Source: an optimization exercise on an open RTL-to-GDS flow (aim: a short achievable clock period and few clock cycles). Production flows keep margins and buffers that such runs may drop.
At most, simulation tests tie the RTL to the original design; equivalence was not proved.
Not every run is shown, and edits may drop behaviour that the tests do not exercise.
For runs 2 and 3, only the layout was checked, not whether the RTL still works.

### flow/design.v
`timescale 1ns / 1ps
module kgprisc_core (
    input clk,
    input reset,
    output [9:0] imem_addr,
    input [31:0] imem_rdata,
    output [9:0] dmem_addr,
    output [31:0] dmem_wdata,
    output dmem_we,
    input [31:0] dmem_rdata
    );
    reg [31:0] fa;           
    reg [31:0] pc_d;         
    reg        dv;           
    reg        ptk_d;        
    reg [31:0] ptg_d;        
    localparam BN = 8;
    localparam BI = 3;
    reg [BN-1:0]   bval;
    reg [9-BI:0]   btag [0:BN-1];
    reg [31:0]     btgt [0:BN-1];
    reg [31:0] rf [0:31];    
    reg [31:0] rv;           
    reg [31:0] zf;           
    reg        cf;           
    reg [31:0] xa, xb, xs, xpred;
    reg [4:0]  xd;
    reg        xwen, xload, xstore, xsetc, xbr;
    reg        xadd, xneg, xand, xxor, xshl, xshr;
    reg [31:0] mres;
    reg        mz;
    reg [4:0]  md;
    reg        mwen, mload;
    reg [9:0]  da;
    reg [31:0] dwd;
    reg        dwe;
    assign imem_addr  = fa[9:0];
    assign dmem_addr  = da;
    assign dmem_wdata = dwd;
    assign dmem_we    = dwe;
    wire [32:0] sum = {1'b0, xa} + {1'b0, xb};
    wire [31:0] neg = (~xb) + 32'd1;
    wire        sh_big = |xb[31:5];
    wire [31:0] shl = sh_big ? 32'd0 : (xa << xb[4:0]);
    wire [31:0] shr = sh_big ? 32'd0 : (xa >> xb[4:0]);
    wire [31:0] xres = ({32{xadd}} & sum[31:0]) |
                       ({32{xneg}} & neg) |
                       ({32{xand}} & (xa & xb)) |
                       ({32{xxor}} & (xa ^ xb)) |
                       ({32{xshl}} & shl) |
                       ({32{xshr}} & shr);
    wire        xzero = (xres == 32'd0);
    wire        xcarry = sum[32];
    wire        xfwd = xwen & ~xload;
    wire        xredir = xbr & (xa != xpred);
    wire [31:0] mval = mload ? dmem_rdata : mres;
    wire        mzero = mload ? (dmem_rdata == 32'd0) : mz;
    wire [31:0] iw = imem_rdata;
    wire [2:0]  op = iw[31:29];
    wire [4:0]  rs = iw[28:24];
    wire [4:0]  rt = iw[23:19];
    wire [3:0]  rf4 = iw[13:10];    
    wire [3:0]  lf4 = iw[3:0];      
    wire opR  = (op == 3'b000);
    wire opI  = (op == 3'b001);
    wire opLS = (op == 3'b010);
    wire opB1 = (op == 3'b011);
    wire opB2 = (op == 3'b100);
    wire opB3 = (op == 3'b101);
    wire r_add  = opR & (rf4 == 4'd0);
    wire r_comp = opR & (rf4 == 4'd1);
    wire r_and  = opR & (rf4 == 4'd2);
    wire r_xor  = opR & (rf4 == 4'd3);
    wire r_shli = opR & (rf4 == 4'd4);
    wire r_shri = opR & ((rf4 == 4'd5) | (rf4 == 4'd8));
    wire r_shlv = opR & (rf4 == 4'd6);
    wire r_shrv = opR & ((rf4 == 4'd7) | (rf4 == 4'd9));
    wire r_valid = r_add | r_comp | r_and | r_xor | r_shli | r_shri | r_shlv | r_shrv;
    wire i_addi  = opI & (lf4 == 4'd0);
    wire i_compi = opI & (lf4 == 4'd1);
    wire ls_lw   = opLS & ~iw[0];
    wire ls_sw   = opLS & iw[0];
    wire b_b     = opB1 & (lf4 == 4'd0);
    wire b_bl    = opB1 & (lf4 == 4'd1);
    wire b_bcy   = opB1 & (lf4 == 4'd2);
    wire b_bncy  = opB1 & (lf4 == 4'd3);
    wire b_br    = opB2;
    wire b_bltz  = opB3 & (lf4 == 4'd0);
    wire b_bz    = opB3 & (lf4 == 4'd1);
    wire b_bnz   = opB3 & (lf4 == 4'd2);
    wire use_rs = r_add | r_and | r_xor | r_shli | r_shri | r_shlv | r_shrv |
                  i_addi | opLS | b_br | b_bltz | b_bz | b_bnz;
    wire use_rt = r_add | r_comp | r_and | r_xor | r_shlv | r_shrv | ls_sw;
    wire selx_a = xfwd & (xd == rs);
    wire selm_a = mwen & (md == rs);
    wire selx_b = xfwd & (xd == rt);
    wire selm_b = mwen & (md == rt);
    wire [31:0] rfa = rv[rs] ? rf[rs] : 32'd0;
    wire [31:0] rfb = rv[rt] ? rf[rt] : 32'd0;
    wire [31:0] vala = selx_a ? xres : selm_a ? mval : rfa;
    wire [31:0] valb = selx_b ? xres : selm_b ? mval : rfb;
    wire [31:0] rf0  = rv[0] ? rf[0] : 32'd0;
    wire [31:0] val0 = (xfwd & (xd == 5'd0)) ? xres : (mwen & (md == 5'd0)) ? mval : rf0;
    wire [31:0] rf31 = rv[31] ? rf[31] : 32'd0;
    wire [31:0] val31 = (xfwd & (xd == 5'd31)) ? xres : (mwen & (md == 5'd31)) ? mval : rf31;
    wire z_rs = selx_a ? xzero : selm_a ? mzero : (~rv[rs] | zf[rs]);
    wire s_rs = vala[31];
    wire c_now = xsetc ? xcarry : cf;
    wire xl = xwen & xload;
    wire stall = xl & ((use_rs & (xd == rs)) | (use_rt & (xd == rt)) |
                       (b_bl & (xd == 5'd0)));
    wire taken = b_b | b_bl | b_br |
                 (b_bcy & c_now) | (b_bncy & ~c_now) |
                 (b_bltz & s_rs) | (b_bz & z_rs) | (b_bnz & ~z_rs);
    wire [31:0] pc1 = pc_d + 32'd1;
    wire [31:0] target = b_br ? val31 :
                         opB3 ? {12'd0, iw[23:4]} : {7'd0, iw[28:4]};
    wire [BI-1:0] fidx = fa[BI-1:0];
    wire          fhit = bval[fidx] & (btag[fidx] == fa[9:BI]);
    wire          lbl = opB1 | opB3;              
    wire [31:0]   dnext = taken ? target : pc1;
    wire          dmis = ptk_d ? (~taken | (target != ptg_d)) : taken;
    wire [BI-1:0] didx = pc_d[BI-1:0];
    wire go = dv & ~stall & ~xredir;
    wire wr_rs = r_valid | i_addi | i_compi;
    wire d_wen = wr_rs | ls_lw | b_bl;
    wire [4:0] d_dst = ls_lw ? rt : b_bl ? 5'd31 : rs;
    wire use_imm = r_shli | r_shri | opI | opLS | b_bl;
    wire [31:0] imm = opI  ? {{12{iw[23]}}, iw[23:4]} :
                      opLS ? {{14{iw[18]}}, iw[18:1]} :
                      b_bl ? pc1 : {27'd0, iw[18:14]};
    always @(posedge clk) begin
        if (reset)
            fa <= 32'd1;
        else if (xredir)
            fa <= xa;
        else if (dv & stall)
            fa <= pc_d;
        else if (dv & dmis)
            fa <= dnext;
        else if (fhit)
            fa <= btgt[fidx];
        else
            fa <= fa + 32'd1;
        pc_d <= fa;
        ptk_d <= fhit;
        ptg_d <= btgt[fidx];
        if (dv & ~stall & ~xredir & lbl & taken) begin
            btag[didx] <= pc_d[9:BI];
            btgt[didx] <= target;
        end
    end
    always @(posedge clk or posedge reset) begin
        if (reset)
            dv <= 1'b0;
        else
            dv <= ~(xredir | (dv & (stall | dmis)));
    end
    always @(posedge clk or posedge reset) begin
        if (reset)
            bval <= {BN{1'b0}};
        else if (dv & ~stall & ~xredir) begin
            if (lbl & taken)
                bval[didx] <= 1'b1;
            else if (ptk_d & ~taken)
                bval[didx] <= 1'b0;
        end
    end
    always @(posedge clk) begin
        xa <= b_bl ? val0 : vala;
        xb <= use_imm ? imm : valb;
        xs <= valb;
        xpred <= val31;
        xd <= d_dst;
        xadd <= r_add | i_addi | opLS | b_bl;
        xneg <= r_comp | i_compi;
        xand <= r_and;
        xxor <= r_xor;
        xshl <= r_shli | r_shlv;
        xshr <= r_shri | r_shrv;
    end
    always @(posedge clk or posedge reset) begin
        if (reset) begin
            xwen   <= 1'b0;
            xload  <= 1'b0;
            xstore <= 1'b0;
            xsetc  <= 1'b0;
            xbr    <= 1'b0;
        end else begin
            xwen   <= go & d_wen;
            xload  <= go & ls_lw;
            xstore <= go & ls_sw;
            xsetc  <= go & (r_add | i_addi | opLS | b_bl);
            xbr    <= go & b_br;
        end
    end
    always @(posedge clk) begin
        mres <= xres;
        mz   <= xzero;
        md   <= xd;
        da   <= sum[9:0];
        dwd  <= xs;
    end
    always @(posedge clk or posedge reset) begin
        if (reset) begin
            mwen  <= 1'b0;
            mload <= 1'b0;
            dwe   <= 1'b0;
            cf    <= 1'b0;
        end else begin
            mwen  <= xwen;
            mload <= xload;
            dwe   <= xstore;
            if (xsetc)
                cf <= xcarry;
        end
    end
    always @(posedge clk) begin
        if (mwen) begin
            rf[md] <= mval;
            zf[md] <= mzero;
        end
    end
    always @(posedge clk or posedge reset) begin
        if (reset)
            rv <= 32'd0;
        else if (mwen)
            rv[md] <= 1'b1;
    end
endmodule
### flow/flow/run.sh
#!/bin/bash
set -euo pipefail
bash standard.sh synth > synth.log 2>&1
bash standard.sh SETUP_SLACK_MARGIN=11.5 MATCH_CELL_FOOTPRINT=0 finish > layout.log 2>&1
### flow/standard.sh
#!/bin/bash
# synth_recipe.tcl (not shown) runs the flow's synth.tcl, then flattens the netlist and writes it again
# the make line also repeats each setting of config.mk as NAME=value (left out here)
make -C /OpenROAD-flow-scripts/flow DESIGN_CONFIG=/design/flow/config.mk WORK_HOME=/design/flow/orfs CLKGATE_MAP_FILE= SYNTH_SCRIPT=/design/flow/synth_recipe.tcl "${@:-finish}"
### flow/config.mk
export PLATFORM = sky130hd
export DESIGN_NAME = kgprisc_core
export DESIGN_NICKNAME = kgprisc_core
export VERILOG_FILES = /design/flow/design.v
export SDC_FILE = /design/flow/constraint.sdc
export NUM_CORES = 4
export LEC_CHECK = 0
export CAP_MARGIN = 20
export CORE_MARGIN = 2
export CORE_UTILIZATION = 25
export SLEW_MARGIN = 20
### flow/constraint.sdc
create_clock -name core_clock -period 16.0 [get_ports {clk}]
set_input_delay 3.2000 -clock core_clock [delete_from_list [all_inputs] [get_ports {clk}]]
set_output_delay 3.2000 -clock core_clock [all_outputs]
set_load 0.01 [all_outputs]
Figure 1. Wiring by layer (run 1).
The bar under the picture is 200 um long.
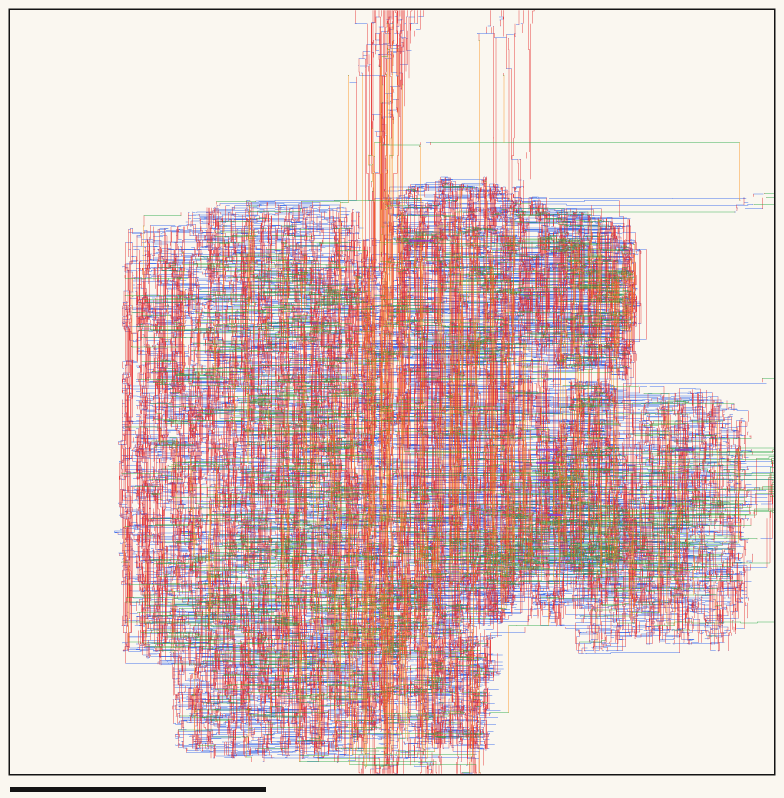
M3: marked green, wire length 43.0 mm. M4: marked orange, wire length 29.7 mm. M1: marked blue, wire length 141 mm. M5: marked purple, wire length 82.8 um. M2: marked red, wire length 177 mm.

Figure 2. Sequential cells colored by netlist name (run 1).
Other sequential cells in the stronger gray, the rest of the logic in the fainter gray.
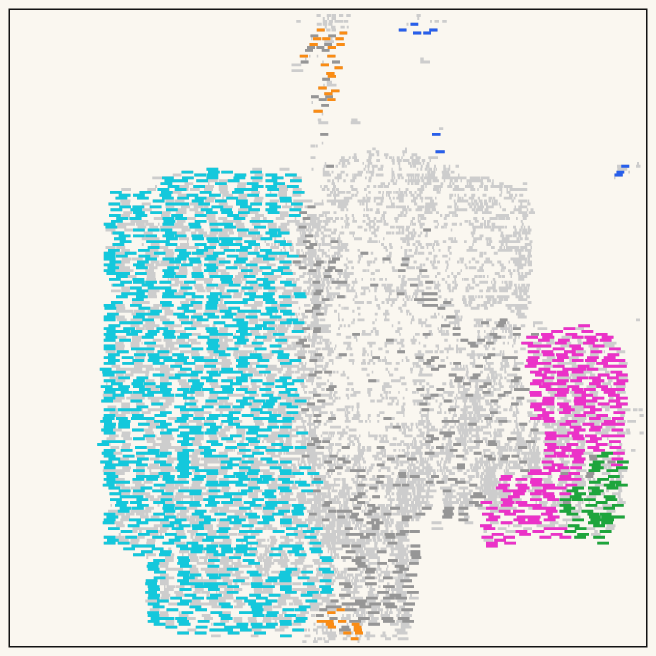
`da`: marked blue, sequential cells 10. `btgt`: marked magenta, sequential cells 256. `dwd`: marked orange, sequential cells 32, where a vertical strip down the middle. `btag`: marked green, sequential cells 56, where lower right. `rf`: marked cyan, sequential cells 1024.
Another 356 sequential cells are not colored.

Figure 3. The whole layout, all layers (run 1).
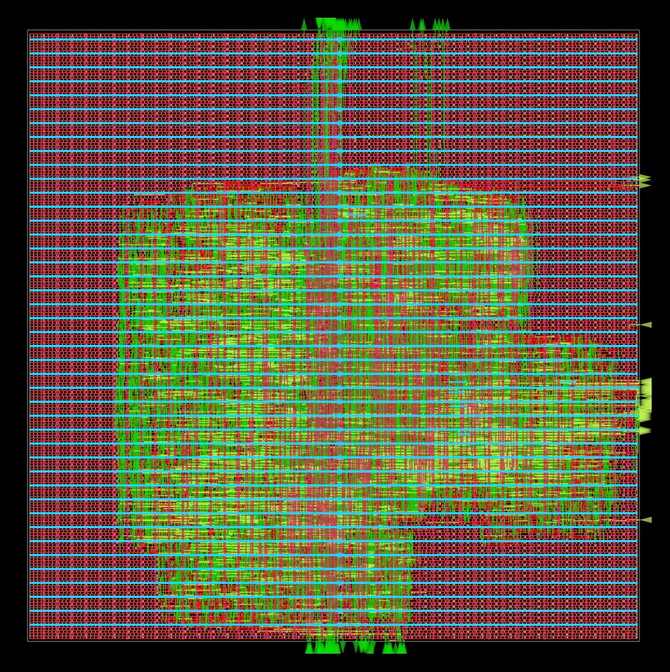
I/O pins: 119
final core occ: 31.8%

Figure 4. Signal wires on met2 (run 1).
The bar under the picture is 200 um long.
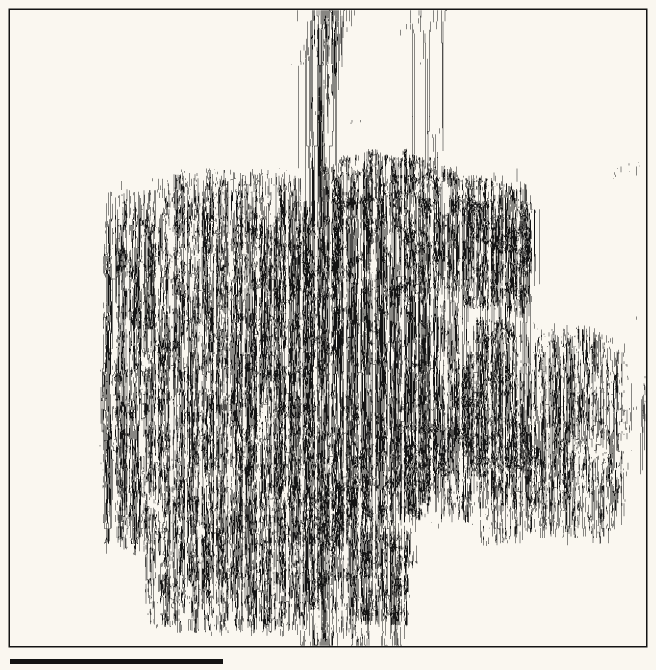
The layer holds 45% of the routed length. The longest straight run is 200 um.

==> flow_summary.json, run 1 <==
{
  "status": "no timing/DRC/antenna violations",
  "signal_buffers": 773,
  "synthCells": 5956,
  "seqPwrFrac_pct": 42.0,
  "yosys-top-cells-count": "edfxtp_1, mux4_2, clkbuf_1",
  "ir_drop_v": 0.0000804,
  "crit_path_end": "fa[13]",
  "critPathBufInv": 7,
  "yosys.area_share.simple_pct": 7.39,
  "whs_path_depth": 0,
  "clk-insertion-delay-late_ns": 0.91,
  "start_util_pct": 25.1,
  "synth_area_mm2": 0.0879,
  "pg_seq_w": 0.00536,
  "yosysWarnings": 1,
  "die_h_um": 597,
  "comb_power_share_pct": 23.9,
  "pg_clk_w": 0.00436,
  "hold_path.class": "reg2reg",
  "internal_power_w": 0.00876,
  "final_net_count": 6567,
  "synthTopCellsByArea": "edfxtp_1, mux4_2, dfxtp_1, mux2i_1, dfrtp_1",
  "die_w_um": 597,
  "root_buffer": "clkbuf_16",
  "rr_startpoint": "xa[9]",
  "synth-edff-count": 1368,
  "reg2reg_to": "fa[13]",
  "vias_per_cell": 5.80,
  "final_cells": 11200,
  "synth_nets": 6067,
  "synth.most_common_cell": "edfxtp_1",
  "top_register": "rf",
  "hold_end": "dwd[16]"
}
Testbench counts for the RTL of run 1, summed over its fixed seeds: cycles 19,322.
Figure 5. Cell placement (run 1).
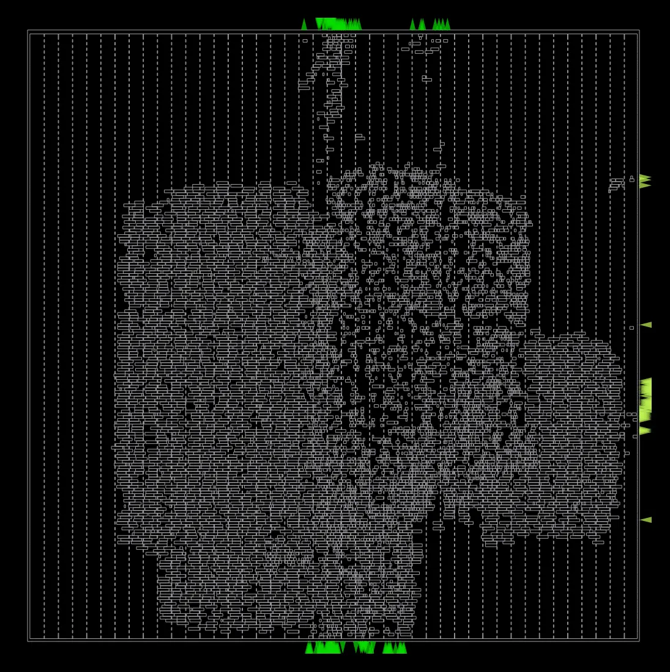

## Run 2: what changed since run 1
--- a/flow/design.v
+++ b/flow/design.v
@@ -12,13 +12,6 @@
     reg [31:0] fa;           
     reg [31:0] pc_d;         
     reg        dv;           
-    reg        ptk_d;        
-    reg [31:0] ptg_d;        
-    localparam BN = 8;
-    localparam BI = 3;
-    reg [BN-1:0]   bval;
-    reg [9-BI:0]   btag [0:BN-1];
-    reg [31:0]     btgt [0:BN-1];
     reg [31:0] rf [0:31];    
     reg [31:0] rv;           
     reg [31:0] zf;           
@@ -115,12 +108,6 @@
     wire [31:0] pc1 = pc_d + 32'd1;
     wire [31:0] target = b_br ? val31 :
                          opB3 ? {12'd0, iw[23:4]} : {7'd0, iw[28:4]};
-    wire [BI-1:0] fidx = fa[BI-1:0];
-    wire          fhit = bval[fidx] & (btag[fidx] == fa[9:BI]);
-    wire          lbl = opB1 | opB3;              
-    wire [31:0]   dnext = taken ? target : pc1;
-    wire          dmis = ptk_d ? (~taken | (target != ptg_d)) : taken;
-    wire [BI-1:0] didx = pc_d[BI-1:0];
     wire go = dv & ~stall & ~xredir;
     wire wr_rs = r_valid | i_addi | i_compi;
     wire d_wen = wr_rs | ls_lw | b_bl;
@@ -136,35 +123,17 @@
             fa <= xa;
         else if (dv & stall)
             fa <= pc_d;
-        else if (dv & dmis)
-            fa <= dnext;
-        else if (fhit)
-            fa <= btgt[fidx];
+        else if (dv & taken)
+            fa <= target;
         else
             fa <= fa + 32'd1;
         pc_d <= fa;
-        ptk_d <= fhit;
-        ptg_d <= btgt[fidx];
-        if (dv & ~stall & ~xredir & lbl & taken) begin
-            btag[didx] <= pc_d[9:BI];
-            btgt[didx] <= target;
-        end
     end
     always @(posedge clk or posedge reset) begin
         if (reset)
             dv <= 1'b0;
         else
-            dv <= ~(xredir | (dv & (stall | dmis)));
-    end
-    always @(posedge clk or posedge reset) begin
-        if (reset)
-            bval <= {BN{1'b0}};
-        else if (dv & ~stall & ~xredir) begin
-            if (lbl & taken)
-                bval[didx] <= 1'b1;
-            else if (ptk_d & ~taken)
-                bval[didx] <= 1'b0;
-        end
+            dv <= ~(xredir | (dv & (stall | taken)));
     end
     always @(posedge clk) begin
         xa <= b_bl ? val0 : vala;
==> flow/run.sh (new file) <==
#!/bin/bash
# synth_recipe.tcl (not shown) runs the flow's synth.tcl, then flattens the netlist and writes it again
# the make line also repeats each setting of config.mk as NAME=value (left out here)
make -C /OpenROAD-flow-scripts/flow DESIGN_CONFIG=/design/flow/config.mk WORK_HOME=/design/flow/orfs CLKGATE_MAP_FILE= SYNTH_SCRIPT=/design/flow/synth_recipe.tcl finish
--- a/flow/config.mk
+++ b/flow/config.mk
@@ -8,4 +8,5 @@
 export CAP_MARGIN = 20
 export CORE_MARGIN = 2
 export CORE_UTILIZATION = 25
+export SETUP_SLACK_MARGIN = 0.6
 export SLEW_MARGIN = 20
removed: flow/flow/run.sh
removed: flow/standard.sh
Figure 6. Cell placement (run 2).
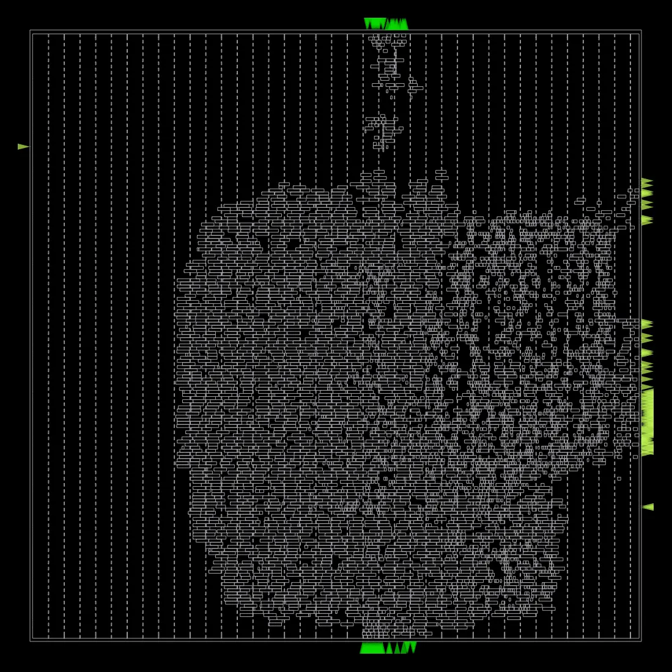
Core ar.: 0.282 mm2
final core occ: 29.0%

Figure 7. The whole layout, all layers (run 2).
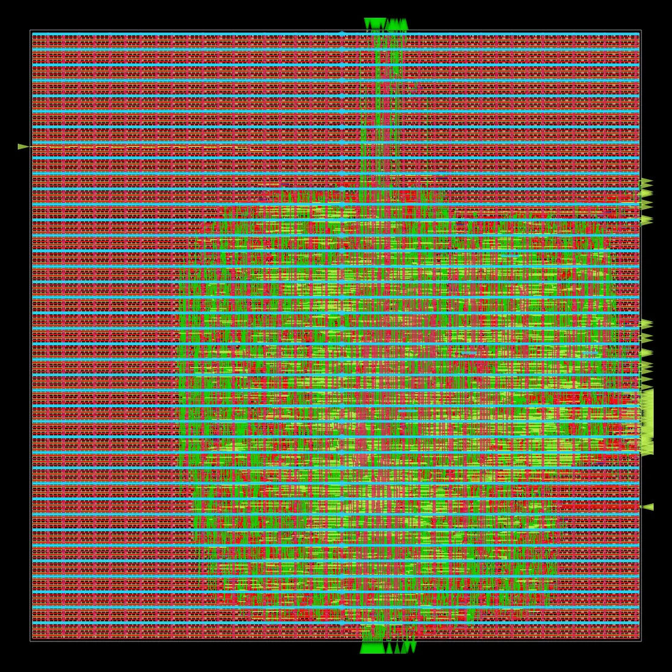
Die H: 537 um
Post-Layout Cell Count: 8748

==> flow_summary.json, run 2 <==
{
  "status": "no timing/DRC/antenna violations",
  "post-route-min-period_ns": 7.77,
  "internal_power_w": 0.00689,
  "pin_count": 119,
  "nWellTaps": 3743,
  "seqPwrFrac_pct": 43.4,
  "hold_path.class": "reg2reg",
  "pg_seq_w": 0.00431,
  "whs_path_depth": 0,
  "start_util_pct": 25.1,
  "hold_path_startpoint": "xs[25]",
  "yosys.area_share.simple_pct": 6.87,
  "final_net_count": 4971,
  "synth.most_common_cell": "edfxtp_1",
  "synth_nets": 4963,
  "signal_buffers": 270,
  "vias_per_cell": 5.75,
  "reg2reg_to": "fa[19]",
  "antenna_cells": 23,
  "critPathBufInv": 2,
  "rr_startpoint": "xb[2]",
  "top_register": "rf",
  "clk-insertion-delay-late_ns": 0.85,
  "p_sw_w": 0.00304,
  "die_w_um": 537,
  "ir_drop_v": 0.0000815,
  "synthTopCellsByArea": "edfxtp_1, mux4_2, dfxtp_1, mux2i_1, nand2_1",
  "pg_clk_w": 0.00364,
  "placed_cell_area_mm2": 0.0767,
  "cts.path.max_buffers": 3,
  "max_freq_mhz": 129,
  "grt_start_max_net_pins": 89,
  "hold_end": "dwd[25]",
  "synth_area_mm2": 0.0709,
  "yosysWarnings": 1,
  "synthCells": 4854,
  "grt_util_met2_pct": 29.3,
  "drc_errors": 0,
  "grt_pass1_wl_mm": 385,
  "endpoint_kind": "register",
  "ant_nets": 0,
  "dr.max_layer_used": "met5",
  "comb_power_share_pct": 20.0,
  "root_buffer": "clkbuf_16",
  "synth_compound_area_share_pct": 7.93,
  "crit_path_end": "fa[4]",
  "critPathTopFamily": "simple AND/OR/NAND/NOR gates",
  "synthAdderAreaFrac_pct": 0.769,
  "netlist.area_leader.share_pct": 44.7,
  "synth_area_per_cell_um2": 14.6,
  "yosys-top-cells-count": "edfxtp_1, mux4_2, nand2_1",
  "synth-edff-count": 1056
}
Figure 8. Sequential cells colored by netlist name (run 2).
Other sequential cells in the stronger gray, the rest of the logic in the fainter gray.
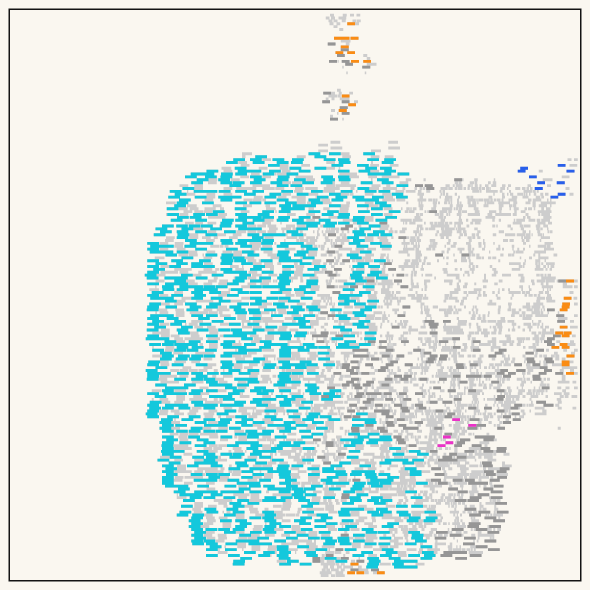
`dwd`: marked orange, sequential cells 32. `rf`: marked cyan, sequential cells 1024. `xd`: marked magenta, sequential cells 5, where lower right. `da`: marked blue, sequential cells 10.

Figure 9. Wiring by layer (run 2).
The bar under the picture is 200 um long.
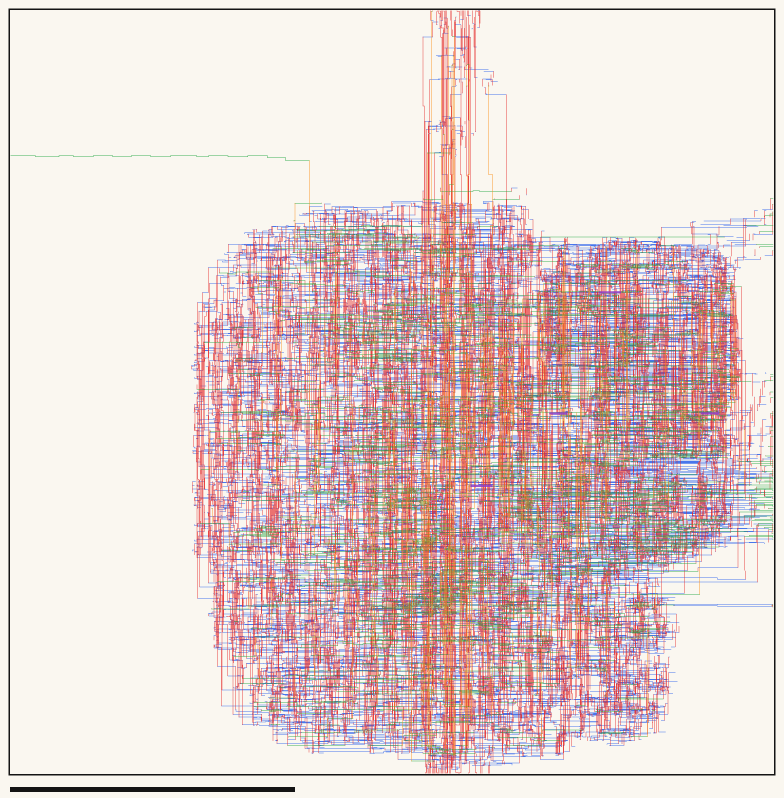

## Run 3: what changed since run 2
==> flow/flow/run.sh (new file) <==
#!/bin/bash
set -euo pipefail
bash standard.sh synth > synth.log 2>&1
bash standard.sh SETUP_SLACK_MARGIN=11 finish > layout.log 2>&1
==> flow/standard.sh (new file) <==
#!/bin/bash
# synth_recipe.tcl (not shown) runs the flow's synth.tcl, then flattens the netlist and writes it again
# the make line also repeats each setting of config.mk as NAME=value (left out here)
make -C /OpenROAD-flow-scripts/flow DESIGN_CONFIG=/design/flow/config.mk WORK_HOME=/design/flow/orfs CLKGATE_MAP_FILE= SYNTH_SCRIPT=/design/flow/synth_recipe.tcl "${@:-finish}"
--- a/flow/config.mk
+++ b/flow/config.mk
@@ -8,5 +8,4 @@
 export CAP_MARGIN = 20
 export CORE_MARGIN = 2
 export CORE_UTILIZATION = 25
-export SETUP_SLACK_MARGIN = 0.6
 export SLEW_MARGIN = 20
removed: flow/run.sh
Figure 10. Wiring by layer (run 3).
The bar under the picture is 200 um long.
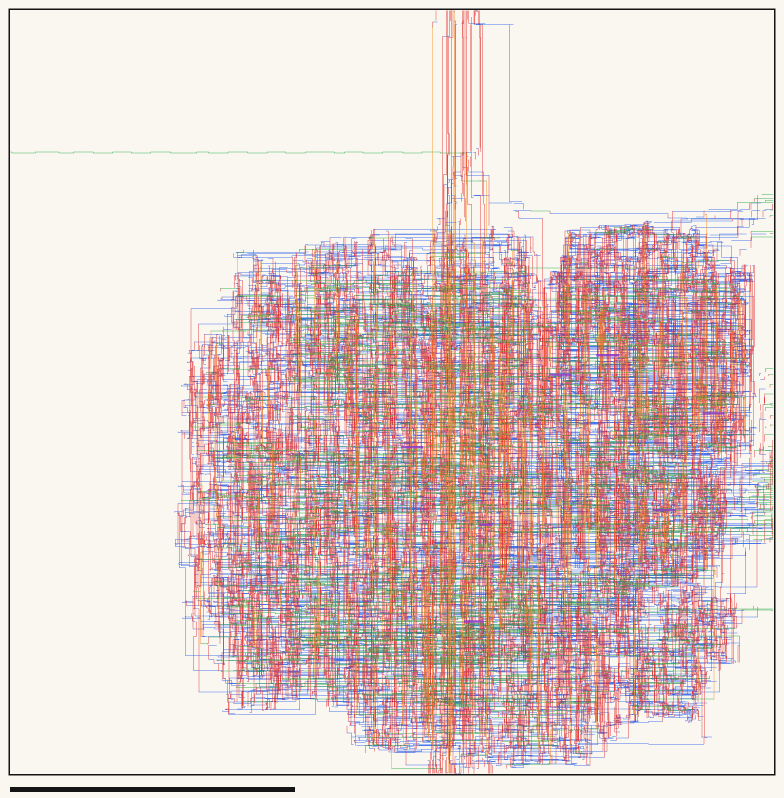
M3: marked green, wire length 38.5 mm. M5: marked purple, wire length 89.2 um. M1: marked blue, wire length 108 mm. M4: marked orange, wire length 21.7 mm. M2: marked red, wire length 133 mm.

Figure 11. Signal wires on met2 (run 3).
The bar under the picture is 200 um long.
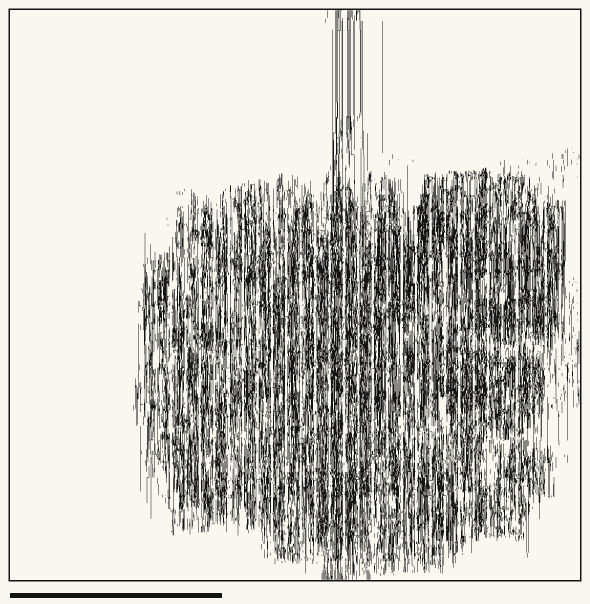
The wires run mostly vertical. The layer holds 44% of the routed length.

==> flow_summary.json, run 3 <==
{
  "status": "no timing/DRC/antenna violations",
  "die_h_um": 537,
  "critPathBufInv": 2,
  "p_sw_w": 0.00317,
  "synthCells": 4854,
  "synthAdderAreaFrac_pct": 0.769,
  "hold_path_startpoint": "xs[0]",
  "grt_start_max_net_pins": 68,
  "grt_util_met2_pct": 30.4,
  "yosys-top-cells-count": "edfxtp_1, mux4_2, nand2_1",
  "yosys.area_share.simple_pct": 6.87,
  "dr.max_layer_used": "met5",
  "ir_drop_v": 0.000101,
  "synth_area_mm2": 0.0709,
  "drc_errors": 0,
  "vias_per_cell": 5.88,
  "synth_nets": 4963,
  "pg_clk_w": 0.00355,
  "ant_nets": 0,
  "start_util_pct": 25.1,
  "whs_path_depth": 0,
  "max_freq_mhz": 169,
  "placed_cell_area_mm2": 0.0769,
  "synth_compound_area_share_pct": 7.93,
  "synth.most_common_cell": "edfxtp_1",
  "rr_startpoint": "xb[0]",
  "reg2reg_to": "fa[15]",
  "final_core_util_pct": 31.2,
  "crit_path_end": "fa[0]",
  "grt_pass1_wl_mm": 407,
  "signal_buffers": 542,
  "netlist.area_leader.share_pct": 44.7,
  "critPathTopFamily": "simple AND/OR/NAND/NOR gates",
  "antenna_cells": 20,
  "cts.path.max_buffers": 3,
  "nWellTaps": 3743,
  "comb_power_share_pct": 23.5,
  "synth_area_per_cell_um2": 14.6,
  "post-route-min-period_ns": 5.92,
  "die_w_um": 537,
  "synth-edff-count": 1056,
  "yosysWarnings": 1,
  "seqPwrFrac_pct": 41.9,
  "pin_count": 119,
  "hold_end": "dwd[0]",
  "final_net_count": 5253
}
Figure 12. Routed metal per tile (run 3).
The bar under the picture is 200 um long. The die is cut into 27 by 27 equal tiles; black is low, pale yellow is high, scaled to the fullest tile. Values are wire area over tile area, all layers added.
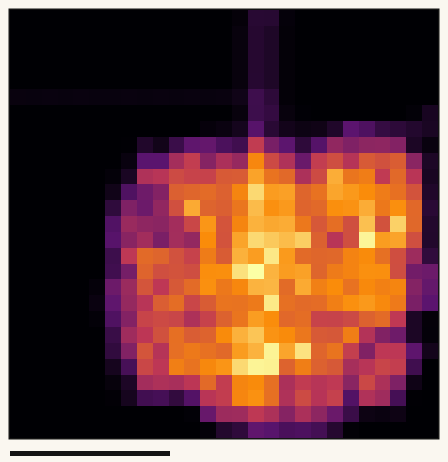
The emptiest ninth of the die: upper left. The fullest tile reaches 0.68. The densest ninth of the die: center.

Figure 13. Cell placement (run 3).
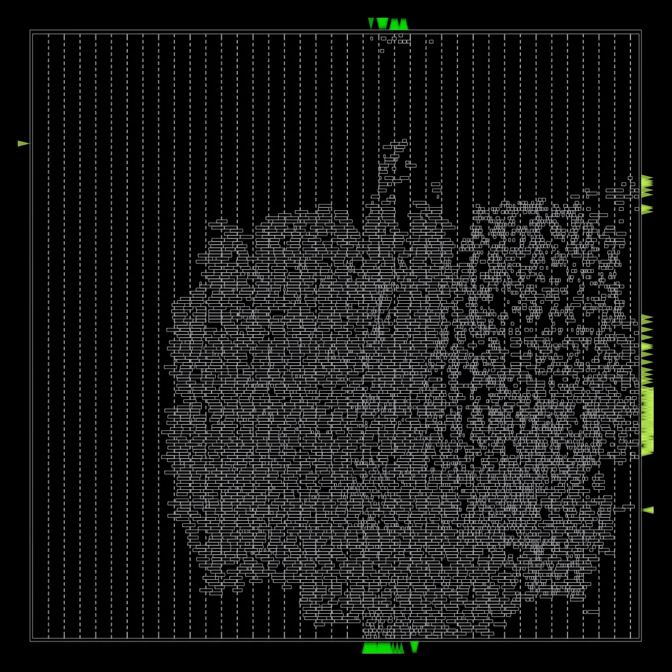

--- run 4 (changed files replaced; the others as in run 3) ---
==> flow/design.v <==
`timescale 1ns / 1ps
module kgprisc_core (
    input clk,
    input reset,
    output [9:0] imem_addr,
    input [31:0] imem_rdata,
    output [9:0] dmem_addr,
    output [31:0] dmem_wdata,
    output dmem_we,
    input [31:0] dmem_rdata
    );
    reg [31:0] fa;           
    reg [31:0] pc_d;         
    reg        dv;           
    reg        ptk_d;        
    reg [31:0] ptg_d;        
    localparam BN = 8;
    localparam BI = 3;
    reg [BN-1:0]   bval;
    reg [9-BI:0]   btag [0:BN-1];
    reg [31:0]     btgt [0:BN-1];
    reg [31:0] rf [0:31];    
    reg [31:0] rv;           
    reg        cf;           
    reg [31:0] xa, xb, xs, xbt, xnd;
    reg [9:0]  xpc;
    reg [31:0] xpc1;
    reg        xiss, xlbl, xtke, xptk;
    reg        xbltz, xbz, xbnz;
    reg [4:0]  xd;
    reg        xwen, xload, xstore, xsetc, xbr;
    reg        xadd, xneg, xand, xxor, xshl, xshr;
    reg [31:0] mres;
    reg [4:0]  md;
    reg        mwen, mload;
    reg [9:0]  da;
    reg [31:0] dwd;
    reg        dwe;
    assign imem_addr  = fa[9:0];
    assign dmem_addr  = da;
    assign dmem_wdata = dwd;
    assign dmem_we    = dwe;
    wire [32:0] sum = {1'b0, xa} + {1'b0, xb};
    wire [31:0] neg = (~xb) + 32'd1;
    wire        sh_big = |xb[31:5];
    wire [31:0] shl = sh_big ? 32'd0 : (xa << xb[4:0]);
    wire [31:0] shr = sh_big ? 32'd0 : (xa >> xb[4:0]);
    wire [31:0] xres = ({32{xadd}} & sum[31:0]) |
                       ({32{xneg}} & neg) |
                       ({32{xand}} & (xa & xb)) |
                       ({32{xxor}} & (xa ^ xb)) |
                       ({32{xshl}} & shl) |
                       ({32{xshr}} & shr);
    wire        xzero = (xres == 32'd0);
    wire        xcarry = sum[32];
    wire        xfwd = xwen & ~xload;
    wire        xact = (xbltz & xa[31]) | (xbz & ~(|xa)) | (xbnz & (|xa));
    wire        xtk = xtke | xact;
    wire [31:0] xrtgt = xbr ? xa : xtk ? xbt : xpc1;
    wire        xredir = xiss & (xrtgt != xnd);
    wire [31:0] mval = mload ? dmem_rdata : mres;
    wire [31:0] iw = imem_rdata;
    wire [2:0]  op = iw[31:29];
    wire [4:0]  rs = iw[28:24];
    wire [4:0]  rt = iw[23:19];
    wire [3:0]  rf4 = iw[13:10];    
    wire [3:0]  lf4 = iw[3:0];      
    wire opR  = (op == 3'b000);
    wire opI  = (op == 3'b001);
    wire opLS = (op == 3'b010);
    wire opB1 = (op == 3'b011);
    wire opB2 = (op == 3'b100);
    wire opB3 = (op == 3'b101);
    wire r_add  = opR & (rf4 == 4'd0);
    wire r_comp = opR & (rf4 == 4'd1);
    wire r_and  = opR & (rf4 == 4'd2);
    wire r_xor  = opR & (rf4 == 4'd3);
    wire r_shli = opR & (rf4 == 4'd4);
    wire r_shri = opR & ((rf4 == 4'd5) | (rf4 == 4'd8));
    wire r_shlv = opR & (rf4 == 4'd6);
    wire r_shrv = opR & ((rf4 == 4'd7) | (rf4 == 4'd9));
    wire r_valid = r_add | r_comp | r_and | r_xor | r_shli | r_shri | r_shlv | r_shrv;
    wire i_addi  = opI & (lf4 == 4'd0);
    wire i_compi = opI & (lf4 == 4'd1);
    wire ls_lw   = opLS & ~iw[0];
    wire ls_sw   = opLS & iw[0];
    wire b_b     = opB1 & (lf4 == 4'd0);
    wire b_bl    = opB1 & (lf4 == 4'd1);
    wire b_bcy   = opB1 & (lf4 == 4'd2);
    wire b_bncy  = opB1 & (lf4 == 4'd3);
    wire b_br    = opB2;
    wire b_bltz  = opB3 & (lf4 == 4'd0);
    wire b_bz    = opB3 & (lf4 == 4'd1);
    wire b_bnz   = opB3 & (lf4 == 4'd2);
    wire use_rs = r_add | r_and | r_xor | r_shli | r_shri | r_shlv | r_shrv |
                  i_addi | opLS | b_br | b_bltz | b_bz | b_bnz;
    wire use_rt = r_add | r_comp | r_and | r_xor | r_shlv | r_shrv | ls_sw;
    wire selx_a = xfwd & (xd == rs);
    wire selm_a = mwen & (md == rs);
    wire selx_b = xfwd & (xd == rt);
    wire selm_b = mwen & (md == rt);
    wire [31:0] rfa = rv[rs] ? rf[rs] : 32'd0;
    wire [31:0] rfb = rv[rt] ? rf[rt] : 32'd0;
    wire [31:0] vala = selx_a ? xres : selm_a ? mval : rfa;
    wire [31:0] valb = selx_b ? xres : selm_b ? mval : rfb;
    wire [31:0] rf0  = rv[0] ? rf[0] : 32'd0;
    wire [31:0] val0 = (xfwd & (xd == 5'd0)) ? xres : (mwen & (md == 5'd0)) ? mval : rf0;
    wire [31:0] rf31 = rv[31] ? rf[31] : 32'd0;
    wire [31:0] val31 = (xfwd & (xd == 5'd31)) ? xres :
                        (mwen & ~mload & (md == 5'd31)) ? mres : rf31;
    wire c_now = xsetc ? xcarry : cf;
    wire xl = xwen & xload;
    wire stall = xl & ((use_rs & (xd == rs)) | (use_rt & (xd == rt)) |
                       (b_bl & (xd == 5'd0)));
    wire taken_e = b_b | b_bl | b_br | (b_bcy & c_now) | (b_bncy & ~c_now);
    wire regc = b_bltz | b_bz | b_bnz;
    wire act_x = (b_bltz & xres[31]) | (b_bz & xzero) | (b_bnz & ~xzero);
    wire prd_r = selx_a ? act_x : (ptk_d | b_bnz);
    wire taken = taken_e | (regc & prd_r);
    wire [31:0] pc1 = pc_d + 32'd1;
    wire [31:0] target = b_br ? val31 :
                         opB3 ? {12'd0, iw[23:4]} : {7'd0, iw[28:4]};
    wire [BI-1:0] fidx = fa[BI-1:0];
    wire          fhit = bval[fidx] & (btag[fidx] == fa[9:BI]);
    wire          lbl = opB1 | opB3;              
    wire          ptk_l = ptk_d & ~b_br;
    wire          mis_t = ~ptk_l;
    wire          mis_n = ptk_d;
    wire [31:0]   fseq = fhit ? btgt[fidx] : fa + 32'd1;
    wire [31:0]   fa_t = reset ? 32'd1 : xredir ? xrtgt : (dv & stall) ? pc_d :
                         (dv & mis_t) ? target : fseq;
    wire [31:0]   fa_n = reset ? 32'd1 : xredir ? xrtgt : (dv & stall) ? pc_d :
                         (dv & mis_n) ? pc1 : fseq;
    wire go = dv & ~stall & ~xredir;
    wire wr_rs = r_valid | i_addi | i_compi;
    wire d_wen = wr_rs | ls_lw | b_bl;
    wire [4:0] d_dst = ls_lw ? rt : b_bl ? 5'd31 : rs;
    wire use_imm = r_shli | r_shri | opI | opLS | b_bl;
    wire [31:0] imm = opI  ? {{12{iw[23]}}, iw[23:4]} :
                      opLS ? {{14{iw[18]}}, iw[18:1]} :
                      b_bl ? pc1 : {27'd0, iw[18:14]};
    always @(posedge clk) begin
        fa <= taken ? fa_t : fa_n;
        pc_d <= fa;
        ptk_d <= fhit;
        ptg_d <= btgt[fidx];
        if (xlbl & xtk) begin
            btag[xpc[BI-1:0]] <= xpc[9:BI];
            btgt[xpc[BI-1:0]] <= xbt;
        end
    end
    always @(posedge clk or posedge reset) begin
        if (reset)
            dv <= 1'b0;
        else
            dv <= ~(xredir | (dv & (stall | (taken ? mis_t : mis_n))));
    end
    always @(posedge clk or posedge reset) begin
        if (reset)
            bval <= {BN{1'b0}};
        else if (xlbl & xtk)
            bval[xpc[BI-1:0]] <= 1'b1;
        else if (xiss & xptk)
            bval[xpc[BI-1:0]] <= 1'b0;
    end
    always @(posedge clk) begin
        xa <= b_bl ? val0 : vala;
        xb <= use_imm ? imm : valb;
        xs <= valb;
        xnd <= taken ? (ptk_l ? ptg_d : target) : pc1;
        xbt <= target;
        xpc1 <= pc1;
        xpc <= pc_d[9:0];
        xptk <= ptk_d;
        xd <= d_dst;
        xadd <= r_add | i_addi | opLS | b_bl;
        xneg <= r_comp | i_compi;
        xand <= r_and;
        xxor <= r_xor;
        xshl <= r_shli | r_shlv;
        xshr <= r_shri | r_shrv;
    end
    always @(posedge clk or posedge reset) begin
        if (reset) begin
            xwen   <= 1'b0;
            xload  <= 1'b0;
            xstore <= 1'b0;
            xsetc  <= 1'b0;
            xbr    <= 1'b0;
            xiss   <= 1'b0;
            xlbl   <= 1'b0;
            xtke   <= 1'b0;
            xbltz  <= 1'b0;
            xbz    <= 1'b0;
            xbnz   <= 1'b0;
        end else begin
            xiss   <= go;
            xlbl   <= go & lbl;
            xtke   <= go & taken_e;
            xbltz  <= go & b_bltz;
            xbz    <= go & b_bz;
            xbnz   <= go & b_bnz;
            xwen   <= go & d_wen;
            xload  <= go & ls_lw;
            xstore <= go & ls_sw;
            xsetc  <= go & (r_add | i_addi | opLS | b_bl);
            xbr    <= go & b_br;
        end
    end
    always @(posedge clk) begin
        mres <= xres;
        md   <= xd;
        da   <= sum[9:0];
        dwd  <= xs;
    end
    always @(posedge clk or posedge reset) begin
        if (reset) begin
            mwen  <= 1'b0;
            mload <= 1'b0;
            dwe   <= 1'b0;
            cf    <= 1'b0;
        end else begin
            mwen  <= xwen;
            mload <= xload;
            dwe   <= xstore;
            if (xsetc)
                cf <= xcarry;
        end
    end
    always @(posedge clk) begin
        if (mwen) begin
            rf[md] <= mval;
        end
    end
    always @(posedge clk or posedge reset) begin
        if (reset)
            rv <= 32'd0;
        else if (mwen)
            rv[md] <= 1'b1;
    end
endmodule
==> flow/flow/run.sh <==
#!/bin/bash
set -euo pipefail
bash standard.sh synth > synth.log 2>&1
bash standard.sh SETUP_SLACK_MARGIN=11.5 MATCH_CELL_FOOTPRINT=0 finish > layout.log 2>&1
Figure 14. Cell placement (run 4).
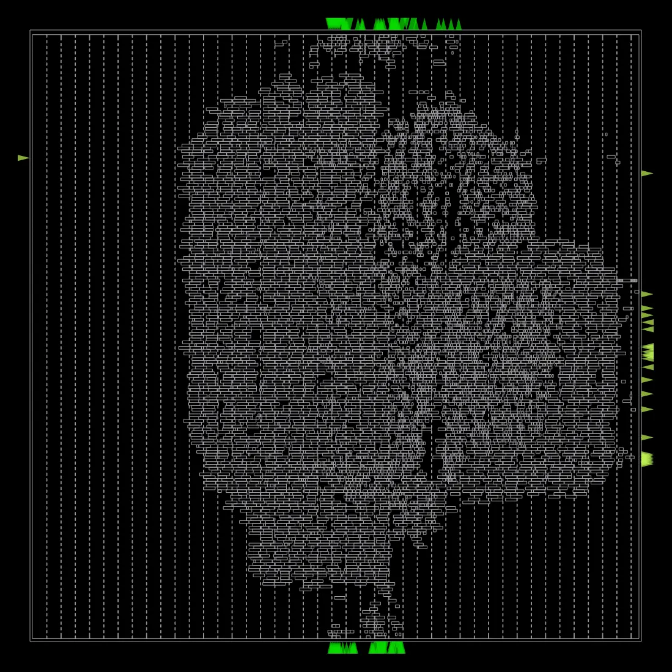
Well Taps: 4557
final core occ: 31.7%
seq_cells: 1782

Figure 15. Sequential cells colored by netlist name (run 4).
Other sequential cells in the stronger gray, the rest of the logic in the fainter gray.
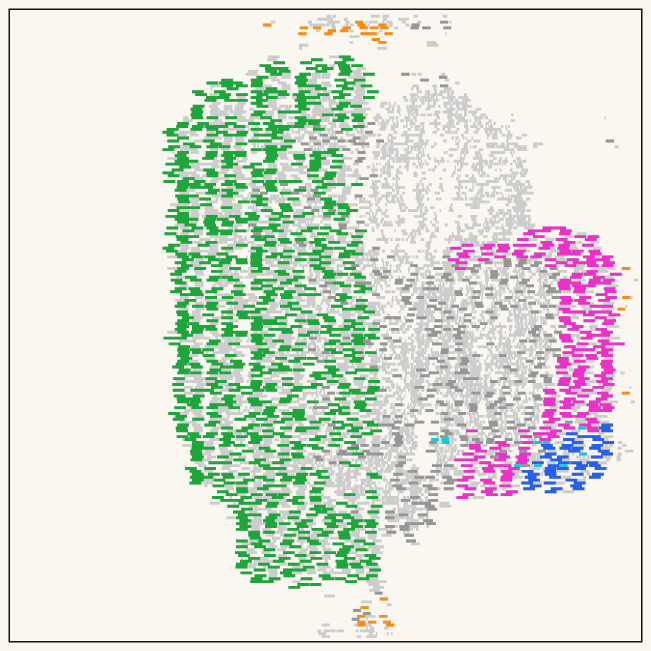
`btgt`: marked magenta, sequential cells 256, where middle right. `dwd`: marked orange, sequential cells 32. `xpc`: marked cyan, sequential cells 10. `btag`: marked blue, sequential cells 56, where lower right. `rf`: marked green, sequential cells 1024, where a vertical strip down the middle.
Another 404 sequential cells are not colored.

Figure 16. Routed metal per tile (run 4).
The bar under the picture is 200 um long. The die is cut into 30 by 30 equal tiles; black is low, pale yellow is high, scaled to the fullest tile. Values are wire area over tile area, all layers added.
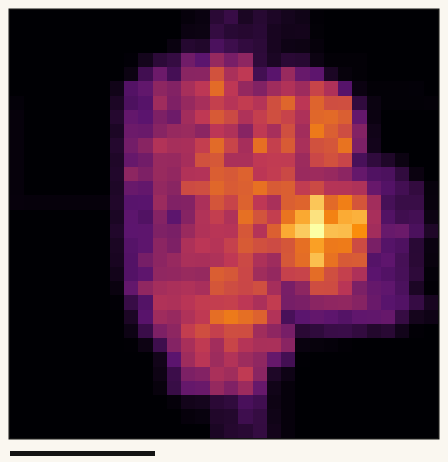
The emptiest ninth of the die: lower left. 15% of the tiles are over half the peak. 45% of the tiles are nearly empty.

==> flow_summary.json, run 4 <==
{
  "status": "no timing/DRC/antenna violations",
  "signal_buffers": 668,
  "cts.path.max_buffers": 4,
  "synth_compound_area_share_pct": 7.95,
  "ys_seq_area_share_pct": 57.1,
  "ant_nets": 0,
  "drc_errors": 0,
  "yosys.area_share.simple_pct": 5.90,
  "hold_end": "dwd[3]",
  "grt_util_met2_pct": 31.8,
  "multi_input_cells": 3421,
  "yosys-top-cells-count": "edfxtp_1, mux4_2, dfxtp_1",
  "dr.max_layer_used": "met5",
  "post-route-min-period_ns": 5.07,
  "comb_power_share_pct": 24.8,
  "worstRegToRegCells": 19,
  "rr_startpoint": "xa[0]",
  "portBuffers": 118,
  "start_util_pct": 25.2,
  "crit_path_end": "xb[12]",
  "seqPwrFrac_pct": 41.8,
  "reg2reg_to": "fa[22]",
  "worst_path_largest_cell_delay_ns": 0.51,
  "synth-edff-count": 1336,
  "critPathBufInv": 2,
  "antenna_cells": 46,
  "grt_pass1_wl_mm": 502,
  "vias_per_cell": 5.82,
  "synthAdderAreaFrac_pct": 0.660,
  "synth_nets": 5877,
  "critPathTopFamily": "multiplexers",
  "pg_seq_w": 0.00566,
  "clk-insertion-delay-late_ns": 0.93,
  "cts_inserted_buffers": 188,
  "final_layout_size_suffix_gt1_share_pct": 37.3,
  "die_h_um": 592,
  "hold_path_startpoint": "xs[3]",
  "placed_cell_area_mm2": 0.0933,
  "pg_clk_w": 0.00452,
  "netlist.area_leader.share_pct": 46.4,
  "yosys.area.top_type": "edfxtp_1",
  "layout_commonest_cell": "edfxtp_1",
  "synthFlopType": "edfxtp_1",
  "yosysWarnings": 1,
  "pin_count": 119,
  "final_net_count": 6306,
  "final-max-slew-violation-count": 0,
  "synthCells": 5766,
  "required_ns": 16.76,
  "p_sw_w": 0.00422,
  "die_w_um": 592,
  "synth.most_common_cell": "edfxtp_1",
  "dp.cells": 10100,
  "max_freq_mhz": 197,
  "whs_path_depth": 0,
  "grt_start_max_net_pins": 75,
  "regToRegSetupSlack_ns": 11.09,
  "ir_drop_v": 0.0000931,
  "synth_area_mm2": 0.0865
}
Testbench counts for the RTL of run 4, summed over its fixed seeds: cycles 19,458.
## Run 5: what changed since run 4
--- a/flow/design.v
+++ b/flow/design.v
@@ -51,7 +51,10 @@
                        ({32{xxor}} & (xa ^ xb)) |
                        ({32{xshl}} & shl) |
                        ({32{xshr}} & shr);
-    wire        xzero = (xres == 32'd0);
+    wire [31:0] zchk = (xa ^ xb) ^ {xa[30:0] | xb[30:0], 1'b0};
+    wire        xzf = (xadd & ~(|zchk)) | (xneg & ~(|xb)) |
+                      (xand & ~(|(xa & xb))) | (xxor & (xa == xb));
+    wire        xshf = xshl | xshr;
     wire        xcarry = sum[32];
     wire        xfwd = xwen & ~xload;
     wire        xact = (xbltz & xa[31]) | (xbz & ~(|xa)) | (xbnz & (|xa));
@@ -99,10 +102,26 @@
     wire selm_a = mwen & (md == rs);
     wire selx_b = xfwd & (xd == rt);
     wire selm_b = mwen & (md == rt);
-    wire [31:0] rfa = rv[rs] ? rf[rs] : 32'd0;
-    wire [31:0] rfb = rv[rt] ? rf[rt] : 32'd0;
-    wire [31:0] vala = selx_a ? xres : selm_a ? mval : rfa;
-    wire [31:0] valb = selx_b ? xres : selm_b ? mval : rfb;
+    wire [31:0] osa = (32'd1 << rs) & rv;
+    wire [31:0] osb = (32'd1 << rt) & rv;
+    reg  [31:0] rfa, rfb;
+    integer k;
+    always @(*) begin
+        rfa = 32'd0;
+        rfb = 32'd0;
+        for (k = 0; k < 32; k = k + 1) begin
+            rfa = rfa | ({32{osa[k]}} & rf[k]);
+            rfb = rfb | ({32{osb[k]}} & rf[k]);
+        end
+    end
+    wire [31:0] byp_a = selx_a ? xres : mval;
+    wire [31:0] byp_b = selx_b ? xres : mval;
+    wire        srf_a = ~b_bl & ~selx_a & ~selm_a;
+    wire        srf_b = ~use_imm & ~selx_b & ~selm_b;
+    wire        srf_s = ~selx_b & ~selm_b;
+    wire [31:0] oth_a = b_bl ? val0 : ((selx_a | selm_a) ? byp_a : 32'd0);
+    wire [31:0] oth_b = use_imm ? imm : ((selx_b | selm_b) ? byp_b : 32'd0);
+    wire [31:0] oth_s = (selx_b | selm_b) ? byp_b : 32'd0;
     wire [31:0] rf0  = rv[0] ? rf[0] : 32'd0;
     wire [31:0] val0 = (xfwd & (xd == 5'd0)) ? xres : (mwen & (md == 5'd0)) ? mval : rf0;
     wire [31:0] rf31 = rv[31] ? rf[31] : 32'd0;
@@ -114,8 +133,8 @@
                        (b_bl & (xd == 5'd0)));
     wire taken_e = b_b | b_bl | b_br | (b_bcy & c_now) | (b_bncy & ~c_now);
     wire regc = b_bltz | b_bz | b_bnz;
-    wire act_x = (b_bltz & xres[31]) | (b_bz & xzero) | (b_bnz & ~xzero);
-    wire prd_r = selx_a ? act_x : (ptk_d | b_bnz);
+    wire act_x = (b_bz & xzf) | (b_bnz & ~xzf);
+    wire prd_r = (selx_a & ~xshf & ~b_bltz) ? act_x : (ptk_d | b_bnz);
     wire taken = taken_e | (regc & prd_r);
     wire [31:0] pc1 = pc_d + 32'd1;
     wire [31:0] target = b_br ? val31 :
@@ -164,9 +183,9 @@
             bval[xpc[BI-1:0]] <= 1'b0;
     end
     always @(posedge clk) begin
-        xa <= b_bl ? val0 : vala;
-        xb <= use_imm ? imm : valb;
-        xs <= valb;
+        xa <= ({32{srf_a}} & rfa) | oth_a;
+        xb <= ({32{srf_b}} & rfb) | oth_b;
+        xs <= ({32{srf_s}} & rfb) | oth_s;
         xnd <= taken ? (ptk_l ? ptg_d : target) : pc1;
         xbt <= target;
         xpc1 <= pc1;
--- a/flow/config.mk
+++ b/flow/config.mk
@@ -8,4 +8,5 @@
 export CAP_MARGIN = 20
 export CORE_MARGIN = 2
 export CORE_UTILIZATION = 25
+export PLACE_DENSITY = 0.8
 export SLEW_MARGIN = 20
==> flow_summary.json, run 5 <==
{
  "synthCells": 6787,
  "ys_seq_area_share_pct": 59.0,
  "place_ws_ns": 8.49,
  "ys_types": 101,
  "post_cts_buffers": 451,
  "synthAdderAreaFrac_pct": 1.16,
  "netlist.area_leader.share_pct": 48.0,
  "dp_hpwl_mm": 251,
  "gp_congestion": 1.04,
  "root_buffer": "clkbuf_16",
  "synthMuxAreaShare_pct": 6.17,
  "synth_area_mm2": 0.0836,
  "cts_sinks": 1782,
  "grt_start_max_net_pins": 61,
  "cts.path.max_buffers": 3,
  "pin_count": 119,
  "yosys.area_share.simple_pct": 9.70,
  "lastStage": "global routing",
  "yosys.area.top_type": "edfxtp_1",
  "htreeDepth": 4,
  "synthTopCellsByArea": "edfxtp_1, dfxtp_1, a22oi_1, mux4_2, a221oi_1",
  "synth-xor-area-share_pct": 1.70,
  "async_reset_ff_share_pct": 3.14,
  "holdBufCountCts": 0,
  "synth_top_family_by_area": "compound AO/OA/AOI/OAI gates",
  "error_message": "[ERROR GRT-0232] Routing congestion too high. Check the congestion heatmap in the GUI.",
  "grt_overflow": 3,
  "ctsResizeCount": 1164,
  "placed_cell_area_mm2": 0.0917,
  "synthFlopType": "edfxtp_1",
  "grt_util_met2_pct": 41.4,
  "yosys-top-cells-count": "edfxtp_1, a22oi_1, clkbuf_1",
  "cts_inserted_buffers": 178,
  "synth.most_common_cell": "edfxtp_1",
  "portBuffers": 118,
  "synth-edff-count": 1336,
  "synth_compound_area_share_pct": 18.5,
  "grt_use_met3_pct": 31.7,
  "status": "did not finish",
  "die_h_um": 582,
  "met1_usage_pct": 31.1,
  "start_util_pct": 25.1,
  "dp.cells": 10900,
  "synth_seq_cells": 1782,
  "yosysWarnings": 1,
  "die_w_um": 582,
  "track_usage_pct": 34.4,
  "synth_nets": 6929,
  "synth_area_per_cell_um2": 12.3
}
Testbench counts for the RTL of run 5, summed over its fixed seeds: cycles 19,458.
## Run 6: what changed since run 5
--- a/flow/design.v
+++ b/flow/design.v
@@ -22,7 +22,8 @@
     reg [31:0] rf [0:31];    
     reg [31:0] rv;           
     reg        cf;           
-    reg [31:0] xa, xb, xs, xbt, xnd;
+    reg [31:0] xra, xrb, xba, xbb, xbs, xbt, xnd;
+    reg        xsa, xsb, xss;
     reg [9:0]  xpc;
     reg [31:0] xpc1;
     reg        xiss, xlbl, xtke, xptk;
@@ -40,6 +41,9 @@
     assign dmem_addr  = da;
     assign dmem_wdata = dwd;
     assign dmem_we    = dwe;
+    wire [31:0] xa = xsa ? xba : xra;
+    wire [31:0] xb = xsb ? xbb : xrb;
+    wire [31:0] xs = xss ? xbs : xrb;
     wire [32:0] sum = {1'b0, xa} + {1'b0, xb};
     wire [31:0] neg = (~xb) + 32'd1;
     wire        sh_big = |xb[31:5];
@@ -57,10 +61,12 @@
     wire        xshf = xshl | xshr;
     wire        xcarry = sum[32];
     wire        xfwd = xwen & ~xload;
-    wire        xact = (xbltz & xa[31]) | (xbz & ~(|xa)) | (xbnz & (|xa));
+    wire        xaz = xsa ? ~(|xba) : ~(|xra);
+    wire        xact = (xbltz & xa[31]) | (xbz & xaz) | (xbnz & ~xaz);
     wire        xtk = xtke | xact;
     wire [31:0] xrtgt = xbr ? xa : xtk ? xbt : xpc1;
-    wire        xredir = xiss & (xrtgt != xnd);
+    wire        xane = xsa ? (xba != xnd) : (xra != xnd);
+    wire        xredir = xiss & (xbr ? xane : xtk ? (xbt != xnd) : (xpc1 != xnd));
     wire [31:0] mval = mload ? dmem_rdata : mres;
     wire [31:0] iw = imem_rdata;
     wire [2:0]  op = iw[31:29];
@@ -119,9 +125,9 @@
     wire        srf_a = ~b_bl & ~selx_a & ~selm_a;
     wire        srf_b = ~use_imm & ~selx_b & ~selm_b;
     wire        srf_s = ~selx_b & ~selm_b;
-    wire [31:0] oth_a = b_bl ? val0 : ((selx_a | selm_a) ? byp_a : 32'd0);
-    wire [31:0] oth_b = use_imm ? imm : ((selx_b | selm_b) ? byp_b : 32'd0);
-    wire [31:0] oth_s = (selx_b | selm_b) ? byp_b : 32'd0;
+    wire [31:0] oth_a = b_bl ? val0 : byp_a;
+    wire [31:0] oth_b = use_imm ? imm : byp_b;
+    wire [31:0] oth_s = byp_b;
     wire [31:0] rf0  = rv[0] ? rf[0] : 32'd0;
     wire [31:0] val0 = (xfwd & (xd == 5'd0)) ? xres : (mwen & (md == 5'd0)) ? mval : rf0;
     wire [31:0] rf31 = rv[31] ? rf[31] : 32'd0;
@@ -183,9 +189,14 @@
             bval[xpc[BI-1:0]] <= 1'b0;
     end
     always @(posedge clk) begin
-        xa <= ({32{srf_a}} & rfa) | oth_a;
-        xb <= ({32{srf_b}} & rfb) | oth_b;
-        xs <= ({32{srf_s}} & rfb) | oth_s;
+        xra <= rfa;
+        xrb <= rfb;
+        xsa <= ~srf_a;
+        xsb <= ~srf_b;
+        xss <= ~srf_s;
+        xba <= oth_a;
+        xbb <= oth_b;
+        xbs <= oth_s;
         xnd <= taken ? (ptk_l ? ptg_d : target) : pc1;
         xbt <= target;
         xpc1 <= pc1;
--- a/flow/config.mk
+++ b/flow/config.mk
@@ -8,5 +8,4 @@
 export CAP_MARGIN = 20
 export CORE_MARGIN = 2
 export CORE_UTILIZATION = 25
-export PLACE_DENSITY = 0.8
 export SLEW_MARGIN = 20
Figure 17. The whole layout, all layers (run 6).
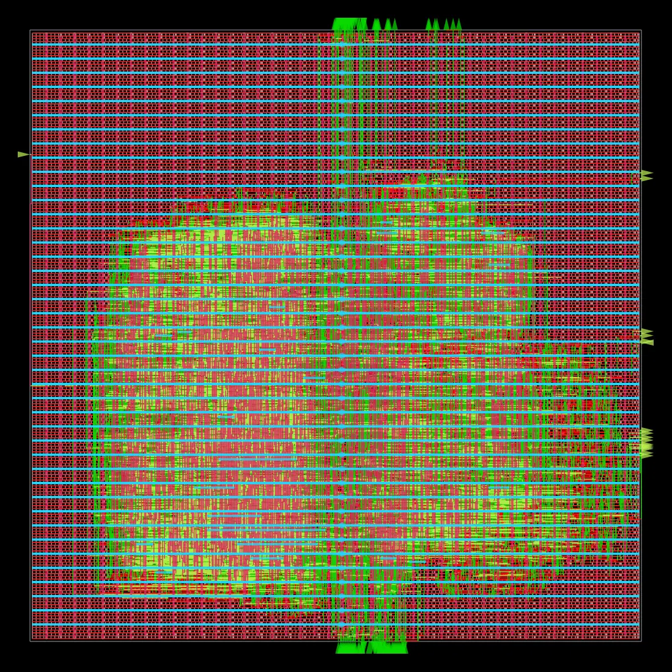
final core occ: 32.7%
Final Routed Wirelength: 514 mm

Figure 18. Signal wires on met2 (run 6).
The bar under the picture is 200 um long.
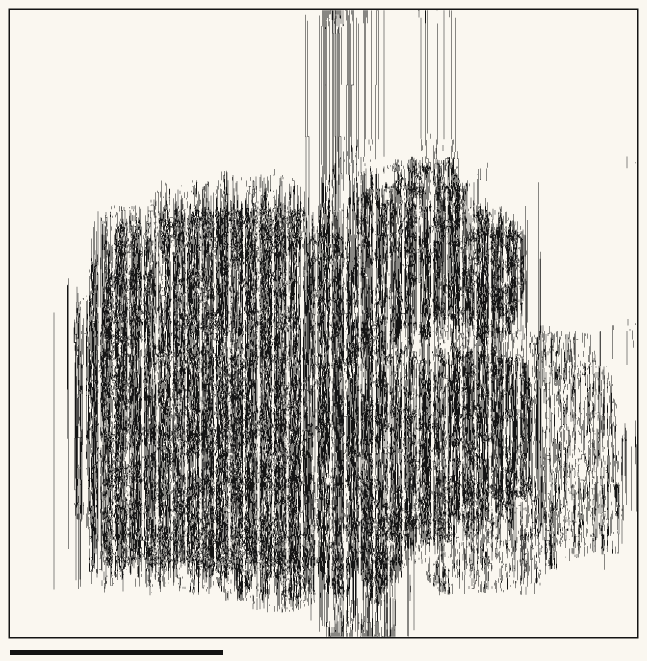
The longest straight run is 310 um. The wires run mostly vertical. The layer holds 40% of the routed length. 6746 nets have wire on it. The layer carries 205 mm of wire.

Figure 19. Sequential cells colored by netlist name (run 6).
Other sequential cells in the stronger gray, the rest of the logic in the fainter gray.
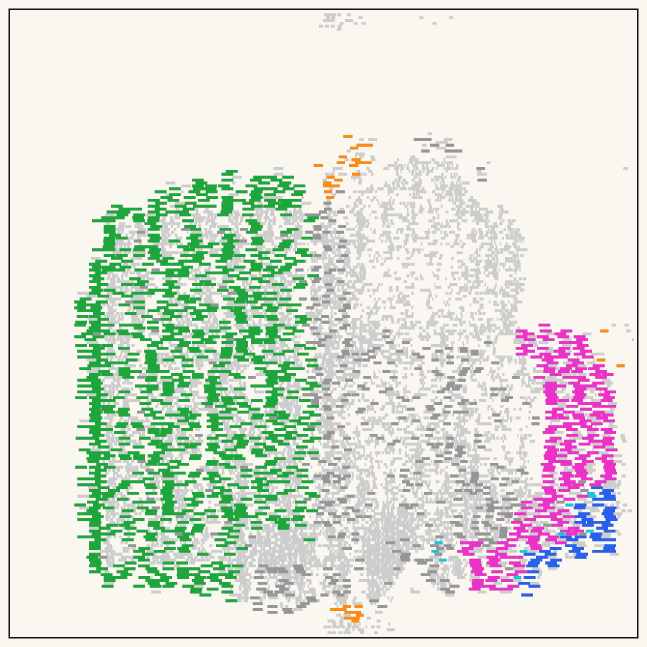
`dwd`: marked orange, sequential cells 32, where a vertical strip down the middle. `btag`: marked blue, sequential cells 56, where lower right. `rf`: marked green, sequential cells 1024. `xpc`: marked cyan, sequential cells 10, where lower right. `btgt`: marked magenta, sequential cells 256.

==> flow_summary.json, run 6 <==
{
  "status": "no timing/DRC/antenna violations",
  "htreeDepth": 4,
  "pin_count": 119,
  "grt_start_max_net_pins": 47,
  "die_h_um": 588,
  "synth_area_mm2": 0.0852,
  "yosys-top-cells-count": "edfxtp_1, a22oi_1, dfxtp_1",
  "cts_sinks": 1849,
  "synth_area_per_cell_um2": 12.2,
  "yosysWarnings": 1,
  "holdBufCountCts": 0,
  "synth-xor-area-share_pct": 1.74,
  "dp_hpwl_mm": 290,
  "root_buffer": "clkbuf_16",
  "ys_seq_area_share_pct": 59.5,
  "yosys.area_share.simple_pct": 9.94,
  "die_w_um": 588,
  "synth_nets": 7103,
  "gp_congestion": 1.05,
  "yosys.area.top_type": "edfxtp_1",
  "ys_types": 109,
  "synth_compound_area_share_pct": 17.7,
  "synth_seq_cells": 1849,
  "synth.most_common_cell": "edfxtp_1",
  "dp.cells": 11300,
  "grt_overflow": 0,
  "placed_cell_area_mm2": 0.0940,
  "cts_inserted_buffers": 190,
  "synthMuxAreaShare_pct": 6.55,
  "start_util_pct": 25.1,
  "synthTopCellsByArea": "edfxtp_1, dfxtp_1, a22oi_1, mux2i_1, a221oi_1"
}
Testbench counts for the RTL of run 6, summed over its fixed seeds: cycles 19,458.
Figure 20. Wiring by layer (run 6).
The bar under the picture is 200 um long.
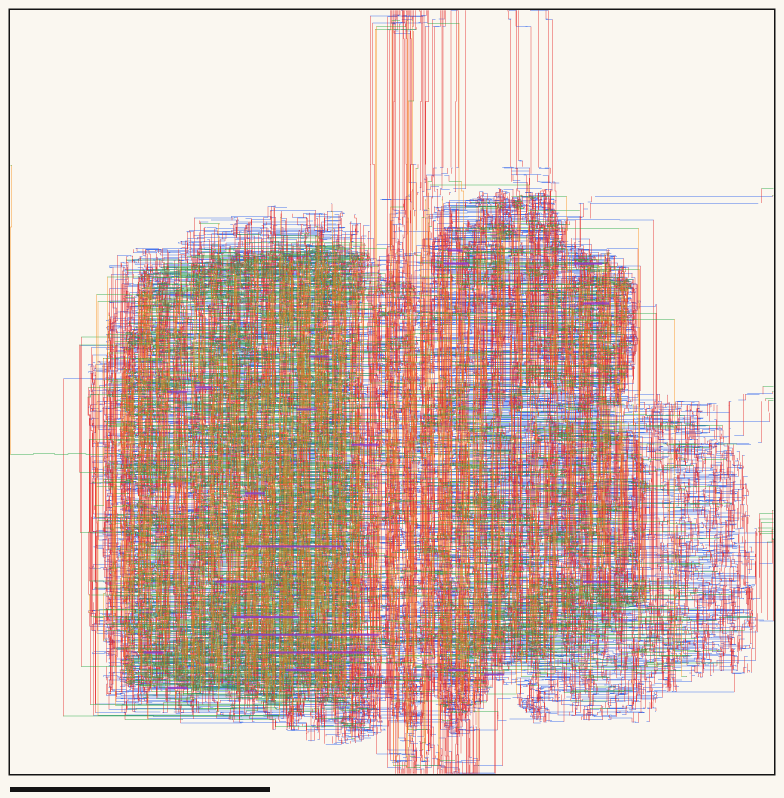

## Run 7: what changed since run 6
--- a/flow/config.mk
+++ b/flow/config.mk
@@ -8,4 +8,5 @@
 export CAP_MARGIN = 20
 export CORE_MARGIN = 2
 export CORE_UTILIZATION = 25
+export PLACE_DENSITY = 0.45
 export SLEW_MARGIN = 20
Figure 21. Wiring by layer (run 7).
The bar under the picture is 200 um long.
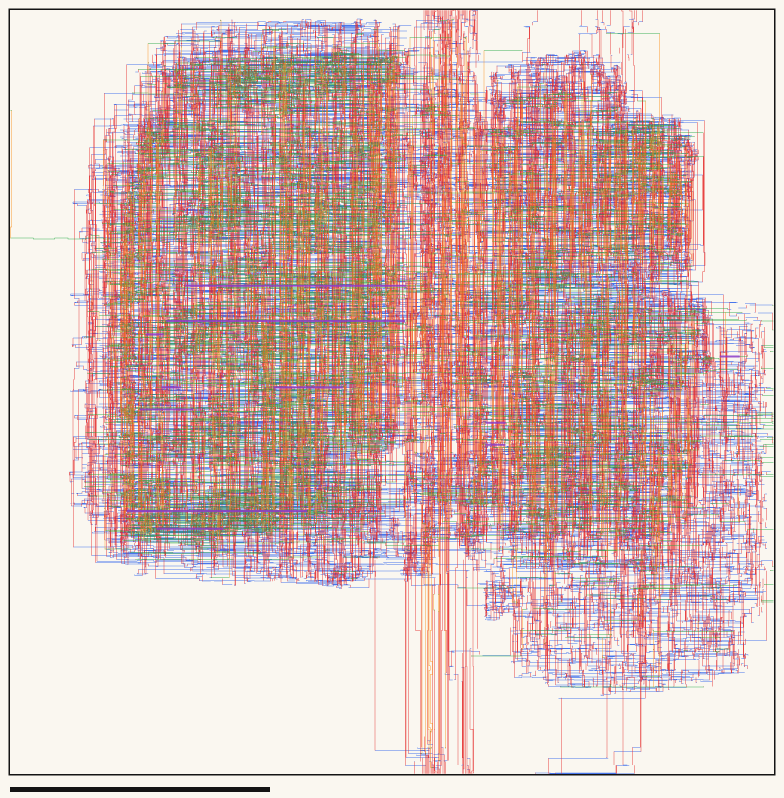
M3: marked green, wire length 68.6 mm. M5: marked purple, wire length 696 um. M2: marked red, wire length 229 mm. M4: marked orange, wire length 52.4 mm. M1: marked blue, wire length 187 mm.

Figure 22. Signal wires on met2 (run 7).
The bar under the picture is 200 um long.
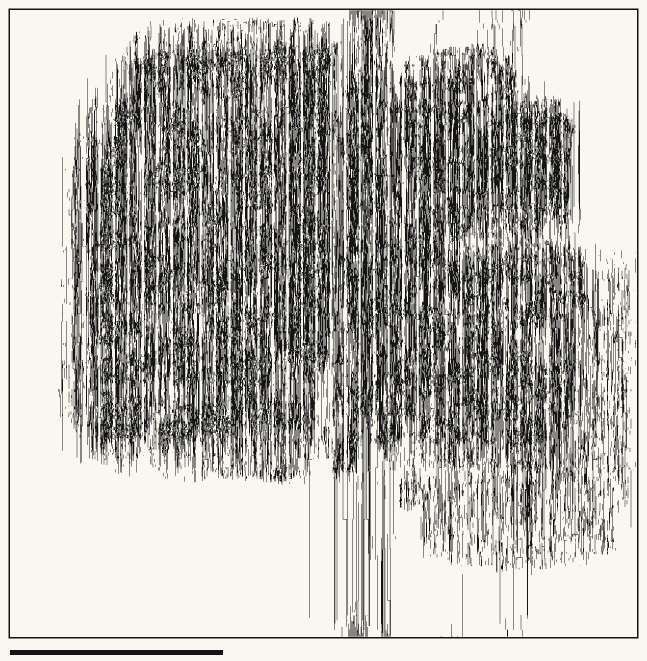
The longest straight run is 202 um. The layer carries 229 mm of wire. The wires run mostly vertical. The layer holds 43% of the routed length.

Figure 23. Sequential cells colored by netlist name (run 7).
Other sequential cells in the stronger gray, the rest of the logic in the fainter gray.
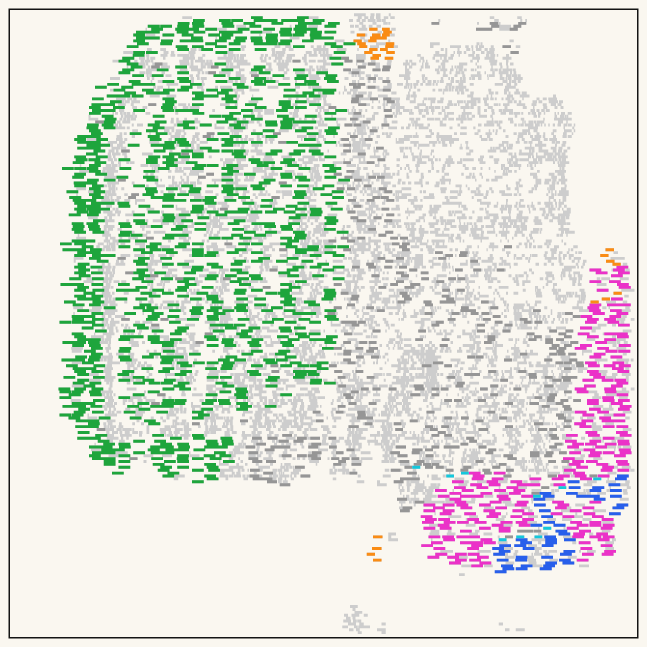
`btgt`: marked magenta, sequential cells 256. `rf`: marked green, sequential cells 1024. `btag`: marked blue, sequential cells 56, where lower right. `dwd`: marked orange, sequential cells 32. `xpc`: marked cyan, sequential cells 10, where lower right.

==> flow_summary.json, run 7 <==
{
  "htreeDepth": 4,
  "core_mm2": 0.340,
  "p_sw_w": 0.00553,
  "signal_buffers": 916,
  "root_buffer": "clkbuf_16",
  "setup_viol": 0,
  "dp_hpwl_mm": 326,
  "ys_types": 109,
  "max_freq_mhz": 204,
  "synth_compound_area_share_pct": 17.7,
  "area_delta_synth_final_pct": 31.9,
  "clock_power_share_pct": 32.1,
  "grt_start_max_net_pins": 63,
  "swShare_pct": 35.3,
  "yosys.area.top_type": "edfxtp_1",
  "synth_area_per_cell_um2": 12.2,
  "internal_power_w": 0.0102,
  "die_w_um": 588,
  "cts_sinks": 1849,
  "holdBufCountCts": 0,
  "yosys.area_share.simple_pct": 9.94,
  "routed_wl_mm": 538,
  "grt_pass1_wl_mm": 685,
  "p_per_area_mw_per_mm2": 139,
  "yosys-top-cells-count": "edfxtp_1, a22oi_1, dfxtp_1",
  "synthTopCellsByArea": "edfxtp_1, dfxtp_1, a22oi_1, mux2i_1, a221oi_1",
  "synth_top_family_by_area": "compound AO/OA/AOI/OAI gates",
  "final_core_util_pct": 33.1,
  "critPathTopFamily": "simple AND/OR/NAND/NOR gates",
  "ir_drop_v": 0.000103,
  "pg_seq_w": 0.00597,
  "start_util_pct": 25.1,
  "dp.cells": 11300,
  "synth.most_common_cell": "edfxtp_1",
  "synth_nets": 7103,
  "synth_area_mm2": 0.0852,
  "grt_overflow": 0,
  "worstRegToRegCells": 17,
  "rsz0062_at_grt": "true",
  "status": "no timing/DRC/antenna violations",
  "gp_congestion": 0.987,
  "synthMuxAreaShare_pct": 6.55,
  "placed_cell_area_mm2": 0.0942,
  "crit_path_start": "xsb",
  "synth_seq_cells": 1849,
  "cts_inserted_buffers": 208,
  "criticalPathCategory": "reg2reg",
  "final_min_period_over_clock_period_pct": 30.7,
  "die_h_um": 588,
  "synth-xor-area-share_pct": 1.74,
  "yosysWarnings": 1,
  "place_ws_ns": 8.48,
  "ys_seq_area_share_pct": 59.5,
  "setup_tns_ns": 0,
  "pin_count": 119
}

==> layout pictures side by side <==
The whole layout, all layers.
shot_01.png
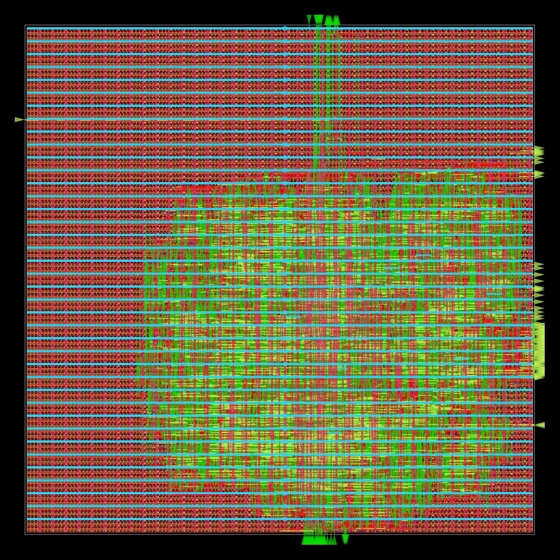
shot_02.png
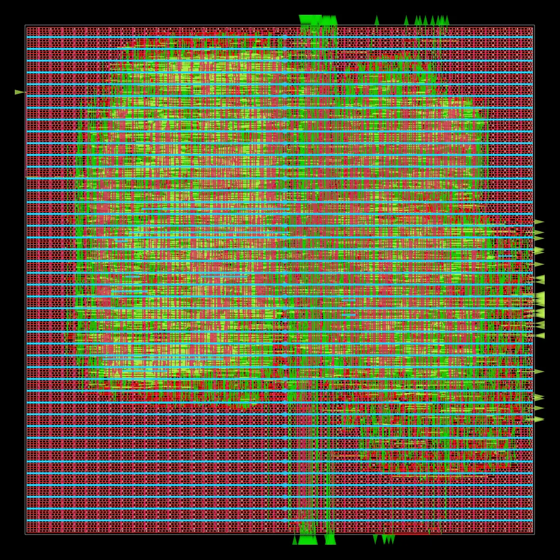
shot_03.png
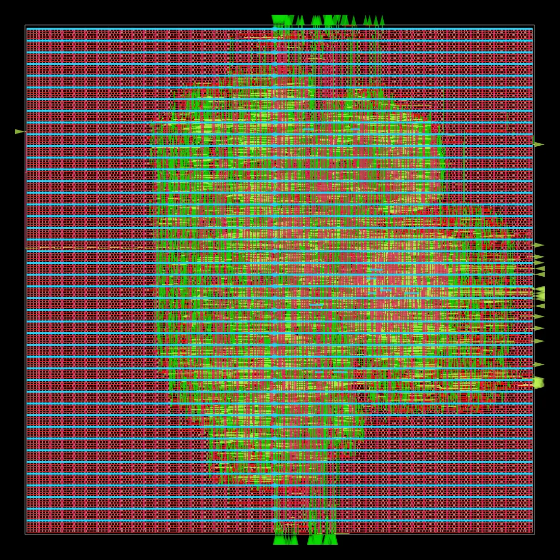
run 4: shot_03.png
run 7: shot_02.png
run 3: shot_01.png
- most wire: shot_02.png
- fewest cells: shot_01.png


==> notes/layouts.md <==
Pictures saved along the way, in no particular order.

Routed metal per tile.
picture 1
The bar under the picture is 200 um long. The die is cut into 29 by 29 equal tiles; black is low, pale yellow is high, scaled to the fullest tile. Values are wire area over tile area, all layers added.
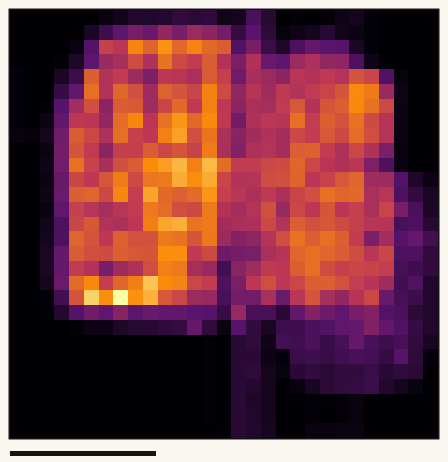
picture 2
The bar under the picture is 200 um long. The die is cut into 30 by 30 equal tiles; black is low, pale yellow is high, scaled to the fullest tile. Values are wire area over tile area, all layers added.
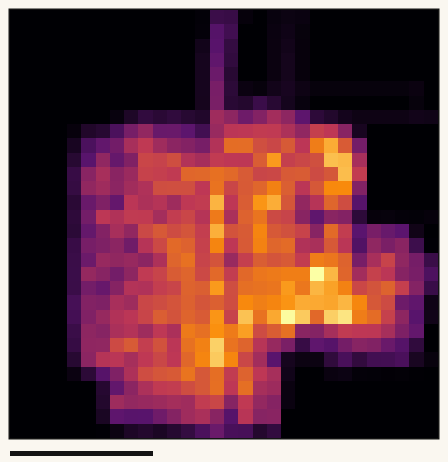
picture 3
The bar under the picture is 200 um long. The die is cut into 27 by 27 equal tiles; black is low, pale yellow is high, scaled to the fullest tile. Values are wire area over tile area, all layers added.
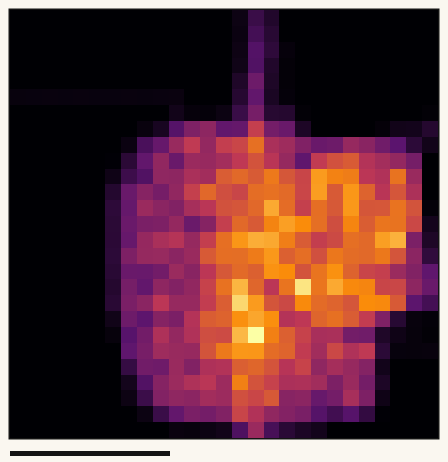
picture 4
The bar under the picture is 200 um long. The die is cut into 29 by 29 equal tiles; black is low, pale yellow is high, scaled to the fullest tile. Values are wire area over tile area, all layers added.
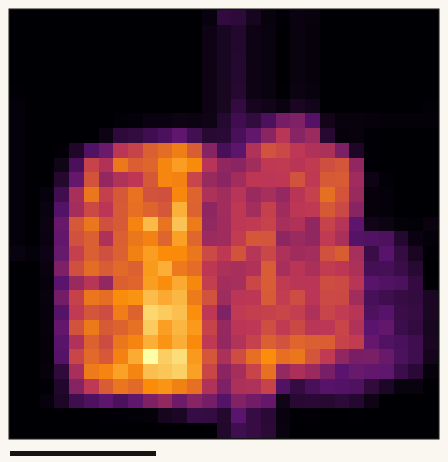
The one with the smallest die is picture 3.
Picture 3 is run 2.
Picture 1 is run 7.
Picture 2 is run 1.
Picture 4 is run 6.

separate check: timing with driven ports:
How much do the figures lean on ideal ports? The routed layouts below were timed once more, with nothing changed but the port constraints. Step 1, drivers: a clkbuf_16 drives clk and a buf_2 each remaining input, both assumed. Step 2 times the ports against the registers' clock, not the clock port: input delays grow and output delays shrink by t, the midpoint of the rising clock arrivals with the driver on. Slacks: ideal ports / drivers / drivers and shift; pairs: ideal ports / drivers.
run	t, ns	setup WS [ns]	worst hold slack (ns)	worst setup path at the end	latest minus earliest clock arrival (ns)
run 1	0.963	9.624 / 9.432 / 8.469	0.322 / 0.322 / 0.322	input to register	0.111 / 0.112
run 2	0.912	8.226 / 8.218 / 7.306	0.324 / 0.324 / 0.324	input to register	0.072 / 0.072
run 3	0.905	10.079 / 9.879 / 8.973	0.323 / 0.323 / 0.323	input to register	0.061 / 0.061
run 4	0.961	10.929 / 10.656 / 9.695	0.327 / 0.327 / 0.327	input to register	0.135 / 0.136
run 6	0.978	10.998 / 10.998 / 10.117	0.352 / 0.352 / 0.352	input to register	0.109 / 0.109
run 7	1.008	11.087 / 11.006 / 9.998	0.374 / 0.374 / 0.374	input to register	0.109 / 0.109
After both steps setup and hold are still met in every run listed. The setup slack of run 4, which loses most, moves by -0.273 ns with the drivers and by -1.234 ns with both steps.
